What follows belongs to an exercise in optimizing a design on an open flow for small area, a short achievable clock period and few clock cycles; a production flow would make more cautious choices. Where RTL was checked, it was by simulation tests only, not by an equivalence proof against the original. Not every run is shown, and edits may drop behaviour that the tests do not exercise. Only the layout flow was run in runs 3 and 4; the RTL was not checked for function there.

`design/flow/design.v`:
```
module conv(
    input rst,
    input clk, 
    output reg M0_R_req, 
    output reg [31:0]M0_addr, 
    input [31:0]M0_R_data, 
    output reg [3:0]M0_W_req, 
    output [31:0]M0_W_data,
    output reg M1_R_req, 
    output reg [31:0]M1_addr, 
    input [31:0]M1_R_data, 
    output reg [3:0]M1_W_req, 
    output reg [31:0]M1_W_data,
    input start,
    output reg finish
);
    reg [31:0]window[8:0];
    reg [31:0]weight[8:0];
    reg [31:0]bias;
    reg [3:0]state;
    reg [4:0]weight_index;
    reg [5:0]window_index;
    reg [2:0]array_index;
    reg [9:0]window_head;
    reg [2:0]move_state;
    reg [2:0]cal_state;
    reg signed [63:0]product[8:0];
    reg signed [31:0]ans;
    reg [9:0]write_back_index;
    reg stall;
    reg send;
    integer i;
    assign M0_W_data = 32'd0;
    always@(posedge clk)begin
        if(rst)begin
            state <= 0;
            finish <= 0;
            M0_R_req <= 0;
            M0_W_req <= 0;
            M1_R_req <= 0;
            M1_W_req <= 0;
        end else begin
        if(start==1&&state==0)begin
            state <= 1;
            array_index <= 0;
            window_index <= 0;
            weight_index <= 0;
            window_head <= 0;
            move_state <= 0;
            cal_state <= 0;
            write_back_index <= 0;
            send <= 1;
            stall <= 1;
        end 
        if(state==1&&start==0)begin
            if(weight_index>=10)begin
                state <= 2;
                send <= 1;
            end else if(send)begin
                M0_R_req <= 1;
                M0_W_req <= 0;
                M0_addr <= (784+weight_index)*4;
                send <= 0;
            end else begin
                M0_R_req <= 0;
                M0_W_req <= 0;
                weight_index <= weight_index + 1;
                weight[weight_index-1] <= M0_R_data;
                send <= 1;
            end
        end else if(state==2)begin
            if(send)begin
                M0_R_req <= 1;
                M0_W_req <= 0;
                M0_addr <= 793*4;
                send <= 0;
            end else begin
                bias <= M0_R_data;
                send <= 1;
                state <= 3;
            end
        end else if(state==3)begin
            if(window_index>=58)begin
                send <= 1;
                state <= 4;
                window_index <= 0;
            end else if(send)begin
                M0_R_req <= 1;
                M0_W_req <= 0;
                M0_addr <= window_index*4;
                send <= 0;
            end else begin
                if(stall)begin
                    stall <= 0;
                end else begin
                if(window_index==1)begin
                    window_index <= 28;
                    array_index <= 3;
                end else if(window_index==29)begin
                    window_index <= 56;
                    array_index <= 6;
                end else begin
                    window_index <= window_index + 1;
                    array_index <= array_index + 1;
                end
                M0_R_req <= 0;
                window[array_index] = M0_R_data;
                send <= 1;
                stall <= 1;
                end
            end
        end else if(state==4)begin
            if(send==1)begin
                if(move_state==0)begin
                    M0_addr <= (window_head+2)*4;
                end else if(move_state==1)begin
                    M0_addr <= (window_head+30)*4;
                end else begin
                    M0_addr <= (window_head+58)*4;
                end               
                M0_R_req <= 1;
                M0_W_req <= 0;
                send <= 0;
            end else begin 
                if(stall)begin
                    stall <= 0;
                end else begin
                if(move_state==0)begin
                    window[2] <= M0_R_data;
                    move_state <= move_state + 1;
                end else if(move_state==1)begin
                    window[5] <= M0_R_data;
                    move_state <= move_state + 1;
                end else begin
                    window[8] <= M0_R_data;
                    move_state <= 0;
                    state <= 5;
                end
                send <= 1;
                stall <= 1;
                end
            end
        end else if(state==5)begin
            if(cal_state==0)begin
                for(i=0; i<9; i=i+1)begin
                    product[i] <= $signed(window[i])*$signed(weight[i]);
                end
                cal_state <= 1;
            end else if(cal_state==1)begin
                for(i=0; i<9; i=i+1)begin
                    product[i][31:0] <= product[i][47:16];
                end
                cal_state <= 2;
            end else begin
                ans <= $signed(product[0][31:0])+$signed(product[1][31:0])+
                        $signed(product[2][31:0])+$signed(product[3][31:0])+
                        $signed(product[4][31:0])+$signed(product[5][31:0])+
                        $signed(product[6][31:0])+$signed(product[7][31:0])+
                        $signed(product[8][31:0]);
                cal_state <= 0;
                state <= 6;
            end
        end else if(state==6)begin
            M1_R_req <= 1;
            M1_W_req <= 4'b1111;
            M1_addr <= write_back_index*4;
            M1_W_data <= ans;
            state <= 7;
            write_back_index <= write_back_index + 1;
        end else if(state==7)begin
            if(write_back_index>=676)begin
                finish <= 1;
            end else begin
                window[0] <= window[1];
                window[1] <= window[2];
                window[3] <= window[4];
                window[4] <= window[5];
                window[6] <= window[7];
                window[7] <= window[8];
                if(window_head%28 >= 25)begin
                    window_head <= window_head + 3;
                    state <= 8;
                end else begin 
                    window_head <= window_head + 1;
                    state <= 4;
                end
            end
        end else if(state==8)begin
            if(window_index>=58)begin
                send <= 1;
                state <= 4;
                window_index <= 0;
            end else begin
                if(send)begin
                    M0_R_req <= 1;
                    M0_W_req <= 0;
                    M0_addr <= (window_head+window_index)*4;
                    send <= 0;
                end else begin
                    if(stall)begin
                        stall <= 0;
                    end else begin
                    if(window_index==1)begin
                        window_index <= 28;
                        array_index <= 3;
                    end else if(window_index==29)begin
                        window_index <= 56;
                        array_index <= 6;
                    end else begin
                        window_index <= window_index + 1;
                        array_index <= array_index + 1;
                    end
                    M0_R_req <= 0;
                    window[array_index] <= M0_R_data;
                    send <= 1;
                    stall <= 1;
                    end
                end
            end
        end
    end
    end
endmodule
```
`design/flow/run.sh`:
```
#!/bin/bash
# synth_recipe.tcl (not shown) runs the flow's synth.tcl, then flattens the netlist and writes it again
# the make line also repeats each setting of config.mk as NAME=value (left out here)
make -C /OpenROAD-flow-scripts/flow DESIGN_CONFIG=/design/flow/config.mk WORK_HOME=/design/flow/orfs CLKGATE_MAP_FILE= SYNTH_SCRIPT=/design/flow/synth_recipe.tcl finish
```
`design/flow/config.mk`:
```
export PLATFORM = sky130hd
export DESIGN_NAME = conv
export DESIGN_NICKNAME = conv
export VERILOG_FILES = /design/flow/design.v
export SDC_FILE = /design/flow/constraint.sdc
export NUM_CORES = 8
export LEC_CHECK = 0
export CAP_MARGIN = 20
export CORE_MARGIN = 2
export CORE_UTILIZATION = 40
export SLEW_MARGIN = 20
```
`design/flow/constraint.sdc`:
```
create_clock -name core_clock -period 12.0 [get_ports {clk}]
set_input_delay 2.4000 -clock core_clock [delete_from_list [all_inputs] [get_ports {clk}]]
set_output_delay 2.4000 -clock core_clock [all_outputs]
set_load 0.01 [all_outputs]
```
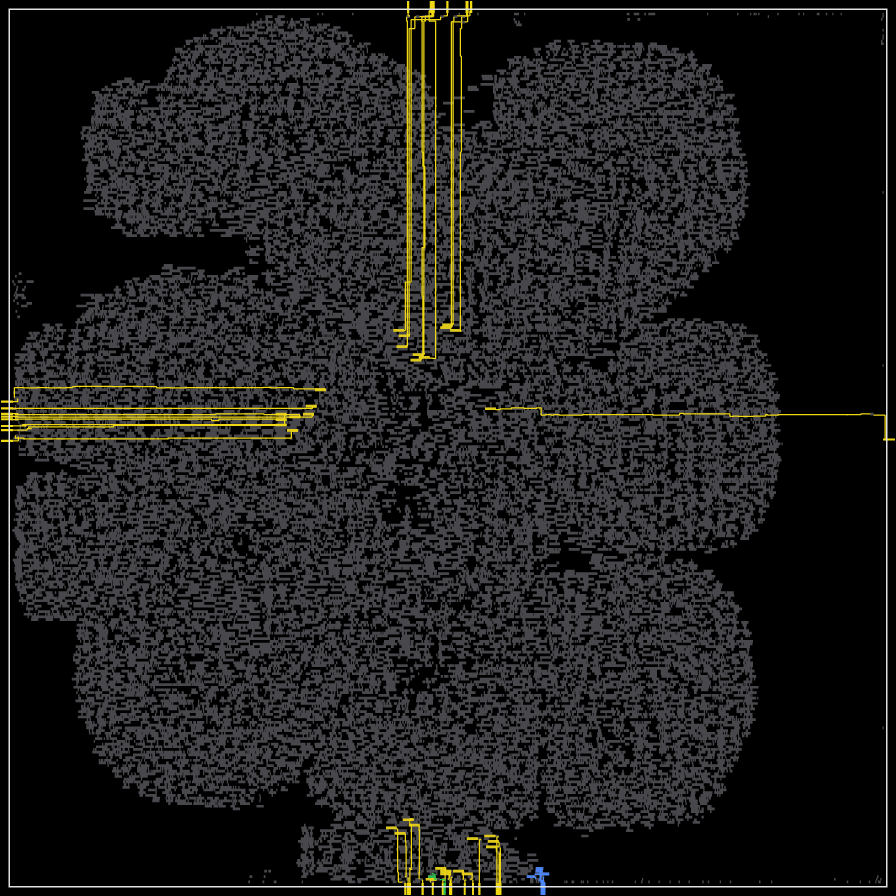
**Above:** run 1 (I/O nets highlighted).
color	port	bits	direction	end cells	wire
yellow	M1_W_data	32	output	32	6510 µm
green	finish	1	output	1	22.9 µm
blue	M0_W_req	4	output	4	79.0 µm
# IOs: 206
input/output buffers: 98

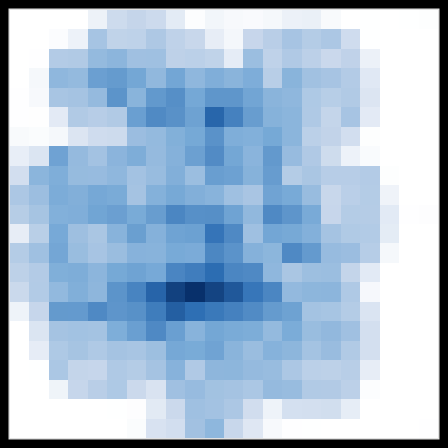
**Above:** run 1 (routed metal per tile).
The die is cut into 22 by 22 equal tiles; white is low, dark blue is high, scaled to the fullest tile. Values are wire area over tile area, all layers added.
nearly empty tiles	22%
tiles over half the peak	19%
mean over tiles	0.22
densest ninth of the die	center
fullest tile	0.72
Tot GR Track Use: 0.260
drt total wl: 989000 µm
Vias: 221k
WL per Instance: 23.2 µm

==> results.cfg, run 1 <==
[status]
outcome = timing/DRC/antenna clean

[synth]
yosysMostFrequentCell = inv_1
synth_area_leader_cell = fa_1
synthMuxAreaShare = 0.000220
synth_top_family_by_area = adder cells
ys_top_cells_by_area = fa_1 (51%), edfxtp_1 (11%), inv_1 (10%)
yosys-top-cells-count = inv_1 (8545), fa_1 (7767), nand2_1 (7293)
synth_edf_count = 1135
async_flop_share = 0
ys_warn_count = 3
syn_avg_cell_area_um2 = 9.33

[worst_hold_path]
hold_start = ans[2]$_DFFE_PP_

[cells_and_area]
nFillCells = 75100
layout-drive-gt1-share = 0.0315
finalNetCount = 41600
layout_common_cells = inv_1 (8544), fa_1 (7767), nand2_1 (7281)

[clock_tree]
cts_root_buffer = clkbuf_16
cts.path.max_buffers = 4
post_cts_buffers = 0
cts_resized = 0

[timing]
period_minus_slack_ps = 9540
rsz0062_at_grt = no
tightest_slew_ps = 1360
slew_headroom = 0.0850
finalClockSkew_ps = 121
fin_crit_sh = 0.795
setup_viol_count_final = 0

[global_routing]
grt_start_max_net_pins = 157

[critical_path]
worst-r2r-cell-count = 26
path_depth = 26
end_kind = flip-flop
r2r-end = product[4][46]$_DFFE_PP_
cp.arrival_ps = 10160
crit_required_ps = 12620
rrSetupSlack_ps = 2460
crit_slowest_cell = a2111oi_1

[drt]
viasPerCell = 5.18

[floorplanning]
core.rowCount = 322
dieWidth_um = 881
die-area_um2 = 777000
Testbench counts for the RTL of run 1, summed over its fixed seeds: cycles 319,424.
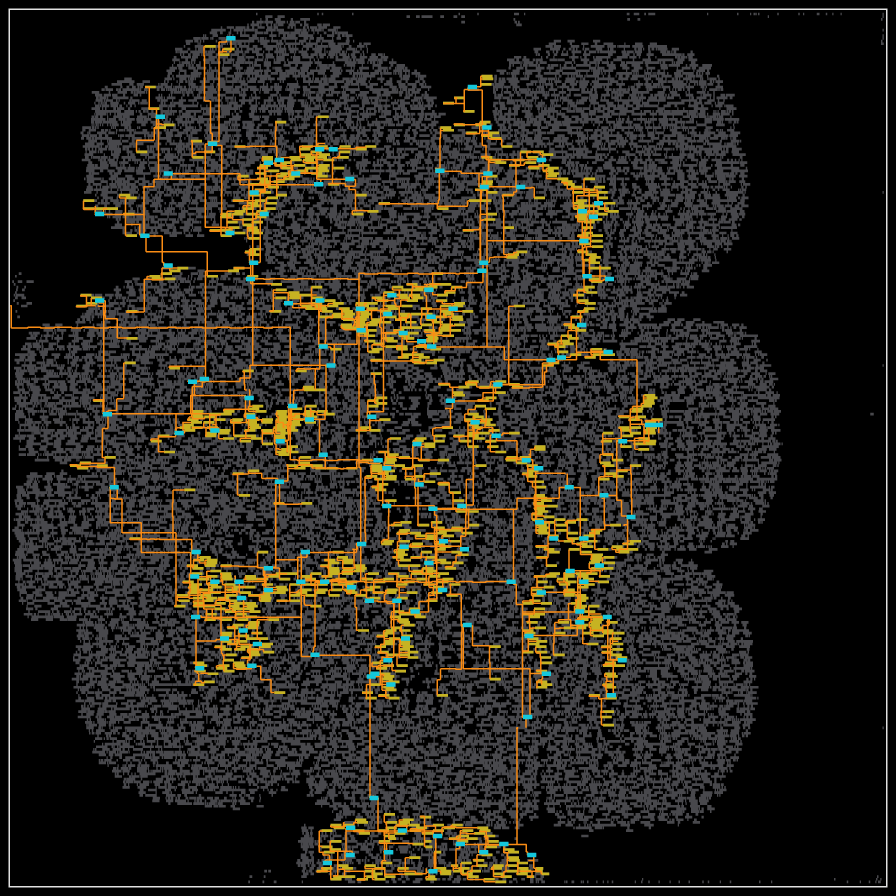
**Above:** run 1 (clock wires, drivers and flops).
[cyan] clock-net drivers | count: 147
[yellow] flip-flops | count: 1146
[orange] clock wires | length: 22.4 mm
routed clock nets	148
clk latency of the worst-skew pair: 950 ps

run 1: kinds of logic after synthesis:
group,after synthesis
flops,1146
mux,6
other cells,1
buf+inv,10300
compound gates,1477
xor+xnor,807
simple gates,9902
fa+ha+maj,9333
run 1: stage by stage:
step | std cells | instance area, µm² | hold slack, ps | worst slack [ps]
final | 42700 | 325000 | 407 | 2460
after global routing | 42600 | 325000 | 413 | 2200
after CTS | 42500 | 325000 | 403 | 2370
after detailed placement | 42200 | 320000 | 405 | 2430
after global placement | 42200 | 320000 | 403 | 2500
after floorplan | 33100 | 308000 | 400 | 864
run 1: worst register-to-register path, stage by stage (launching register included):
cell	delay, ps
edfxtp_1	740
buf_4	500
nand2_1	160
fa_1	520
inv_1	60
fa_1	450
fa_1	530
fa_1	550
inv_1	50
fa_1	500
inv_1	40
ha_1	260
inv_1	50
fa_1	530
inv_1	50
fa_1	510
ha_1	380
a21o_1	200
a2111oi_1	770
a31oi_1	480
o21ai_1	480
o31a_1	250
o21ai_0	150
or4_1	460
a31o_2	260
a21oi_1	170
xnor2_1	80
run 1: registers in the layout, summed over array words and instances, names as in the netlist, 5 cells and up:
signal and cells:
M0_addr 11, M1_W_data 32, M1_addr 10, ans 32
product 432, weight 288, weight_index 5, window 288
window_head 10, window_index 6, write_back_index 10
run 1: metal layers:
metal	up-vias	part of all wire	global-route usage
li1	92500	-	-
met1	117000	0.38	0.333
met2	9897	0.46	0.411
met3	2030	0.10	0.0662
met4	68	0.058	0.132
met5	-	0.00065	0.00185
run 1: final cells by class:
| class | count | area [µm²] | share of cell area |
|---|---|---|---|
| Timing Repair Buffer | 753 | 6010 | 0.0185 |
| Tap cell | 10200 | 12800 | 0.0392 |
| Sequential cell | 1146 | 34300 | 0.105 |
| Clock buffer | 160 | 3770 | 0.0116 |
| Clock inverter | 106 | 1200 | 0.00369 |
| Inverter | 8545 | 32100 | 0.0986 |
| Antenna cell | 158 | 395 | 0.00122 |
| Multi-Input combinational cell | 21600 | 235000 | 0.722 |
**Run 1: top view of the die**

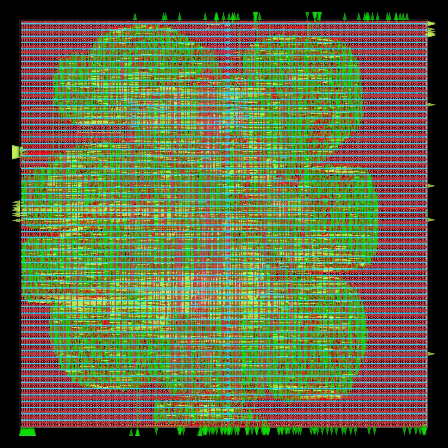

==> run 2: too many edits to list; what changed since run 1 <==
design/flow/design.v: 223 -> 2595 lines; modules unchanged: 0
  conv: edited, 223 -> 163 lines
  conv_mac_h: new, 910 lines
  conv_mac_l: new, 1522 lines
==> module conv as of run 2 <==
module conv(
    input rst,
    input clk,
    output M0_R_req,
    output [31:0] M0_addr,
    input [31:0] M0_R_data,
    output [3:0] M0_W_req,
    output [31:0] M0_W_data,
    output M1_R_req,
    output [31:0] M1_addr,
    input [31:0] M1_R_data,
    output [3:0] M1_W_req,
    output [31:0] M1_W_data,
    input start,
    output finish
);
    localparam ST_IDLE = 2'd0, ST_W = 2'd1, ST_P = 2'd2, ST_END = 2'd3;
    reg  [1:0]  st;
    reg         rreq;
    reg  [9:0]  ra;           
    reg  [3:0]  wk;           
    reg  [1:0]  ph;           
    reg  [4:0]  col;          
    reg         t1_w, t1_pz, t1_wf;
    reg         t2_pz, t2_wf, t3_pz, t3_wf, t4_wf;
    reg         wreq;
    reg  [9:0]  wa;           
    reg         fin;
    reg  [31:0] wdata;
    assign M0_R_req  = rreq;
    assign M0_addr   = {20'd0, ra, 2'b00};
    assign M0_W_req  = 4'd0;
    assign M0_W_data = 32'd0;
    assign M1_R_req  = wreq;
    assign M1_W_req  = {4{wreq}};
    assign M1_addr   = {20'd0, wa, 2'b00};
    assign M1_W_data = wdata;
    assign finish    = fin;
    reg [9:0] wtab;
    always @(*) begin
        case (wk)
            4'd1: wtab = 10'd784;
            4'd2: wtab = 10'd787;
            4'd3: wtab = 10'd791;
            4'd4: wtab = 10'd785;
            4'd5: wtab = 10'd788;
            4'd6: wtab = 10'd792;
            4'd7: wtab = 10'd786;
            default: wtab = 10'd789;
        endcase
    end
    always @(posedge clk) begin
        if (rst) begin
            st    <= ST_IDLE;
            rreq  <= 1'b0;
            t1_w  <= 1'b0;
            t1_wf <= 1'b0;
            t2_wf <= 1'b0;
            t3_wf <= 1'b0;
            t4_wf <= 1'b0;
            wreq  <= 1'b0;
            fin   <= 1'b0;
        end else begin
            case (st)
                ST_IDLE: if (start) begin
                    st   <= ST_W;
                    rreq <= 1'b1;
                    ra   <= 10'd790;
                    wk   <= 4'd1;
                end
                ST_W: begin
                    if (wk == 4'd9) begin
                        st  <= ST_P;
                        ra  <= 10'd0;
                        ph  <= 2'd0;
                        col <= 5'd0;
                    end else begin
                        ra <= wtab;
                        wk <= wk + 4'd1;
                    end
                end
                ST_P: begin
                    if (ra == 10'd783 && ph == 2'd2) begin
                        st   <= ST_END;
                        rreq <= 1'b0;
                    end else if (ph == 2'd2) begin
                        ra  <= ra - 10'd55;
                        ph  <= 2'd0;
                        col <= (col == 5'd27) ? 5'd0 : col + 5'd1;
                    end else begin
                        ra <= ra + 10'd28;
                        ph <= ph + 2'd1;
                    end
                end
                default: ;
            endcase
            t1_w  <= (st == ST_W);
            t1_pz <= (st == ST_P) && (ph == 2'd0);
            t1_wf <= (st == ST_P) && (ph == 2'd2) && (col >= 5'd2);
            t2_pz <= t1_pz;
            t2_wf <= t1_wf;
            t3_pz <= t2_pz;
            t3_wf <= t2_wf;
            t4_wf <= t3_wf;
            wreq  <= t4_wf;
            if (st == ST_IDLE) wa <= 10'h3ff;
            else if (t4_wf) wa <= wa + 10'd1;
            if (wreq && wa == 10'd675) fin <= 1'b1;
        end
    end
    wire [32:0] x = {M0_R_data, 1'b0};
    reg  [15:0] bneg, bone, btwo;
    reg  [7:0]  lneg, lone, ltwo;
    integer k;
    always @(posedge clk) begin
        for (k = 0; k < 16; k = k + 1) begin
            bneg[k] <= x[2*k+2];
            bone[k] <= x[2*k+1] ^ x[2*k];
            btwo[k] <= (x[2*k+2] ^ x[2*k+1]) & ~(x[2*k+1] ^ x[2*k]);
        end
        lneg <= bneg[7:0];
        lone <= bone[7:0];
        ltwo <= btwo[7:0];
    end
    wire [15:0] hneg = {bneg[15:8], 8'd0}, hone = {bone[15:8], 8'd0}, htwo = {btwo[15:8], 8'd0};
    wire [15:0] gneg = {8'd0, lneg}, gone = {8'd0, lone}, gtwo = {8'd0, ltwo};
    reg [31:0] q00, q01, q02, q10, q11, q12, q20, q21, q22;
    always @(posedge clk) begin
        q00 <= q01; q01 <= q02; q02 <= t1_w ? q10 : q00;
        q10 <= q11; q11 <= q12; q12 <= t1_w ? q20 : q10;
        q20 <= q21; q21 <= q22; q22 <= t1_w ? M0_R_data : q20;
    end
    reg  [31:0] hs0, hc0, hs1, hc1, hs2, hc2;
    wire [31:0] nhs0, nhc0, nhs1, nhc1, nhs2, nhc2;
    conv_mac_h h0(.neg(hneg), .one(hone), .two(htwo), .w(q00), .os(nhs0), .oc(nhc0));
    conv_mac_h h1(.neg(hneg), .one(hone), .two(htwo), .w(q10), .os(nhs1), .oc(nhc1));
    conv_mac_h h2(.neg(hneg), .one(hone), .two(htwo), .w(q20), .os(nhs2), .oc(nhc2));
    reg  [31:0] s0, c0, s1, c1, s2, c2;
    reg  [3:0]  g0, p0, g1, p1, g2, p2;
    wire [31:0] ns0, nc0, ns1, nc1, ns2, nc2;
    wire [3:0]  ng0, np0, ng1, np1, ng2, np2;
    wire k0 = g0[3] | (p0[3] & g0[2]) | (p0[3] & p0[2] & g0[1]) | (p0[3] & p0[2] & p0[1] & g0[0]);
    wire k1 = g1[3] | (p1[3] & g1[2]) | (p1[3] & p1[2] & g1[1]) | (p1[3] & p1[2] & p1[1] & g1[0]);
    wire k2 = g2[3] | (p2[3] & g2[2]) | (p2[3] & p2[2] & g2[1]) | (p2[3] & p2[2] & p2[1] & g2[0]);
    conv_mac_l m0(.neg(gneg), .one(gone), .two(gtwo), .w(q02), .x0(hs0), .x1(hc0),
        .x2(t3_pz ? 32'h00030000 : s0), .x3(t3_pz ? 32'd0 : c0), .ki(t3_pz ? 1'b0 : k0),
        .os(ns0), .oc(nc0), .og(ng0), .op(np0));
    conv_mac_l m1(.neg(gneg), .one(gone), .two(gtwo), .w(q12), .x0(hs1), .x1(hc1),
        .x2(t3_pz ? s0 : s1), .x3(t3_pz ? c0 : c1), .ki(t3_pz ? k0 : k1),
        .os(ns1), .oc(nc1), .og(ng1), .op(np1));
    conv_mac_l m2(.neg(gneg), .one(gone), .two(gtwo), .w(q22), .x0(hs2), .x1(hc2),
        .x2(t3_pz ? s1 : s2), .x3(t3_pz ? c1 : c2), .ki(t3_pz ? k1 : k2),
        .os(ns2), .oc(nc2), .og(ng2), .op(np2));
    always @(posedge clk) begin
        hs0 <= nhs0; hc0 <= nhc0;
        hs1 <= nhs1; hc1 <= nhc1;
        hs2 <= nhs2; hc2 <= nhc2;
        s0 <= ns0; c0 <= nc0; g0 <= ng0; p0 <= np0;
        s1 <= ns1; c1 <= nc1; g1 <= ng1; p1 <= np1;
        s2 <= ns2; c2 <= nc2; g2 <= ng2; p2 <= np2;
        wdata <= s2 + c2 + {31'd0, k2};
    end
endmodule
new, not shown: design/flow/flow/run.sh
new, not shown: design/flow/flow/fixpol.py
new, not shown: design/flow/flow/nlsim.py
new, not shown: design/flow/standard.sh
removed: design/flow/run.sh
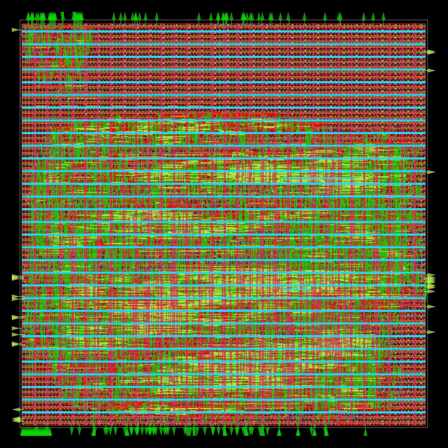
**Above:** run 2 (top view of the die).
Row Count: 158
die height: 437 µm
die area: 191000 µm²
design area: 86900 µm²

==> run 2 against run 1 <==
- critical endpoint is now s0[18]$_DFF_P_
- critical path type unchanged
- sequential share of layout area is 9.3 points higher
- setup slack gained 5600 ps
- sequential cell count down 313
- cell area decreased by 73%
- final cell count shrank 79%
- routed wire length fell by 72%
- clock-buffer cell count down 37
- highest routed layer unchanged
==> results.cfg, run 2 <==
[worst_hold_path]
hold_start = q21[23]$_DFF_P_
worstHoldEndpoint = q20[23]$_DFF_P_
min_path_cells = 0

[critical_path]
cp.arrival_ps = 4580
worst-r2r-cell-count = 8
worst_setup_path_start_kind = flip-flop
crit_required_ps = 12610
path_class = flip-flop to flip-flop
crit_path_max_fanout = 34
r2r-end = s0[18]$_DFF_P_
end_kind = flip-flop
rrSetupSlack_ps = 8040

[cells_and_area]
layout-drive-gt1-share = 0.134
areaGrowthSynthToFinish_pct = 16.1
finalNetCount = 8120
final_common_cell = a22oi_1
layout_common_cells = a22oi_1 (1321), xnor2_1 (1320), fa_1 (1100)

[status]
outcome = timing/DRC/antenna clean

[placed_design]
place_congestion = 0.876
place_ws_ps = 6750
hpwl_um = 162000
port_buffers = 93

[timing]
setup_ws_ps = 8040
fin_crit_sh = 0.330
rsz0062_at_grt = yes
setup_viol_count_final = 0
finalClockSkew_ps = 56.1
tightest_slew_ps = 1020
slew_viol_final = 0
finalSetupTns_ps = 0
period_minus_slack_ps = 3960
slew_headroom = 0.322
timing.fmax_mhz = 252

[clock_tree]
cts_tree = yes
clk_latency_ps = 780
cts.path.max_buffers = 3
cts_buffers = 98
cts.clk_slew.worst_paths_ps = 70
cts_root_buffer = clkbuf_16

[global_routing]
first_global_vias = 61400
grt_start_max_net_pins = 70
grt-ovfl-total = 0
grt_usage = 0.281
grt_pass1_wl_um = 403000

[synth]
syn_avg_cell_area_um2 = 12.2
syn-instance-count = 6133
ys_warn_count = 1
syn_area_um2 = 74900

[flow_run]
drv_cap = 0

[drt]
wl_per_cell_um = 30.2
final_antenna_net_count = 0
viasPerCell = 6.29
firstDrtPassIters = 7
drc = 0
drt_iter0_drc = 7203

[floorplanning]
boundaryPins = 206
dieWidth_um = 437
start_util = 0.403
core_um2 = 186000
Testbench counts for the RTL of run 2, summed over its fixed seeds: cycles 70,368.
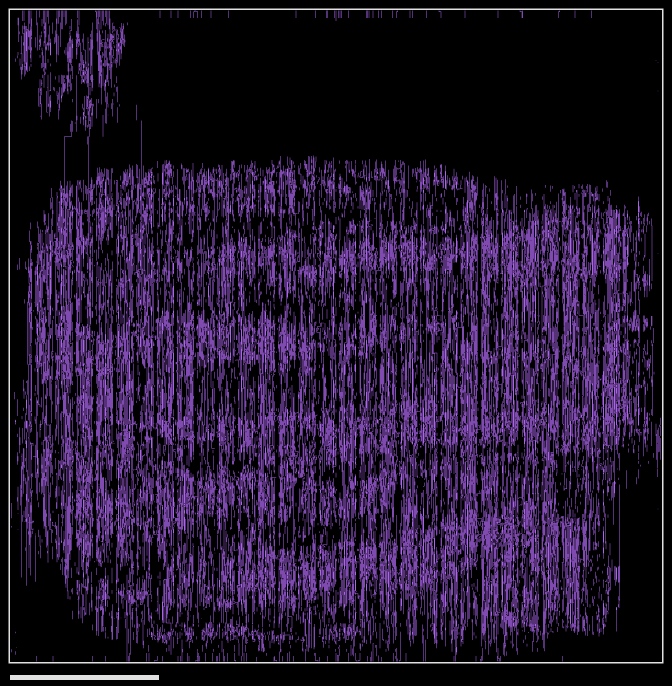
**Above:** run 2 (met2 routing).
Scale bar: 100 µm.
wire length on this layer	120 mm
share of all routed wire	43%
nets with wire on the layer	7015
main direction	vertical
Vias: 57.5k
drt total wl: 276000 µm
grt met2 use: 0.421

==> run 2: cell types whose count changed in the layout (fill, tap and decap cells not counted), sizes merged, moves of 788 or more <==
cell,delta
a22oi,+1313
ha,-1362
dfxtp,+788
nand2,-7162
fa,-6499
edfxtp,-1101
and2,-1747
inv,-8484
==> run 2: layout make-up <==
cell class                 instances  area (µm²)
timing repair buffer             353        4790
clock buffer                     123        2670
tap                             2480        3100
inverter                          84         315
fill                           16800       98700
multi-input combinational       5211       57900
sequential                       833       17300
antenna                            3        7.51
clock inverter                    61         858
==> run 2: per-layer routing <==
metal / vias up / global-route usage / part of all wire
met3: 997 / 0.0845 / 0.12
met5: - / 0.00126 / 0.00037
li1: 22800 / - / -
met4: 5 / 0.157 / 0.068
met1: 29600 / 0.362 / 0.37
met2: 4144 / 0.421 / 0.43
==> run 2: worst max-delay path, stage by stage (launching register included) <==
cell and delay, ps:
dfxtp_4 380, buf_16 250, buf_16 290, xor2_1 260, fa_1 500, fa_2 590, fa_1 430, fa_2 550
fa_2 430
==> run 2: metrics by stage <==
step                      cells  hold slack, ps   util  area, µm²
final                      9148             318  0.468      86900
after global routing       9145             317  0.468      86900
after CTS                  9107             311  0.464      86200
after detailed placement   8817             312  0.432      80200
after global placement     8817             309  0.432      80200
after floorplan            6212             309      -      75900
==> run 2: how the worst max path moves through the flow <==
stage,from,to,slack [ps],cells after the start
6_report,lneg[1]$_DFF_P_,s0[18]$_DFF_P_,8040,8
5_1_grt,lone[5]$_DFF_P_,g0[3]$_DFF_P_,7870,11
4_1_cts,bneg[9]$_DFF_P_,hs0[31]$_DFF_P_,8000,11
3_5_place_dp,lneg[2]$_DFF_P_,s0[1]$_DFF_P_,6750,8
3_3_place_gp,lneg[2]$_DFF_P_,g0[3]$_DFF_P_,6790,11
2_1_floorplan,t3_pz$_DFFE_PN_,s1[25]$_DFF_P_,5410,5
==> run 2: timing repair <==
item                                    CTS  global route
endpoints found under the setup margin  384           132
endpoints found under the hold margin     0             0
cloned                                   17             8
hold buffers                              0             0
buffers inserted                         89            30
pin swaps                                 1             0
resized for setup                       258            77
**Run 2: routed metal per tile**

The die is cut into 22 by 22 equal tiles; white is low, dark blue is high, scaled to the fullest tile. Values are wire area over tile area, all layers added.
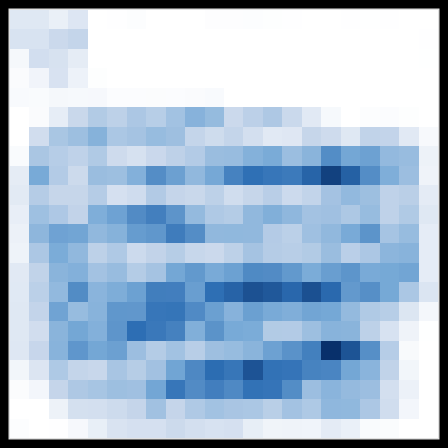

==> run 3: changes to the inputs <==
--- a/design/flow/design.v
+++ b/design/flow/design.v
@@ -21,8 +21,14 @@
     reg  [3:0]  wk;           
     reg  [1:0]  ph;           
     reg  [4:0]  col;          
-    reg         t1_w, t1_pz, t1_wf;
-    reg         t2_pz, t2_wf, t3_pz, t3_wf, t4_wf;
+    reg  [3:0]  p9;           
+    reg         t1_w;
+    reg  [2:0]  sq0;          
+    reg  [3:0]  sq1;
+    reg  [4:0]  sq2;
+    reg  [3:0]  fq0;          
+    reg  [4:0]  fq1;
+    reg  [5:0]  fq2;
     reg         wreq;
     reg  [9:0]  wa;           
     reg         fin;
@@ -39,33 +45,34 @@
     reg [9:0] wtab;
     always @(*) begin
         case (wk)
-            4'd1: wtab = 10'd784;
-            4'd2: wtab = 10'd787;
-            4'd3: wtab = 10'd791;
-            4'd4: wtab = 10'd785;
-            4'd5: wtab = 10'd788;
-            4'd6: wtab = 10'd792;
-            4'd7: wtab = 10'd786;
-            default: wtab = 10'd789;
+            4'd1: wtab = 10'd787;
+            4'd2: wtab = 10'd790;
+            4'd3: wtab = 10'd785;
+            4'd4: wtab = 10'd788;
+            4'd5: wtab = 10'd791;
+            4'd6: wtab = 10'd786;
+            4'd7: wtab = 10'd789;
+            default: wtab = 10'd792;
         endcase
     end
+    wire pix = (st == ST_P);
+    wire wf  = pix && (ph == 2'd2) && (col >= 5'd2);
     always @(posedge clk) begin
         if (rst) begin
-            st    <= ST_IDLE;
-            rreq  <= 1'b0;
-            t1_w  <= 1'b0;
-            t1_wf <= 1'b0;
-            t2_wf <= 1'b0;
-            t3_wf <= 1'b0;
-            t4_wf <= 1'b0;
-            wreq  <= 1'b0;
-            fin   <= 1'b0;
+            st   <= ST_IDLE;
+            rreq <= 1'b0;
+            t1_w <= 1'b0;
+            fq0  <= 4'd0;
+            fq1  <= 5'd0;
+            fq2  <= 6'd0;
+            wreq <= 1'b0;
+            fin  <= 1'b0;
         end else begin
             case (st)
                 ST_IDLE: if (start) begin
                     st   <= ST_W;
                     rreq <= 1'b1;
-                    ra   <= 10'd790;
+                    ra   <= 10'd784;
                     wk   <= 4'd1;
                 end
                 ST_W: begin
@@ -74,12 +81,14 @@
                         ra  <= 10'd0;
                         ph  <= 2'd0;
                         col <= 5'd0;
+                        p9  <= 4'd0;
                     end else begin
                         ra <= wtab;
                         wk <= wk + 4'd1;
                     end
                 end
                 ST_P: begin
+                    p9 <= (p9 == 4'd8) ? 4'd0 : p9 + 4'd1;
                     if (ra == 10'd783 && ph == 2'd2) begin
                         st   <= ST_END;
                         rreq <= 1'b0;
@@ -94,47 +103,49 @@
                 end
                 default: ;
             endcase
-            t1_w  <= (st == ST_W);
-            t1_pz <= (st == ST_P) && (ph == 2'd0);
-            t1_wf <= (st == ST_P) && (ph == 2'd2) && (col >= 5'd2);
-            t2_pz <= t1_pz;
-            t2_wf <= t1_wf;
-            t3_pz <= t2_pz;
-            t3_wf <= t2_wf;
-            t4_wf <= t3_wf;
-            wreq  <= t4_wf;
+            t1_w <= (st == ST_W);
+            fq0  <= {fq0[2:0], wf && (p9 == 4'd8)};
+            fq1  <= {fq1[3:0], wf && (p9 == 4'd2)};
+            fq2  <= {fq2[4:0], wf && (p9 == 4'd5)};
+            wreq <= fq0[3] | fq1[4] | fq2[5];
             if (st == ST_IDLE) wa <= 10'h3ff;
-            else if (t4_wf) wa <= wa + 10'd1;
+            else if (fq0[3] | fq1[4] | fq2[5]) wa <= wa + 10'd1;
             if (wreq && wa == 10'd675) fin <= 1'b1;
         end
     end
+    always @(posedge clk) begin
+        sq0 <= {sq0[1:0], pix && (p9 == 4'd0)};
+        sq1 <= {sq1[2:0], pix && (p9 == 4'd3)};
+        sq2 <= {sq2[3:0], pix && (p9 == 4'd6)};
+    end
+    wire st0 = sq0[2], st1 = sq1[3], st2 = sq2[4];
     wire [32:0] x = {M0_R_data, 1'b0};
-    reg  [15:0] bneg, bone, btwo;
-    reg  [7:0]  lneg, lone, ltwo;
+    reg  [15:0] e0n, e0o, e0t, e1n, e1o, e1t, e2n, e2o, e2t;
+    reg  [7:0]  e3n, e3o, e3t;
     integer k;
     always @(posedge clk) begin
         for (k = 0; k < 16; k = k + 1) begin
-            bneg[k] <= x[2*k+2];
-            bone[k] <= x[2*k+1] ^ x[2*k];
-            btwo[k] <= (x[2*k+2] ^ x[2*k+1]) & ~(x[2*k+1] ^ x[2*k]);
+            e0n[k] <= x[2*k+2];
+            e0o[k] <= x[2*k+1] ^ x[2*k];
+            e0t[k] <= (x[2*k+2] ^ x[2*k+1]) & ~(x[2*k+1] ^ x[2*k]);
         end
-        lneg <= bneg[7:0];
-        lone <= bone[7:0];
-        ltwo <= btwo[7:0];
-    end
-    wire [15:0] hneg = {bneg[15:8], 8'd0}, hone = {bone[15:8], 8'd0}, htwo = {btwo[15:8], 8'd0};
-    wire [15:0] gneg = {8'd0, lneg}, gone = {8'd0, lone}, gtwo = {8'd0, ltwo};
-    reg [31:0] q00, q01, q02, q10, q11, q12, q20, q21, q22;
+        e1n <= e0n; e1o <= e0o; e1t <= e0t;
+        e2n <= e1n; e2o <= e1o; e2t <= e1t;
+        e3n <= e2n[7:0]; e3o <= e2o[7:0]; e3t <= e2t[7:0];
+    end
+    reg [31:0] r0, r1, r2, r3, r4, r5, r6, r7, r8;
     always @(posedge clk) begin
-        q00 <= q01; q01 <= q02; q02 <= t1_w ? q10 : q00;
-        q10 <= q11; q11 <= q12; q12 <= t1_w ? q20 : q10;
-        q20 <= q21; q21 <= q22; q22 <= t1_w ? M0_R_data : q20;
+        r0 <= r1; r1 <= r2; r2 <= r3; r3 <= r4; r4 <= r5;
+        r5 <= r6; r6 <= r7; r7 <= r8; r8 <= t1_w ? M0_R_data : r0;
     end
     reg  [31:0] hs0, hc0, hs1, hc1, hs2, hc2;
     wire [31:0] nhs0, nhc0, nhs1, nhc1, nhs2, nhc2;
-    conv_mac_h h0(.neg(hneg), .one(hone), .two(htwo), .w(q00), .os(nhs0), .oc(nhc0));
-    conv_mac_h h1(.neg(hneg), .one(hone), .two(htwo), .w(q10), .os(nhs1), .oc(nhc1));
-    conv_mac_h h2(.neg(hneg), .one(hone), .two(htwo), .w(q20), .os(nhs2), .oc(nhc2));
+    conv_mac_h h0(.neg({e0n[15:8], 8'd0}), .one({e0o[15:8], 8'd0}), .two({e0t[15:8], 8'd0}),
+        .w(r8), .os(nhs0), .oc(nhc0));
+    conv_mac_h h1(.neg({e1n[15:8], 8'd0}), .one({e1o[15:8], 8'd0}), .two({e1t[15:8], 8'd0}),
+        .w(r4), .os(nhs1), .oc(nhc1));
+    conv_mac_h h2(.neg({e2n[15:8], 8'd0}), .one({e2o[15:8], 8'd0}), .two({e2t[15:8], 8'd0}),
+        .w(r0), .os(nhs2), .oc(nhc2));
     reg  [31:0] s0, c0, s1, c1, s2, c2;
     reg  [3:0]  g0, p0, g1, p1, g2, p2;
     wire [31:0] ns0, nc0, ns1, nc1, ns2, nc2;
@@ -142,15 +153,22 @@
     wire k0 = g0[3] | (p0[3] & g0[2]) | (p0[3] & p0[2] & g0[1]) | (p0[3] & p0[2] & p0[1] & g0[0]);
     wire k1 = g1[3] | (p1[3] & g1[2]) | (p1[3] & p1[2] & g1[1]) | (p1[3] & p1[2] & p1[1] & g1[0]);
     wire k2 = g2[3] | (p2[3] & g2[2]) | (p2[3] & p2[2] & g2[1]) | (p2[3] & p2[2] & p2[1] & g2[0]);
-    conv_mac_l m0(.neg(gneg), .one(gone), .two(gtwo), .w(q02), .x0(hs0), .x1(hc0),
-        .x2(t3_pz ? 32'h00030000 : s0), .x3(t3_pz ? 32'd0 : c0), .ki(t3_pz ? 1'b0 : k0),
+    conv_mac_l m0(.neg({8'd0, e1n[7:0]}), .one({8'd0, e1o[7:0]}), .two({8'd0, e1t[7:0]}),
+        .w(r7), .x0(hs0), .x1(hc0),
+        .x2(st0 ? 32'h00030000 : s0), .x3(st0 ? 32'd0 : c0), .ki(st0 ? 1'b0 : k0),
         .os(ns0), .oc(nc0), .og(ng0), .op(np0));
-    conv_mac_l m1(.neg(gneg), .one(gone), .two(gtwo), .w(q12), .x0(hs1), .x1(hc1),
-        .x2(t3_pz ? s0 : s1), .x3(t3_pz ? c0 : c1), .ki(t3_pz ? k0 : k1),
+    conv_mac_l m1(.neg({8'd0, e2n[7:0]}), .one({8'd0, e2o[7:0]}), .two({8'd0, e2t[7:0]}),
+        .w(r3), .x0(hs1), .x1(hc1),
+        .x2(st1 ? 32'h00030000 : s1), .x3(st1 ? 32'd0 : c1), .ki(st1 ? 1'b0 : k1),
         .os(ns1), .oc(nc1), .og(ng1), .op(np1));
-    conv_mac_l m2(.neg(gneg), .one(gone), .two(gtwo), .w(q22), .x0(hs2), .x1(hc2),
-        .x2(t3_pz ? s1 : s2), .x3(t3_pz ? c1 : c2), .ki(t3_pz ? k1 : k2),
+    conv_mac_l m2(.neg({8'd0, e3n}), .one({8'd0, e3o}), .two({8'd0, e3t}),
+        .w(r8), .x0(hs2), .x1(hc2),
+        .x2(st2 ? 32'h00030000 : s2), .x3(st2 ? 32'd0 : c2), .ki(st2 ? 1'b0 : k2),
         .os(ns2), .oc(nc2), .og(ng2), .op(np2));
+    wire f0 = fq0[3], f1 = fq1[4], f2 = fq2[5];
+    wire [31:0] os = ({32{f0}} & s0) | ({32{f1}} & s1) | ({32{f2}} & s2);
+    wire [31:0] oc = ({32{f0}} & c0) | ({32{f1}} & c1) | ({32{f2}} & c2);
+    wire        ok = (f0 & k0) | (f1 & k1) | (f2 & k2);
     always @(posedge clk) begin
         hs0 <= nhs0; hc0 <= nhc0;
         hs1 <= nhs1; hc1 <= nhc1;
@@ -158,7 +176,7 @@
         s0 <= ns0; c0 <= nc0; g0 <= ng0; p0 <= np0;
         s1 <= ns1; c1 <= nc1; g1 <= ng1; p1 <= np1;
         s2 <= ns2; c2 <= nc2; g2 <= ng2; p2 <= np2;
-        wdata <= s2 + c2 + {31'd0, k2};
+        wdata <= os + oc + {31'd0, ok};
     end
 endmodule
 module conv_mac_h(
--- a/design/flow/config.mk
+++ b/design/flow/config.mk
@@ -8,4 +8,6 @@
 export CAP_MARGIN = 20
 export CORE_MARGIN = 2
 export CORE_UTILIZATION = 40
+export CTS_CLUSTER_DIAMETER = 120
+export CTS_CLUSTER_SIZE = 22
 export SLEW_MARGIN = 20
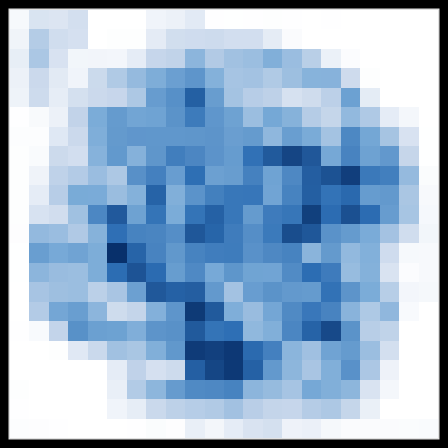
**Above:** run 3 (routed metal per tile).
The die is cut into 22 by 22 equal tiles; white is low, dark blue is high, scaled to the fullest tile. Values are wire area over tile area, all layers added.
tiles over half the peak	35%
mean over tiles	0.27
nearly empty tiles	19%
fullest tile	0.74
densest ninth of the die	center
Tot GR Track Use: 0.289
Vias: 58.5k
WL per Instance: 31.8 µm
drt total wl: 294000 µm

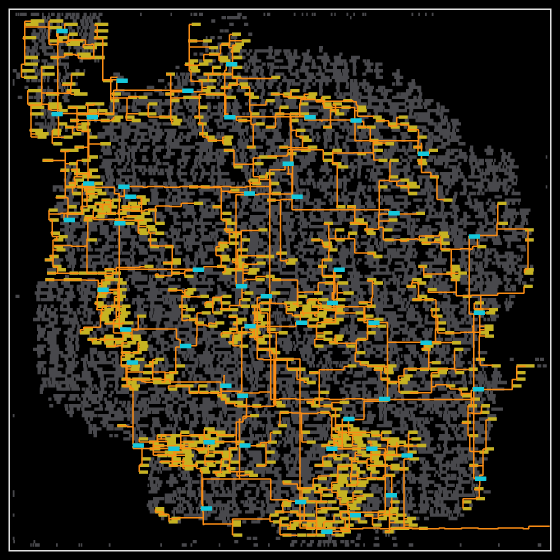
**Above:** run 3 (clock wires, drivers and flops).
[yellow] flip-flops | count: 953
[cyan] clock-net drivers | count: 52
[orange] clock wires | length: 12700 µm
routed clock nets	53
clk_skew: 63.5 ps
clk latency of the worst-skew pair: 760 ps

==> run 3 against run 2 <==
- area after synthesis increased by 2.9%
- global-route usage is 0.85 points higher
- utilization fell by 2.4 points
- setup slack got worse by 58 ps
- first-iteration DRC count up 7.6%
- critical endpoint is now wdata[25]$_DFF_P_
- highest routed layer unchanged
==> results.cfg, run 3 <==
[drt]
viasPerCell = 6.32
final_antenna_net_count = 0
drt_iter0_drc = 7747
firstDrtPassIters = 10
drc = 0

[floorplanning]
die-area_um2 = 196000
start_util = 0.401
core.rowCount = 161
boundaryPins = 206
die_h_um = 443
core_um2 = 192000
dieWidth_um = 443

[critical_path]
worst_setup_path_start_kind = flip-flop
crit_path_max_fanout = 67
path_class = flip-flop to flip-flop
cp.arrival_ps = 4610
end_kind = flip-flop
crit_required_ps = 12590

[timing]
rsz0062_at_grt = yes
slew_viol_final = 0
slew_headroom = 0.205
tightest_slew_ps = 1190
period_minus_slack_ps = 4020
fin_crit_sh = 0.335
hold_viol = 0
fin_hold_ws_ps = 297
finalSetupTns_ps = 0
setup_viol_count_final = 0
setup_ws_ps = 7980
timing.fmax_mhz = 249

[status]
outcome = timing/DRC/antenna clean

[clock_tree]
cts_tree = yes
cts_root_buffer = clkbuf_16
htreeDepth = 2
cts.path.max_buffers = 3
cts_sinks = 953
cts_buffers = 52
cts.clk_slew.worst_paths_ps = 90

[synth]
syn-instance-count = 6340
syn_avg_cell_area_um2 = 12.2
syn_area_um2 = 77000
ys_warn_count = 1

[cells_and_area]
final_util = 0.444
layout-drive-gt1-share = 0.0778
finalNetCount = 8248
final_common_cell = xnor2_1
layout_common_cells = xnor2_1 (1352), a22oi_1 (1326), fa_1 (1266)
areaGrowthSynthToFinish_pct = 10.7

[global_routing]
grt_antenna_before_repair = 21
first_global_vias = 62200
grt_start_max_net_pins = 68
grt_pass1_wl_um = 423000
grt-ovfl-total = 0

[placed_design]
hpwl_um = 191000
port_buffers = 93
place_congestion = 0.931
place_ws_ps = 7370

[worst_hold_path]
hp-class = flip-flop to flip-flop

[flow_run]
drv_cap = 0
==> run 3: final timing paths <==
| check | cells after the start | to | slack, ps | startpoint |
|---|---|---|---|---|
| setup / recovery | 11 | wdata[25]$_DFF_P_ | 7980 | fq0[3]$_SDFF_PP0_ |
| hold / removal | 0 | e1t[5]$_DFF_P_ | 300 | e0t[5]$_DFF_P_ |
| setup reg to reg | 11 | wdata[25]$_DFF_P_ | 7980 | fq0[3]$_SDFF_PP0_ |
| hold reg to reg | 0 | e1t[5]$_DFF_P_ | 300 | e0t[5]$_DFF_P_ |
==> run 3: critical path, cell delays in order, from the launching register on <==
cell and delay [ps]:
dfxtp_2 330, buf_8 180, a222oi_1 450, inv_1 90
ha_1 440, nand3_1 300, nor4_4 630, o311a_4 380
or3_4 240, and2_2 210, a21o_1 190, xor2_2 340
==> run 3: routing by layer <==
metal / wire, µm / track usage / vias to the layer above / part of all wire
met3: 36100 / 0.0868 / 1019 / 0.12
met1: 108000 / 0.361 / 30300 / 0.37
li1: - / - / 23200 / -
met2: 128000 / 0.439 / 4052 / 0.44
met4: 21900 / 0.180 / 8 / 0.074
met5: 57 / 0 / - / 0.00019
==> run 3: area by class of cell <==
type	instances	area [µm²]
Sequential cell	953	19700
Clock buffer	55	1310
Inverter	145	544
Antenna cell	22	55.1
Tap cell	2526	3160
Fill cell	17600	107000
Clock inverter	12	216
Multi-Input combinational cell	5237	57000
Timing Repair Buffer	317	3270
==> run 3: per-stage QoR <==
step                instance area [µm²]  instances
finish                            85300       9267
global route                      85200       9254
CTS                               84100       9213
detailed placement                82200       9129
global placement                  82200       9129
floorplan                         77400       6419
==> run 3: timing repair <==
item                       4_1_cts  5_1_grt
cloned                           0        7
hold buffers                     0        0
pin swaps                        3       14
resized for setup              167      167
setup endpoints to repair      218      115
buffers inserted                17       25
**Run 3: I/O nets highlighted**

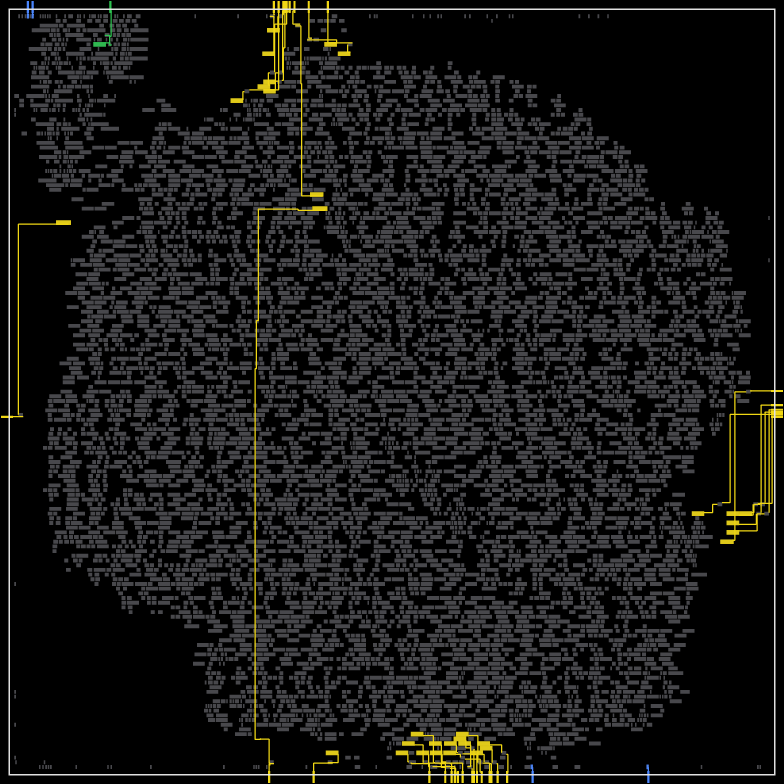

==> run 4: changes to the inputs <==
--- a/design/flow/design.v
+++ b/design/flow/design.v
@@ -169,6 +169,7 @@
     wire [31:0] os = ({32{f0}} & s0) | ({32{f1}} & s1) | ({32{f2}} & s2);
     wire [31:0] oc = ({32{f0}} & c0) | ({32{f1}} & c1) | ({32{f2}} & c2);
     wire        ok = (f0 & k0) | (f1 & k1) | (f2 & k2);
+    wire [32:0] osum = {os, 1'b1} + {oc, ok};
     always @(posedge clk) begin
         hs0 <= nhs0; hc0 <= nhc0;
         hs1 <= nhs1; hc1 <= nhc1;
@@ -176,7 +177,7 @@
         s0 <= ns0; c0 <= nc0; g0 <= ng0; p0 <= np0;
         s1 <= ns1; c1 <= nc1; g1 <= ng1; p1 <= np1;
         s2 <= ns2; c2 <= nc2; g2 <= ng2; p2 <= np2;
-        wdata <= os + oc + {31'd0, ok};
+        wdata <= osum[32:1];
     end
 endmodule
 module conv_mac_h(
==> design/flow/flow/run.sh (replaced) <==
#!/bin/bash
# Layout flow: the standard synthesis, then a netlist pass that removes
# the inverters Yosys leaves between full-adder cells (fixpol.py; the result
# is compared with the synthesized netlist by random simulation in
# nlsim.py), then the standard ORFS layout. Timing repair is asked to leave
# extra setup slack (so the achieved period shrinks) and ports are buffered
# with buf_4 cells.
set -euo pipefail
W=$(pwd)
R=$W/orfs/results/$FLOW_PLATFORM/conv/base
MARGIN=8
PORTBUF=sky130_fd_sc_hd__buf_4
if [[ -f flow/params.sh ]]; then source flow/params.sh; fi
bash standard.sh synth > synth.log 2>&1
cp "$R/1_2_yosys.v" "$W/synth_standard.v"
python3 flow/fixpol.py "$W/synth_standard.v" "$W/synth_fixpol.v" 200 > fixpol.log 2>&1
python3 flow/nlsim.py "$W/synth_standard.v" "$W/synth_fixpol.v" 1024 > nlsim.log 2>&1
cp "$W/synth_fixpol.v" "$R/1_2_yosys.v"
rm -f "$R/1_synth.odb"
export SETUP_SLACK_MARGIN=$MARGIN
export BUFFER_PORTS_ARGS="-buffer_cell $PORTBUF"
bash standard.sh > layout.log 2>&1
==> design/flow/flow/params.sh (new file) <==
MARGIN=8.3
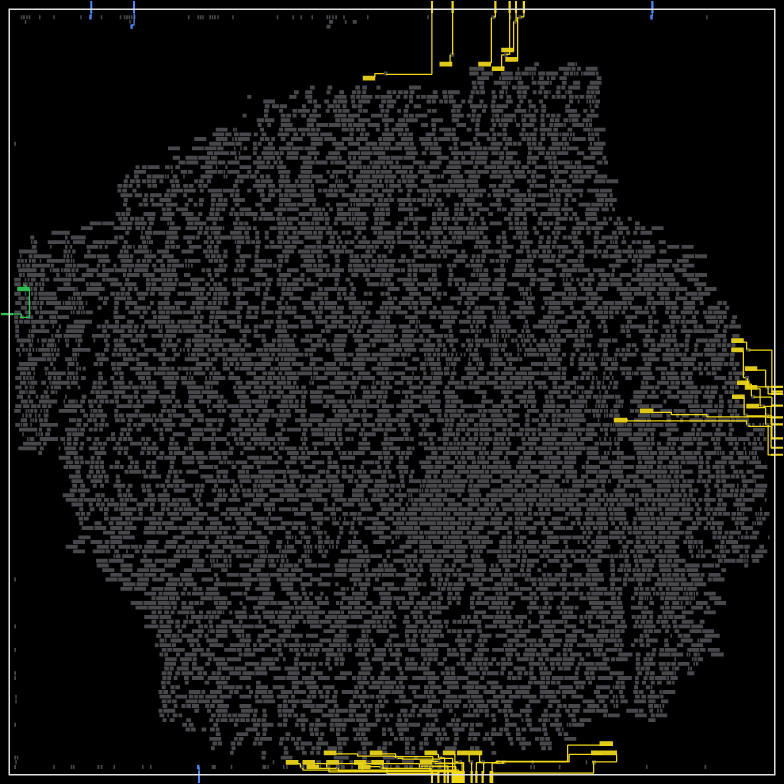
**Above:** run 4 (I/O nets highlighted).
color	port	bits	direction	end cells	wire
yellow	M1_W_data	32	output	32	1560 µm
blue	M0_W_req	4	output	4	18.6 µm
green	finish	1	output	1	35.5 µm
input/output buffers: 93

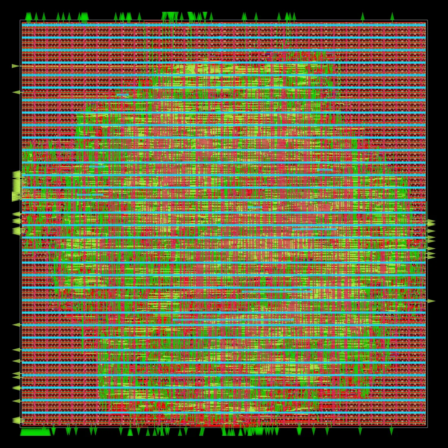
**Above:** run 4 (top view of the die).
die area: 197000 µm²
die height: 443 µm
Row Count: 161

==> run 4 against run 3 <==
- highest routed layer unchanged
- final cell count grew 3.7%
- via count grew 6.5%
- die area grew 0.27%
- still clean on timing, DRC and antenna
==> results.cfg, run 4 <==
[status]
outcome = timing/DRC/antenna clean

[global_routing]
grt_antenna_before_repair = 34
grt_usage = 0.323
first_global_vias = 64500
grt_pass1_wl_um = 462000
grt_start_max_net_pins = 70
grt-ovfl-total = 0

[clock_tree]
cts_sinks = 953
clk_latency_ps = 780
cts.clk_slew.worst_paths_ps = 100
htreeDepth = 2
cts_buffers = 53
cts_tree = yes
cts.path.max_buffers = 3

[timing]
timing.fmax_mhz = 263
finalSetupTns_ps = 0
hold_viol = 0
finalClockSkew_ps = 86.4
slew_viol_final = 0
tightest_slew_ps = 1300
rsz0062_at_grt = yes
setup_viol_count_final = 0

[drt]
final_antenna_net_count = 0
drt_iter0_drc = 8914
wl_per_cell_um = 34.4
drc = 0
firstDrtPassIters = 10
wl_um = 331000
dr_total_vias = 62300

[cells_and_area]
layout_common_cells = xnor2_1 (1340), fa_1 (1233), a22oi_1 (1210)
nFillCells = 17100
final_common_cell = xnor2_1
final_util = 0.475
areaGrowthSynthToFinish_pct = 18.1
seq_area_um2 = 20000
multi_input_area_um2 = 58100
finalNetCount = 8589

[critical_path]
crit_path_max_fanout = 8
cp.arrival_ps = 4450
worst_setup_path_start_kind = flip-flop
worst-r2r-cell-count = 9
crit_required_ps = 12640
path_class = flip-flop to flip-flop
end_kind = flip-flop

[floorplanning]
start_util = 0.402
core_um2 = 192000
boundaryPins = 206

[synth]
ys_warn_count = 1
syn-instance-count = 6388
syn_avg_cell_area_um2 = 12.1
syn_area_um2 = 77300

[placed_design]
hpwl_um = 198000

[worst_hold_path]
hp-class = flip-flop to flip-flop
[run 4: layer usage]
| metal | share of wire | vias up | GRT usage |
|---|---|---|---|
| li1 | - | 24000 | - |
| met1 | 0.35 | 31700 | 0.396 |
| met2 | 0.42 | 5138 | 0.471 |
| met4 | 0.10 | 18 | 0.257 |
| met5 | 0.00099 | - | 0 |
| met3 | 0.13 | 1552 | 0.0979 |
[run 4: area by class of cell]
class / count / area share
sequential: 953 / 0.219
multi-input combinational: 5282 / 0.637
tap: 2526 / 0.0347
antenna: 19 / 0.000521
clock buffer: 62 / 0.0151
clock inverter: 14 / 0.00229
inverter: 148 / 0.00609
timing repair buffer: 609 / 0.0847
[run 4: worst paths after layout]
| path | from | end | slack, ps |
|---|---|---|---|
| worst min-delay path | e0t[2]$_DFF_P_ | e1t[2]$_DFF_P_ | 270 |
| worst max-delay path | e2o[6]$_DFF_P_ | s1[16]$_DFF_P_ | 8200 |
| worst min register to register | e0t[2]$_DFF_P_ | e1t[2]$_DFF_P_ | 270 |
| worst max register to register | e2o[6]$_DFF_P_ | s1[16]$_DFF_P_ | 8200 |
[run 4: stage by stage]
stage | cell area, µm² | setup slack (ps) | hold WS [ps] | std cells
2_1_floorplan | 77700 | 8300 | 310 | 6467
3_3_place_gp | 82100 | 7340 | 310 | 9161
3_5_place_dp | 82100 | 7330 | 312 | 9161
4_1_cts | 87600 | 8220 | 278 | 9419
5_1_grt | 91200 | 8160 | 289 | 9603
6_report | 91200 | 8200 | 267 | 9613
[run 4: worst max-delay path, stage by stage, from the launching register on]
cell	delay, ps
dfxtp_4	420
buf_4	160
buf_12	140
a22oi_1	240
xnor2_1	150
fa_1	520
fa_1	590
fa_1	460
fa_1	470
fa_1	500
[run 4: timing repair]
action                     in CTS  in global routing
setup endpoints to repair     238                197
gates resized for setup       360                358
pin swaps                      44                241
setup buffers                 175                159
cloned                          7                 16
**Run 4: routed metal per tile**

The die is cut into 22 by 22 equal tiles; white is low, dark blue is high, scaled to the fullest tile. Values are wire area over tile area, all layers added.
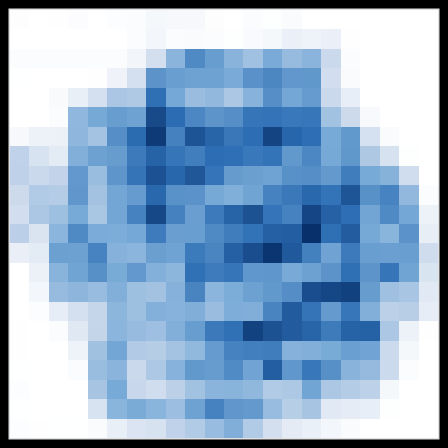

==> run 5: changes to the inputs <==
--- a/design/flow/design.v
+++ b/design/flow/design.v
@@ -57,60 +57,61 @@
     end
     wire pix = (st == ST_P);
     wire wf  = pix && (ph == 2'd2) && (col >= 5'd2);
+    reg  [1:0]  st_n;
+    always @(*) begin
+        st_n = st;
+        case (st)
+            ST_IDLE: if (start) st_n = ST_W;
+            ST_W:    if (wk == 4'd9) st_n = ST_P;
+            ST_P:    if (ra == 10'd783 && ph == 2'd2) st_n = ST_END;
+            default: ;
+        endcase
+        if (rst) st_n = ST_IDLE;
+    end
+    wire winc = fq0[3] | fq1[4] | fq2[5];
     always @(posedge clk) begin
+        st   <= st_n;
+        rreq <= (st_n == ST_W) || (st_n == ST_P);
+        case (st)
+            ST_IDLE: begin
+                ra <= 10'd784;
+                wk <= 4'd1;
+            end
+            ST_W: begin
+                ra  <= (wk == 4'd9) ? 10'd0 : wtab;
+                wk  <= wk + 4'd1;
+                ph  <= 2'd0;
+                col <= 5'd0;
+                p9  <= 4'd0;
+            end
+            default: begin
+                p9 <= (p9 == 4'd8) ? 4'd0 : p9 + 4'd1;
+                if (ph == 2'd2) begin
+                    ra  <= ra - 10'd55;
+                    ph  <= 2'd0;
+                    col <= (col == 5'd27) ? 5'd0 : col + 5'd1;
+                end else begin
+                    ra <= ra + 10'd28;
+                    ph <= ph + 2'd1;
+                end
+            end
+        endcase
         if (rst) begin
-            st   <= ST_IDLE;
-            rreq <= 1'b0;
             t1_w <= 1'b0;
             fq0  <= 4'd0;
             fq1  <= 5'd0;
             fq2  <= 6'd0;
             wreq <= 1'b0;
+            wa   <= 10'h3ff;
             fin  <= 1'b0;
         end else begin
-            case (st)
-                ST_IDLE: if (start) begin
-                    st   <= ST_W;
-                    rreq <= 1'b1;
-                    ra   <= 10'd784;
-                    wk   <= 4'd1;
-                end
-                ST_W: begin
-                    if (wk == 4'd9) begin
-                        st  <= ST_P;
-                        ra  <= 10'd0;
-                        ph  <= 2'd0;
-                        col <= 5'd0;
-                        p9  <= 4'd0;
-                    end else begin
-                        ra <= wtab;
-                        wk <= wk + 4'd1;
-                    end
-                end
-                ST_P: begin
-                    p9 <= (p9 == 4'd8) ? 4'd0 : p9 + 4'd1;
-                    if (ra == 10'd783 && ph == 2'd2) begin
-                        st   <= ST_END;
-                        rreq <= 1'b0;
-                    end else if (ph == 2'd2) begin
-                        ra  <= ra - 10'd55;
-                        ph  <= 2'd0;
-                        col <= (col == 5'd27) ? 5'd0 : col + 5'd1;
-                    end else begin
-                        ra <= ra + 10'd28;
-                        ph <= ph + 2'd1;
-                    end
-                end
-                default: ;
-            endcase
             t1_w <= (st == ST_W);
             fq0  <= {fq0[2:0], wf && (p9 == 4'd8)};
             fq1  <= {fq1[3:0], wf && (p9 == 4'd2)};
             fq2  <= {fq2[4:0], wf && (p9 == 4'd5)};
-            wreq <= fq0[3] | fq1[4] | fq2[5];
-            if (st == ST_IDLE) wa <= 10'h3ff;
-            else if (fq0[3] | fq1[4] | fq2[5]) wa <= wa + 10'd1;
-            if (wreq && wa == 10'd675) fin <= 1'b1;
+            wreq <= winc;
+            wa   <= (st == ST_IDLE) ? 10'h3ff : wa + {9'd0, winc};
+            fin  <= fin | (wreq && wa == 10'd675);
         end
     end
     always @(posedge clk) begin
--- a/design/flow/config.mk
+++ b/design/flow/config.mk
@@ -7,7 +7,7 @@
 export LEC_CHECK = 0
 export CAP_MARGIN = 20
 export CORE_MARGIN = 2
-export CORE_UTILIZATION = 40
+export CORE_UTILIZATION = 55
 export CTS_CLUSTER_DIAMETER = 120
 export CTS_CLUSTER_SIZE = 22
 export SLEW_MARGIN = 20
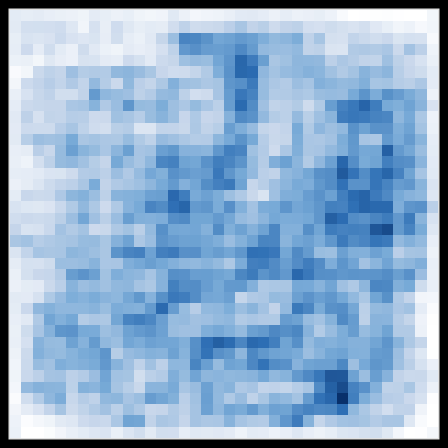
**Above:** run 5 (routed metal per tile).
The die is cut into 38 by 38 equal tiles; white is low, dark blue is high, scaled to the fullest tile. Values are wire area over tile area, all layers added.
mean over tiles	0.42
tiles over half the peak	29%
fullest tile	1.1
WL per Instance: 36.4 µm
drt total wl: 326000 µm

==> run 5 against run 4 <==
- sequential cell count is the same
- final cell count shrank 6.9%
- clock-buffer cell count shrank 3
- sequential share of layout area is essentially flat
- fmax grew 0.68%
- setup slack gained 26 ps
- global-route usage grew 12 points
- first-iteration DRC count grew 2.2%
- hold slack gained 53 ps
==> results.cfg, run 5 <==
[status]
outcome = timing/DRC/antenna clean

[placed_design]
place_area_um2 = 81000
port_buffers = 93
place_congestion = 1.01
placedCellCount = 8481

[drt]
drt-met1-wl_um = 114000
top_layer_used = met5
firstDrtPassIters = 12
met3_length_um = 47100
drt_iter0_drc = 9107
wl_met2_um = 136000
dr_total_vias = 62300

[critical_path]
crit_path_max_fanout = 9
crit_start = e1t[5]$_DFF_P_
path_class = flip-flop to flip-flop
r2r-end = s0[20]$_DFF_P_
cp_common_cell = fa_1
cp.arrival_ps = 4390
crit_family = adder cells
worst_setup_path_start_kind = flip-flop
crit_buf_inv = 1
end_kind = flip-flop
rrSetupSlack_ps = 8220
crit_path_max_incr_delay_ps = 580
crit_slowest_cell = fa_1
r2r_start = e1t[5]$_DFF_P_
crit_chain = buf_4 > a22oi_1 > xnor2_1 > fa_1 > fa_1 > fa_1 > fa_1 > fa_1
worstSetupEndpoint = s0[20]$_DFF_P_

[worst_hold_path]
hp-class = flip-flop to flip-flop

[timing]
slew_viol_final = 0
tightest_slew_ps = 1030
timing.fmax_mhz = 265
fin_hold_ws_ps = 320
hold_viol = 0

[floorplanning]
start_util = 0.552
core.rowCount = 137
die_h_um = 378
die-area_um2 = 143000

[global_routing]
grt-ovfl-total = 0
grt_pass1_wl_um = 455000
grt_antenna_before_repair = 29
grt_usage = 0.447

[cells_and_area]
stdcell_area_um2 = 90400
areaGrowthSynthToFinish_pct = 17.6
fin_cells = 8951
layout_common_cells = xnor2_1 (1332), fa_1 (1238), a22oi_1 (1209)
finalNetCount = 8585

[clock_tree]
cts.path.max_buffers = 3
htreeDepth = 2
cts_buffers = 52
cts_tree = yes
cts_sinks = 953

[synth]
syn_area_um2 = 76900
syn-instance-count = 6358
syn_avg_cell_area_um2 = 12.1
Testbench counts for the RTL of run 5, summed over its fixed seeds: cycles 70,432.
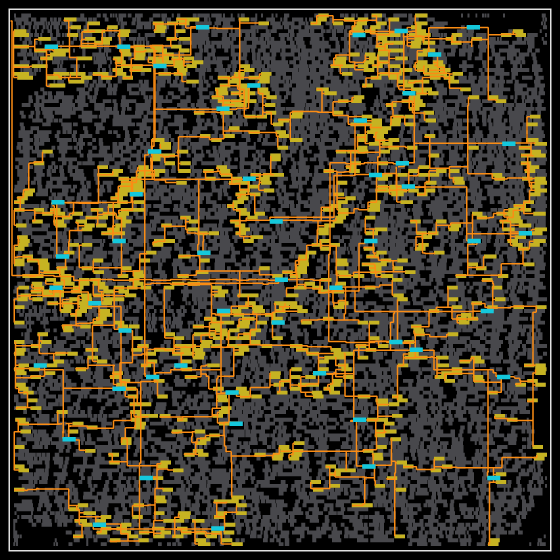
**Above:** run 5 (clock wires, drivers and flops).
[yellow] flip-flops | count: 953
[cyan] clock-net drivers | count: 52
[orange] clock wires | length: 12400 µm
routed clock nets	53
flops lie	widely spread
clk_skew: 44.6 ps
clk latency of the worst-skew pair: 740 ps

run 5: worst min path at each step:
stage / slack, ps / endpoint / start
after global placement: 310 / sq1[3]$_DFF_P_ / sq1[2]$_DFF_P_
after floorplan: 310 / e1n[0]$_DFF_P_ / e0n[0]$_DFF_P_
after global routing: 330 / r0[17]$_DFF_P_ / r1[17]$_DFF_P_
final: 320 / r1[24]$_DFF_P_ / r2[24]$_DFF_P_
after detailed placement: 310 / e1n[4]$_DFF_P_ / e0n[4]$_DFF_P_
after CTS: 320 / e1n[0]$_DFF_P_ / e0n[0]$_DFF_P_
run 5: per-stage QoR:
| step | util | setup WS [ps] |
|---|---|---|
| after global placement | 0.582 | 7160 |
| final | 0.650 | 8220 |
| after detailed placement | 0.582 | 7140 |
| after global routing | 0.650 | 8170 |
| after CTS | 0.625 | 8270 |
| after floorplan | - | 8300 |
run 5: cell type report:
cell class | count | area, µm²
Multi-Input combinational cell | 5252 | 57900
Timing Repair Buffer | 640 | 8230
Antenna cell | 10 | 25.0
Fill cell | 11000 | 48800
Sequential cell | 953 | 19800
Clock buffer | 59 | 1340
Clock inverter | 13 | 174
Inverter | 148 | 556
Tap cell | 1876 | 2350
run 5: repair_timing:
action | 4_1_cts | 5_1_grt
setup endpoints to repair | 225 | 189
setup buffers | 211 | 151
gates cloned | 9 | 17
pin swaps | 22 | 232
gates resized for setup | 337 | 333
run 5: per-layer routing:
metal	vias to the layer above	global-route usage
met5	-	0.00892
met2	5227	0.640
li1	23900	-
met1	31700	0.564
met3	1482	0.166
met4	16	0.294
**Run 5: I/O nets highlighted**

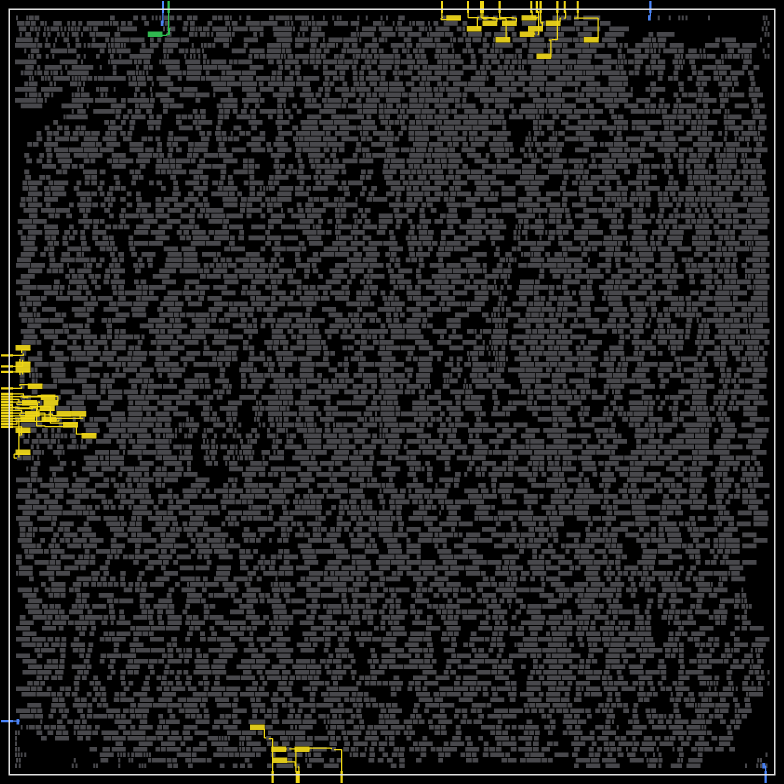

==> run 6: changes to the inputs <==
--- a/design/flow/flow/fixpol.py
+++ b/design/flow/flow/fixpol.py
@@ -163,7 +163,7 @@
         if ci in transparent:
             continue
         for pi, (p, net) in enumerate(pl):
-            if p in OUTPINS or p == "CLK" or not (net in drv):
+            if p in OUTPINS or p == "CLK":
                 continue
             r, par = root(net)
             li = len(loads)
@@ -173,24 +173,28 @@
     flip = {}   # ci -> 0/1 for fa cells and xor/xnor
     fa = [ci for ci, c in enumerate(cells) if base(c[0]) == "fa"]
     xo = [ci for ci, c in enumerate(cells) if base(c[0]) in COMP]
-    for ci in fa + xo:
+    ha = [ci for ci, c in enumerate(cells) if base(c[0]) == "ha"]
+    for ci in fa + xo + ha:
         flip[ci] = 0
     isfa = set(fa)
+    isha = set(ha)
 
     def xdrv(r):
         d = drv.get(r)
-        if d is None:
+        if d is None or d[0] in isha:
             return 0
         return flip.get(d[0], 0)
 
     def need(li):
         ci, pi, r, par = loads[li]
         v = par ^ xdrv(r)
-        if ci in isfa:
+        if ci in isfa or ci in isha:
             v ^= flip[ci]
         return v
 
     def rcost(r):
+        if r in ("1'h0", "1'h1", "1'b0", "1'b1"):
+            return 0
         return 1 if any(need(li) for li in rootloads.get(r, [])) else 0
 
     def touched(ci):
@@ -198,14 +202,15 @@
         t, n, pl = cells[ci]
         for p, net in pl:
             if p in OUTPINS:
-                rs.add(net)
-            elif ci in isfa and net in drv:
+                if ci not in isha:
+                    rs.add(net)
+            elif (ci in isfa or ci in isha) and net in drv:
                 rs.add(root(net)[0])
         return rs
 
     allroots = set(rootloads)
     cost0 = sum(rcost(r) for r in allroots)
-    order = fa + xo
+    order = fa + xo + ha
     # simulated annealing on single flips
     rng = random.Random(1)
     cur = cost0
@@ -231,15 +236,19 @@
     flip.update(bestflip)
     cost1 = sum(rcost(r) for r in allroots)
     ninv_old = sum(1 for ci in transparent if transparent[ci][1])
-    sys.stderr.write("fixpol: %d fa, %d xor; transparent cells %d (%d inverters); "
+    sys.stderr.write("fixpol: %d fa, %d other, %d ha (%d split); transparent cells %d (%d inverters); "
                      "inverted signals before %d after %d\n"
-                     % (len(fa), len(xo), len(transparent), ninv_old, cost0, cost1))
+                     % (len(fa), len(xo), len(ha), sum(flip[c] for c in ha), len(transparent), ninv_old, cost0, cost1))
     # rewrite
     newwires = []
     invnet = {}
     out = []
     k = 0
+    CONST = {"1'h0": "1'h1", "1'h1": "1'h0", "1'b0": "1'b1", "1'b1": "1'b0"}
     for r in sorted(allroots):
+        if r in CONST:
+            invnet[r] = CONST[r]
+            continue
         if any(need(li) for li in rootloads[r]):
             k += 1
             w = "_polinv_%d_" % k
@@ -254,6 +263,13 @@
         if ci in transparent:
             continue
         b = base(t)
+        if flip.get(ci) and b == "ha":
+            d = dict((p, esc(conn.get((ci, pi), net))) for pi, (p, net) in enumerate(pl))
+            out.append("  %sxor2_1 %s (\n    .A(%s),\n    .B(%s),\n    .X(%s)\n  );"
+                       % (P, n.rstrip() + "_hx" if not n.startswith("\\") else n.rstrip() + "_hx ", d["A"], d["B"], d["SUM"]))
+            out.append("  %snor2_1 %s (\n    .A(%s),\n    .B(%s),\n    .Y(%s)\n  );"
+                       % (P, n.rstrip() + "_hn" if not n.startswith("\\") else n.rstrip() + "_hn ", d["A"], d["B"], d["COUT"]))
+            continue
         oldout = None
         if flip.get(ci) and b != "fa":
             cb, cout, sizes = COMP[b]
==> design/flow/flow/params.sh (replaced) <==
MARGIN=8.0
PORTBUF=sky130_fd_sc_hd__buf_2
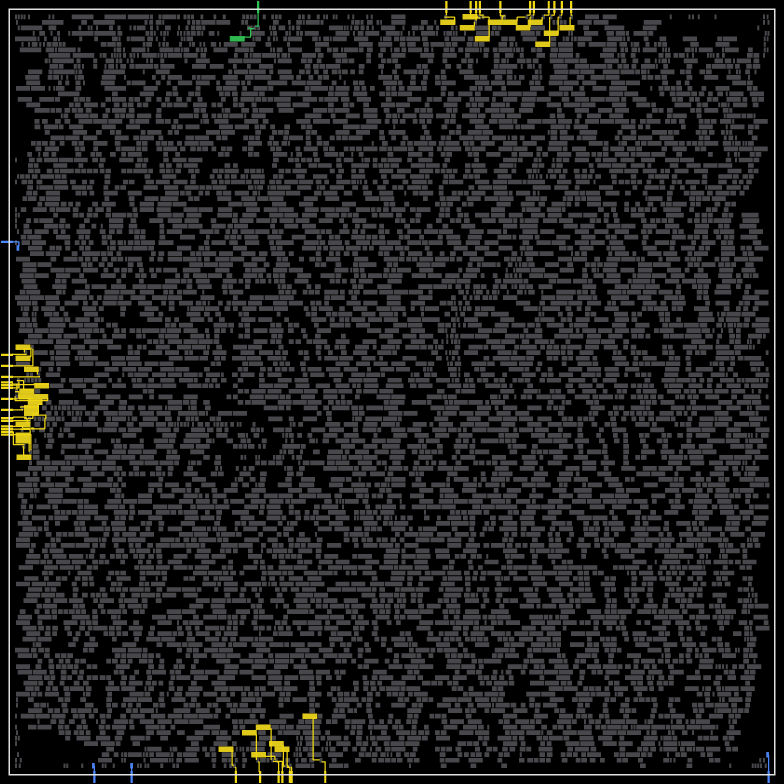
**Above:** run 6 (I/O nets highlighted).
color	port	bits	direction	end cells	wire
yellow	M1_W_data	32	output	32	515 µm
blue	M0_W_req	4	output	4	22.7 µm
green	finish	1	output	1	19.8 µm

==> run 6 against run 5 <==
- synthesized cell count increased by 0.79%
- area after synthesis decreased by 0.28%
- clock skew increased by 33 ps
- critical endpoint is now hs1[31]$_DFF_P_
- sequential cell count stayed put
- via count down 5.1%
- non-clock buffer count shrank 297
==> results.cfg, run 6 <==
[critical_path]
rrSetupSlack_ps = 8040
r2r-end = hs1[31]$_DFF_P_
crit_path_max_incr_delay_ps = 900
cp_common_cell = xnor2_1
crit_path_max_fanout = 24
path_class = flip-flop to flip-flop
r2r_start = e1t[12]$_DFF_P_
crit_slowest_cell = dfxtp_2
worst_setup_path_start_kind = flip-flop
worst-r2r-cell-count = 11
crit_required_ps = 12570
crit_chain = a22oi_1 > xor2_1 > fa_1 > inv_1 > fa_1 > fa_1 > xnor2_1 > xnor2_1 > xnor2_1 > xnor2_1 > xnor2_1
end_kind = flip-flop
cp.arrival_ps = 4530

[timing]
fin_crit_sh = 0.330
tightest_slew_ps = 1170
slew_headroom = 0.218
setup_viol_count_final = 0
finalSetupTns_ps = 0
finalClockSkew_ps = 77.5
period_minus_slack_ps = 3960
rsz0062_at_grt = no
slew_viol_final = 0
hold_viol = 0
timing.fmax_mhz = 253

[clock_tree]
cts.path.max_buffers = 3
cts_root_buffer = clkbuf_16
clk_latency_ps = 750
cts_buffers = 52
htreeDepth = 2
cts_tree = yes
cts_sinks = 953
cts.clk_slew.worst_paths_ps = 90

[worst_hold_path]
worstHoldEndpoint = r1[29]$_DFF_P_
min_path_cells = 0
hp-class = flip-flop to flip-flop
hold_start = r2[29]$_DFF_P_

[drt]
final_antenna_net_count = 0
drt_iter0_drc = 7484
drc = 0
firstDrtPassIters = 9
dr_total_vias = 59100
viasPerCell = 6.79

[floorplanning]
core.rowCount = 137
die_h_um = 377
die-area_um2 = 142000
start_util = 0.552
dieWidth_um = 377
boundaryPins = 206
core_um2 = 139000

[global_routing]
use_met2 = 0.598
grt-ovfl-total = 0
use_met1 = 0.528
gr-max-usage-layer = met2
first_global_vias = 61600
grtUsageMet3 = 0.141
grt_pass1_wl_um = 425000
grt_start_max_net_pins = 65
grt_antenna_before_repair = 24

[placed_design]
place_area_um2 = 80700
hpwl_um = 190000
placedCellCount = 8561
port_buffers = 93
place_congestion = 0.950

[cells_and_area]
areaGrowthSynthToFinish_pct = 9.70
layout-drive-gt1-share = 0.0934
finalNetCount = 8228
final_common_cell = a22oi_1
fin_cells = 8708
final_util = 0.605
nFillCells = 11500
layout_common_cells = a22oi_1 (1326), fa_1 (1267), xnor2_1 (1211)
stdcell_area_um2 = 84100

[synth]
syn_avg_cell_area_um2 = 12.0
syn_area_um2 = 76700
syn-instance-count = 6408
ys_warn_count = 1

[status]
outcome = timing/DRC/antenna clean

[flow_run]
drv_cap = 0
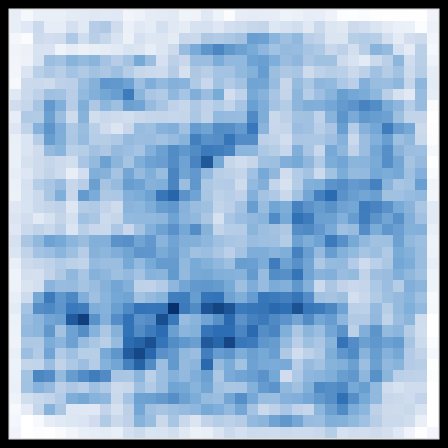
**Above:** run 6 (routed metal per tile).
The die is cut into 38 by 38 equal tiles; white is low, dark blue is high, scaled to the fullest tile. Values are wire area over tile area, all layers added.
tiles over half the peak	26%
mean over tiles	0.38
densest ninth of the die	south
fullest tile	0.99
drt total wl: 299000 µm
Tot GR Track Use: 0.413
WL per Instance: 34.3 µm

## run 6: metal layers
layer	share of wire	routed length, µm
met5	0.00055	164
met3	0.14	41200
met4	0.077	23100
met2	0.42	127000
met1	0.36	108000
## run 6: area by class of cell
class,instances,area [µm²],area share
multi-input cells,5358,56900,0.676
flip-flops and latches,953,19600,0.233
repair buffers,343,3380,0.0402
well taps,1876,2350,0.0279
clock buffers,57,1350,0.0161
inverters,92,345,0.00411
clock inverters,14,199,0.00237
diodes,15,37.5,0.000446
## run 6: worst max-delay path by stage
stage / cells after the start / endpoint / from
2_1_floorplan: 8 / s0[21]$_DFF_P_ / e1o[5]$_DFF_P_
3_3_place_gp: 13 / wdata[21]$_DFF_P_ / fq2[5]$_SDFF_PP0_
3_5_place_dp: 13 / wdata[21]$_DFF_P_ / fq2[5]$_SDFF_PP0_
4_1_cts: 13 / wdata[31]$_DFF_P_ / fq2[5]$_SDFF_PP0_
5_1_grt: 11 / g1[3]$_DFF_P_ / e2t[3]$_DFF_P_
6_report: 11 / hs1[31]$_DFF_P_ / e1t[12]$_DFF_P_
## run 6: per-stage QoR
| stage | hold slack, ps | worst slack, ps |
|---|---|---|
| 6_report | 278 | 8040 |
| 3_5_place_dp | 312 | 7040 |
| 3_3_place_gp | 310 | 7060 |
| 5_1_grt | 318 | 7990 |
| 4_1_cts | 305 | 7970 |
| 2_1_floorplan | 310 | 8100 |
## run 6: worst max-delay path: cells and delay by family (launching register included)
family | cells | cell delay, ps
xor gates and xnor gates | 6 | 1150
DFF | 1 | 900
adders and majority gates | 3 | 1450
AOI/OAI and AO/OA | 1 | 180
buffers and inverters | 1 | 50
## run 6: repair_timing
action	CTS	global route
setup buffers	2	42
cloned	1	16
endpoints found under the setup margin	155	116
pin swaps	2	18
hold buffers	0	0
gates resized for setup	121	223
**Run 6: clock wires, drivers and flops**

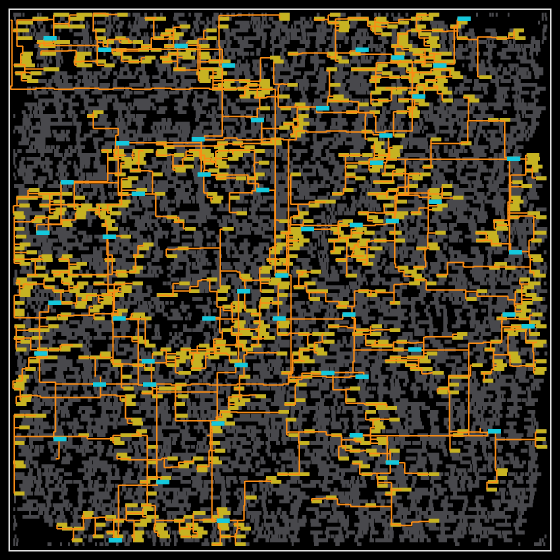

==> run 7: changes to the inputs <==
--- a/design/flow/config.mk
+++ b/design/flow/config.mk
@@ -7,7 +7,7 @@
 export LEC_CHECK = 0
 export CAP_MARGIN = 20
 export CORE_MARGIN = 2
-export CORE_UTILIZATION = 55
+export CORE_UTILIZATION = 65
 export CTS_CLUSTER_DIAMETER = 120
 export CTS_CLUSTER_SIZE = 22
 export SLEW_MARGIN = 20
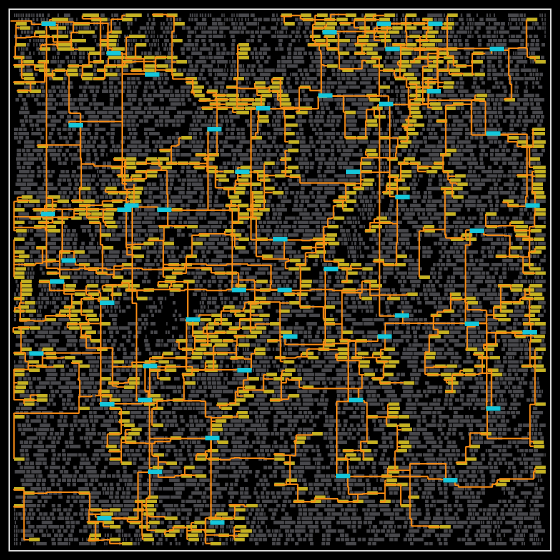
**Above:** run 7 (clock wires, drivers and flops).
[cyan] clock-net drivers | count: 50
[yellow] flip-flops | count: 953
[orange] clock wires | length: 11600 µm
routed clock nets	51
flops lie	widely spread
clk_skew: 45.9 ps
clk latency of the worst-skew pair: 730 ps

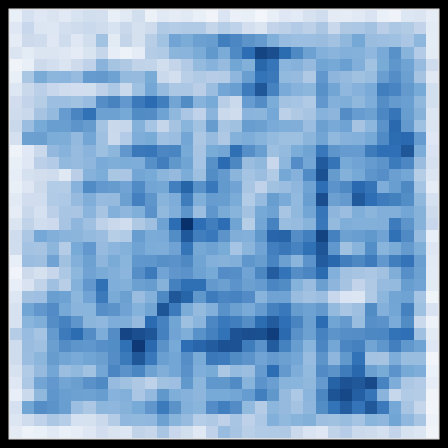
**Above:** run 7 (routed metal per tile).
The die is cut into 35 by 35 equal tiles; white is low, dark blue is high, scaled to the fullest tile. Values are wire area over tile area, all layers added.
mean over tiles	0.44
tiles over half the peak	42%
fullest tile	0.97
emptiest ninth of the die	north-west
Vias: 60.3k
WL per Instance: 34.6 µm

==> run 7 against run 6 <==
- still clean on timing, DRC and antenna
- clock-buffer cell count decreased by 2
- cell area is 1.2% lower
- sequential share of layout area rose by 0.27 points
- synthesized cell count unchanged
- fmax shrank 0.40%
- non-clock buffer count shrank 27
- critical path depth is 1 higher
- setup slack worse by 16 ps
- critical path type unchanged
- largest cell class unchanged
==> results.cfg, run 7 <==
[drt]
drc = 0
viasPerCell = 7.23
final_antenna_net_count = 0
wl_um = 288000
drt_iter0_drc = 8586
firstDrtPassIters = 8

[synth]
syn_area_um2 = 76700
syn_avg_cell_area_um2 = 12.0
ys_warn_count = 1
syn-instance-count = 6408

[critical_path]
crit_path_max_fanout = 23
worst_setup_path_start_kind = flip-flop
rrSetupSlack_ps = 8020
crit_required_ps = 12550
end_kind = flip-flop
path_class = flip-flop to flip-flop
cp.arrival_ps = 4530

[placed_design]
place_ws_ps = 7220
port_buffers = 93
placedCellCount = 8211
hpwl_um = 182000
place_congestion = 0.974
place_area_um2 = 80200

[clock_tree]
cts_root_buffer = clkbuf_16
htreeDepth = 2
cts_buffers = 50
cts.path.max_buffers = 3
cts.clk_slew.worst_paths_ps = 90
cts_hold_buffers = 0
cts_sinks = 953
cts_tree = yes

[global_routing]
grt_usage = 0.471
grt-ovfl-total = 0
grt_antenna_before_repair = 23
grt_start_max_net_pins = 66
grt_pass1_wl_um = 415000
first_global_vias = 62500

[floorplanning]
core_um2 = 117000
die_h_um = 347
start_util = 0.653
boundaryPins = 206
die-area_um2 = 121000
core.rowCount = 126
dieWidth_um = 347

[timing]
hold_viol = 0
setup_viol_count_final = 0
fin_hold_ws_ps = 302
finalSetupTns_ps = 0
slew_headroom = 0.190
rsz0062_at_grt = no
tightest_slew_ps = 1210
fin_crit_sh = 0.331
period_minus_slack_ps = 3980
setup_ws_ps = 8020
timing.fmax_mhz = 252
slew_viol_final = 0

[status]
outcome = timing/DRC/antenna clean

[flow_run]
drv_cap = 0

[cells_and_area]
nFillCells = 8630
final_util = 0.708
fin_cells = 8333
areaGrowthSynthToFinish_pct = 8.42
layout_common_cells = a22oi_1 (1327), fa_1 (1267), xnor2_1 (1211)
stdcell_area_um2 = 83100
layout-drive-gt1-share = 0.0885
finalNetCount = 8199
final_common_cell = a22oi_1

[worst_hold_path]
hp-class = flip-flop to flip-flop
run 7: layout make-up:
| cell class | instances | area (µm²) | share of cell area |
|---|---|---|---|
| antenna | 15 | 37.5 | 0.000452 |
| clock buffer | 55 | 1290 | 0.0155 |
| clock inverter | 8 | 125 | 0.00151 |
| inverter | 92 | 345 | 0.00415 |
| multi-input combinational | 5358 | 56800 | 0.684 |
| sequential | 953 | 19600 | 0.235 |
| tap | 1536 | 1920 | 0.0231 |
| timing repair buffer | 316 | 3010 | 0.0362 |
run 7: metal layers:
| metal | wire, µm | GRT usage | vias up |
|---|---|---|---|
| li1 | - | - | 23300 |
| met2 | 121000 | 0.674 | 5324 |
| met1 | 96800 | 0.592 | 30200 |
| met4 | 24500 | 0.319 | 12 |
| met3 | 45900 | 0.179 | 1420 |
| met5 | 129 | 0.00360 | - |
run 7: critical path, stage by stage, from the launching register on:
cell and delay (ps):
dfxtp_4 590, and3_1 370, a22o_1 270, nor3_2 80
fa_1 410, nand2b_1 190, a21oi_1 310, o32a_1 360
a21o_2 350, a21oi_1 160, o21bai_1 170, a21oi_1 110
xnor2_2 420
run 7: final timing paths:
kind,start,end,cells past startpoint
worst max register to register,fq1[4]$_SDFF_PP0_,wdata[21]$_DFF_P_,12
worst max-delay path,fq1[4]$_SDFF_PP0_,wdata[21]$_DFF_P_,12
worst min-delay path,r2[5]$_DFF_P_,r1[5]$_DFF_P_,0
worst min register to register,r2[5]$_DFF_P_,r1[5]$_DFF_P_,0
run 7: what timing repair did:
item | CTS | global route
setup endpoints to repair | 165 | 115
endpoints found under the hold margin | 0 | 0
gates resized for setup | 98 | 185
setup buffers | 2 | 35
pin swaps | 2 | 6
cloned | 0 | 6
**Run 7: I/O nets highlighted**

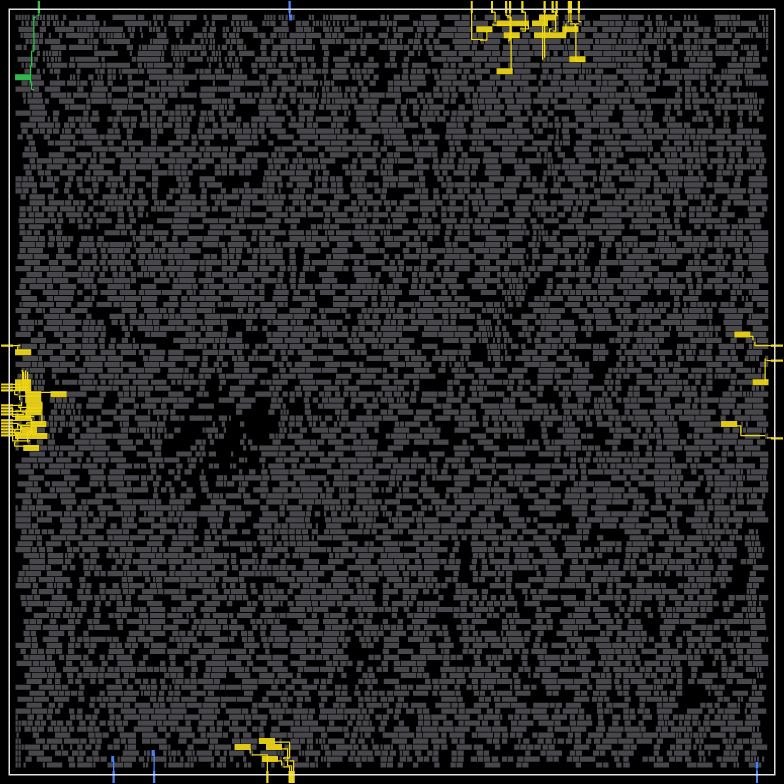

## Run 8: large edit since run 7, in outline
design/flow/design.v: 2615 -> 2986 lines; modules unchanged: 0
  conv: edited, 183 -> 143 lines
  conv_mac: new, 2843 lines
  removed: conv_mac_h, conv_mac_l
==> module conv as of run 8 <==
module conv(
    input rst,
    input clk,
    output M0_R_req,
    output [31:0] M0_addr,
    input [31:0] M0_R_data,
    output [3:0] M0_W_req,
    output [31:0] M0_W_data,
    output M1_R_req,
    output [31:0] M1_addr,
    input [31:0] M1_R_data,
    output [3:0] M1_W_req,
    output [31:0] M1_W_data,
    input start,
    output finish
);
    localparam ST_IDLE = 2'd0, ST_W = 2'd1, ST_P = 2'd2, ST_END = 2'd3;
    reg  [1:0]  st;
    reg         rreq;
    reg  [9:0]  ra;           
    reg  [3:0]  wk;           
    reg  [1:0]  ph;           
    reg  [4:0]  col;          
    reg         t1_w, t1_pz, t1_wf;
    reg         t2_pz, t2_wf, t3_wf;
    reg         wreq;
    reg  [9:0]  wa;           
    reg         fin;
    reg  [31:0] wdata;
    assign M0_R_req  = rreq;
    assign M0_addr   = {20'd0, ra, 2'b00};
    assign M0_W_req  = 4'd0;
    assign M0_W_data = 32'd0;
    assign M1_R_req  = wreq;
    assign M1_W_req  = {4{wreq}};
    assign M1_addr   = {20'd0, wa, 2'b00};
    assign M1_W_data = wdata;
    assign finish    = fin;
    reg [9:0] wtab;
    always @(*) begin
        case (wk)
            4'd1: wtab = 10'd784;
            4'd2: wtab = 10'd787;
            4'd3: wtab = 10'd791;
            4'd4: wtab = 10'd785;
            4'd5: wtab = 10'd788;
            4'd6: wtab = 10'd792;
            4'd7: wtab = 10'd786;
            default: wtab = 10'd789;
        endcase
    end
    always @(posedge clk) begin
        if (rst) begin
            st    <= ST_IDLE;
            rreq  <= 1'b0;
            t1_w  <= 1'b0;
            t1_wf <= 1'b0;
            t2_wf <= 1'b0;
            t3_wf <= 1'b0;
            wreq  <= 1'b0;
            fin   <= 1'b0;
        end else begin
            case (st)
                ST_IDLE: if (start) begin
                    st   <= ST_W;
                    rreq <= 1'b1;
                    ra   <= 10'd790;
                    wk   <= 4'd1;
                end
                ST_W: begin
                    if (wk == 4'd9) begin
                        st  <= ST_P;
                        ra  <= 10'd0;
                        ph  <= 2'd0;
                        col <= 5'd0;
                    end else begin
                        ra <= wtab;
                        wk <= wk + 4'd1;
                    end
                end
                ST_P: begin
                    if (ra == 10'd783 && ph == 2'd2) begin
                        st   <= ST_END;
                        rreq <= 1'b0;
                    end else if (ph == 2'd2) begin
                        ra  <= ra - 10'd55;
                        ph  <= 2'd0;
                        col <= (col == 5'd27) ? 5'd0 : col + 5'd1;
                    end else begin
                        ra <= ra + 10'd28;
                        ph <= ph + 2'd1;
                    end
                end
                default: ;
            endcase
            t1_w  <= (st == ST_W);
            t1_pz <= (st == ST_P) && (ph == 2'd0);
            t1_wf <= (st == ST_P) && (ph == 2'd2) && (col >= 5'd2);
            t2_pz <= t1_pz;
            t2_wf <= t1_wf;
            t3_wf <= t2_wf;
            wreq  <= t3_wf;
            if (st == ST_IDLE) wa <= 10'h3ff;
            else if (t3_wf) wa <= wa + 10'd1;
            if (wreq && wa == 10'd675) fin <= 1'b1;
        end
    end
    wire [32:0] x = {M0_R_data, 1'b0};
    reg  [15:0] bneg, bone, btwo;
    integer k;
    always @(posedge clk) begin
        for (k = 0; k < 16; k = k + 1) begin
            bneg[k] <= x[2*k+2];
            bone[k] <= x[2*k+1] ^ x[2*k];
            btwo[k] <= (x[2*k+2] ^ x[2*k+1]) & ~(x[2*k+1] ^ x[2*k]);
        end
    end
    reg [31:0] q00, q01, q02, q10, q11, q12, q20, q21, q22;
    always @(posedge clk) begin
        q00 <= q01; q01 <= q02; q02 <= t1_w ? q10 : q00;
        q10 <= q11; q11 <= q12; q12 <= t1_w ? q20 : q10;
        q20 <= q21; q21 <= q22; q22 <= t1_w ? M0_R_data : q20;
    end
    reg  [31:0] s0, c0, s1, c1, s2, c2;
    reg         k0, k1, k2;
    wire [31:0] ns0, nc0, ns1, nc1, ns2, nc2;
    wire        nk0, nk1, nk2;
    conv_mac m0(.neg(bneg), .one(bone), .two(btwo), .w(q00),
        .as(t2_pz ? 32'h00030000 : s0), .ac(t2_pz ? 32'd0 : c0), .ki(t2_pz ? 1'b0 : k0),
        .os(ns0), .oc(nc0), .ko(nk0));
    conv_mac m1(.neg(bneg), .one(bone), .two(btwo), .w(q10),
        .as(t2_pz ? s0 : s1), .ac(t2_pz ? c0 : c1), .ki(t2_pz ? k0 : k1),
        .os(ns1), .oc(nc1), .ko(nk1));
    conv_mac m2(.neg(bneg), .one(bone), .two(btwo), .w(q20),
        .as(t2_pz ? s1 : s2), .ac(t2_pz ? c1 : c2), .ki(t2_pz ? k1 : k2),
        .os(ns2), .oc(nc2), .ko(nk2));
    always @(posedge clk) begin
        s0 <= ns0; c0 <= nc0; k0 <= nk0;
        s1 <= ns1; c1 <= nc1; k1 <= nk1;
        s2 <= ns2; c2 <= nc2; k2 <= nk2;
        wdata <= s2 + c2 + {31'd0, k2};
    end
endmodule
==> design/flow/run.sh (new file) <==
#!/bin/bash
# synth_recipe.tcl (not shown) runs the flow's synth.tcl, then flattens the netlist and writes it again
# the make line also repeats each setting of config.mk as NAME=value (left out here)
make -C /OpenROAD-flow-scripts/flow DESIGN_CONFIG=/design/flow/config.mk WORK_HOME=/design/flow/orfs CLKGATE_MAP_FILE= SYNTH_SCRIPT=/design/flow/synth_recipe.tcl finish
--- a/design/flow/config.mk
+++ b/design/flow/config.mk
@@ -8,6 +8,4 @@
 export CAP_MARGIN = 20
 export CORE_MARGIN = 2
-export CORE_UTILIZATION = 65
-export CTS_CLUSTER_DIAMETER = 120
-export CTS_CLUSTER_SIZE = 22
+export CORE_UTILIZATION = 40
 export SLEW_MARGIN = 20
removed: design/flow/flow/run.sh
removed: design/flow/flow/fixpol.py
removed: design/flow/flow/nlsim.py
removed: design/flow/flow/params.sh
removed: design/flow/standard.sh
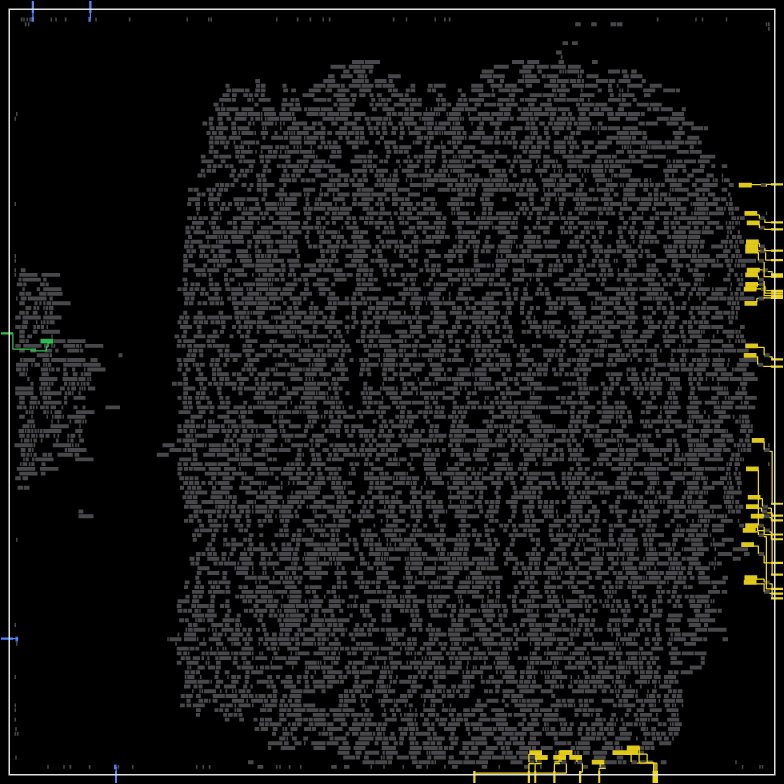
**Above:** run 8 (I/O nets highlighted).
color	port	bits	direction	end cells	wire
green	finish	1	output	1	41.1 µm
blue	M0_W_req	4	output	4	16.6 µm
yellow	M1_W_data	32	output	32	585 µm

==> run 8 against run 7 <==
- still clean
- sequential cell count decreased by 348
- routed wire length increased by 0.69%
- register-to-register slack worse by 2200 ps
- cell area fell by 2.9%
- sequential share of layout area is 7.9 points lower
- setup slack lost 2200 ps
- critical endpoint is now s1[9]$_DFF_P_
- highest routed layer unchanged
==> results.cfg, run 8 <==
[status]
outcome = timing/DRC/antenna clean

[synth]
syn-instance-count = 7442
synth-seq-cells = 605
syn_avg_cell_area_um2 = 10.2
ys_warn_count = 1
yosys-top-cells-count = a22oi_1 (1317), fa_1 (1274), xor2_1 (963)
syn_area_um2 = 75800

[floorplanning]
dieWidth_um = 439
core_um2 = 188000
core.rowCount = 159
boundaryPins = 206
die_h_um = 439
start_util = 0.403

[cells_and_area]
final_common_cell = a22oi_1
areaGrowthSynthToFinish_pct = 6.55
layout-drive-gt1-share = 0.0777
layout_common_cells = a22oi_1 (1317), fa_1 (1274), xor2_1 (963)
finalNetCount = 8509

[clock_tree]
cts_root_buffer = clkbuf_16
cts_buffers = 75
cts_sinks = 605
cts.path.max_buffers = 3
cts_hold_buffers = 0
cts_resized = 0
cts.clk_slew.worst_paths_ps = 60
post_cts_buffers = 0
htreeDepth = 3

[critical_path]
cp.arrival_ps = 6730
crit_path_max_incr_delay_ps = 860
crit_path_max_fanout = 40
end_kind = flip-flop
crit_chain = buf_4 > buf_4 > xor2_1 > fa_1 > inv_1 > fa_1 > inv_1 > fa_1 > fa_1 > fa_1 > inv_1 > fa_1
crit_buf_inv = 5
path_class = flip-flop to flip-flop
crit_required_ps = 12600
worst_setup_path_start_kind = flip-flop
cp_common_cell = fa_1
crit_slowest_cell = buf_4
crit_family = adder cells

[timing]
hold_viol = 0
finalSetupTns_ps = 0
setup_viol_count_final = 0
fin_crit_sh = 0.511
finalClockSkew_ps = 82.5
period_minus_slack_ps = 6140
rsz0062_at_grt = no
slew_headroom = 0.218
fin_hold_ws_ps = 286
tightest_slew_ps = 1170

[drt]
firstDrtPassIters = 8
wl_per_cell_um = 30.4
wl_um = 290000
dr_total_vias = 59400
final_antenna_net_count = 0
viasPerCell = 6.22

[placed_design]
hpwl_um = 173000
port_buffers = 93

[worst_hold_path]
hp-class = flip-flop to flip-flop

[global_routing]
grt-ovfl-total = 0
grt_pass1_wl_um = 427000
use_met2 = 0.452
gr-max-usage-layer = met2
first_global_vias = 63200
grt_start_max_net_pins = 86

[flow_run]
drv_cap = 0
Testbench counts for the RTL of run 8, summed over its fixed seeds: cycles 70,336.
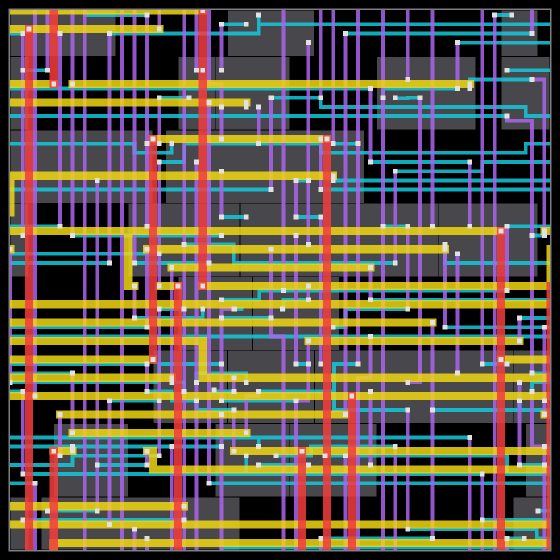
**Above:** run 8 (close-up of the layout).
Window x 319 to 339, y 319 to 339 µm. Cells in gray, sequential cells in the stronger gray; small squares are vias.
color	layer
purple	M2
yellow	M3
cyan	M1
red	M4
sequential cells in the window	0
cells with their middle in the window	21
most frequent	fa_1 (6), a22oi_1 (4), xor2_1 (4)

==> run 8: cell families (layout without fill, tap and decap cells) <==
logic type | after synthesis | in the layout | share of synthesized area
AOI/OAI and AO/OA | 1530 | 1530 | 0.148
xor gates and xnor gates | 1485 | 1485 | 0.172
adders and majority gates | 1466 | 1466 | 0.368
DFF | 605 | 605 | 0.164
other | 1 | 83 | 0.0000495
buffers and inverters | 1770 | 1288 | 0.0919
muxes | 237 | 237 | 0.0339
and+or+nand+nor | 348 | 348 | 0.0223
==> run 8: routing by layer <==
layer | up-vias | part of all wire | routed length, µm
met4 | 6 | 0.056 | 16100
li1 | 23100 | - | -
met5 | - | 0.00037 | 106
met2 | 4816 | 0.43 | 125000
met1 | 30200 | 0.37 | 106000
met3 | 1221 | 0.15 | 42600
==> run 8: final timing paths <==
| path | slack, ps | depth (start not counted) | start | to |
|---|---|---|---|---|
| min reg2reg | 290 | 0 | q02[31]$_DFF_P_ | q01[31]$_DFF_P_ |
| max reg2reg | 5860 | 12 | bneg[2]$_DFF_P_ | s1[9]$_DFF_P_ |
| min | 290 | 0 | q02[31]$_DFF_P_ | q01[31]$_DFF_P_ |
| max | 5860 | 12 | bneg[2]$_DFF_P_ | s1[9]$_DFF_P_ |
==> run 8: stage by stage <==
| stage | util | setup slack (ps) | instances | cell area, µm² |
|---|---|---|---|---|
| final | 0.430 | 5860 | 9537 | 80800 |
| after global routing | 0.429 | 5860 | 9534 | 80700 |
| after CTS | 0.429 | 5980 | 9533 | 80700 |
| after detailed placement | 0.415 | 6060 | 9393 | 78000 |
| after global placement | 0.415 | 6110 | 9393 | 78000 |
| after floorplan | - | 7150 | 7521 | 76100 |
==> run 8: layout make-up <==
type                    count  area, µm²
well taps                2495       3120
fillers                 17800     107000
clock inverters            48        684
multi-input cells        5146      56700
diodes                      3       7.51
inverters                 865       3250
clock buffers              92       2000
flip-flops and latches    605      12600
repair buffers            283       2410

[re-timing with driven ports]
Ports are ideal in the flow. The routed layouts listed here were re-timed in OpenROAD. Step 1, drivers: a clkbuf_16 drives clk and a buf_2 each remaining input, both assumed. Step 2 also shifts input and output timing later by t, the mid clock arrival at the registers, as if the neighbouring blocks saw the same clock. Three values: ideal, step 1, step 2; two values: the first two.
run	t (ns)	setup WS [ns]	worst register clock-pin slew, ns
run 1	1.015	2.461 / 2.461 / 2.461	0.09 / 0.09
run 2	0.836	8.037 / 7.981 / 7.666	0.07 / 0.07
run 3	0.816	7.979 / 7.962 / 7.564	0.11 / 0.11
run 4	0.826	8.197 / 8.157 / 7.815	0.11 / 0.11
run 5	0.801	8.223 / 8.223 / 8.223	0.11 / 0.11
run 6	0.797	8.040 / 8.040 / 8.040	0.11 / 0.11
run 7	0.800	8.024 / 8.024 / 8.024	0.11 / 0.11
run 8	0.829	5.865 / 5.865 / 5.865	0.07 / 0.07
After both steps every run listed still meets setup and hold. The setup slack of run 3, which loses most, moves by -0.017 ns with the drivers and by -0.415 ns with both steps.
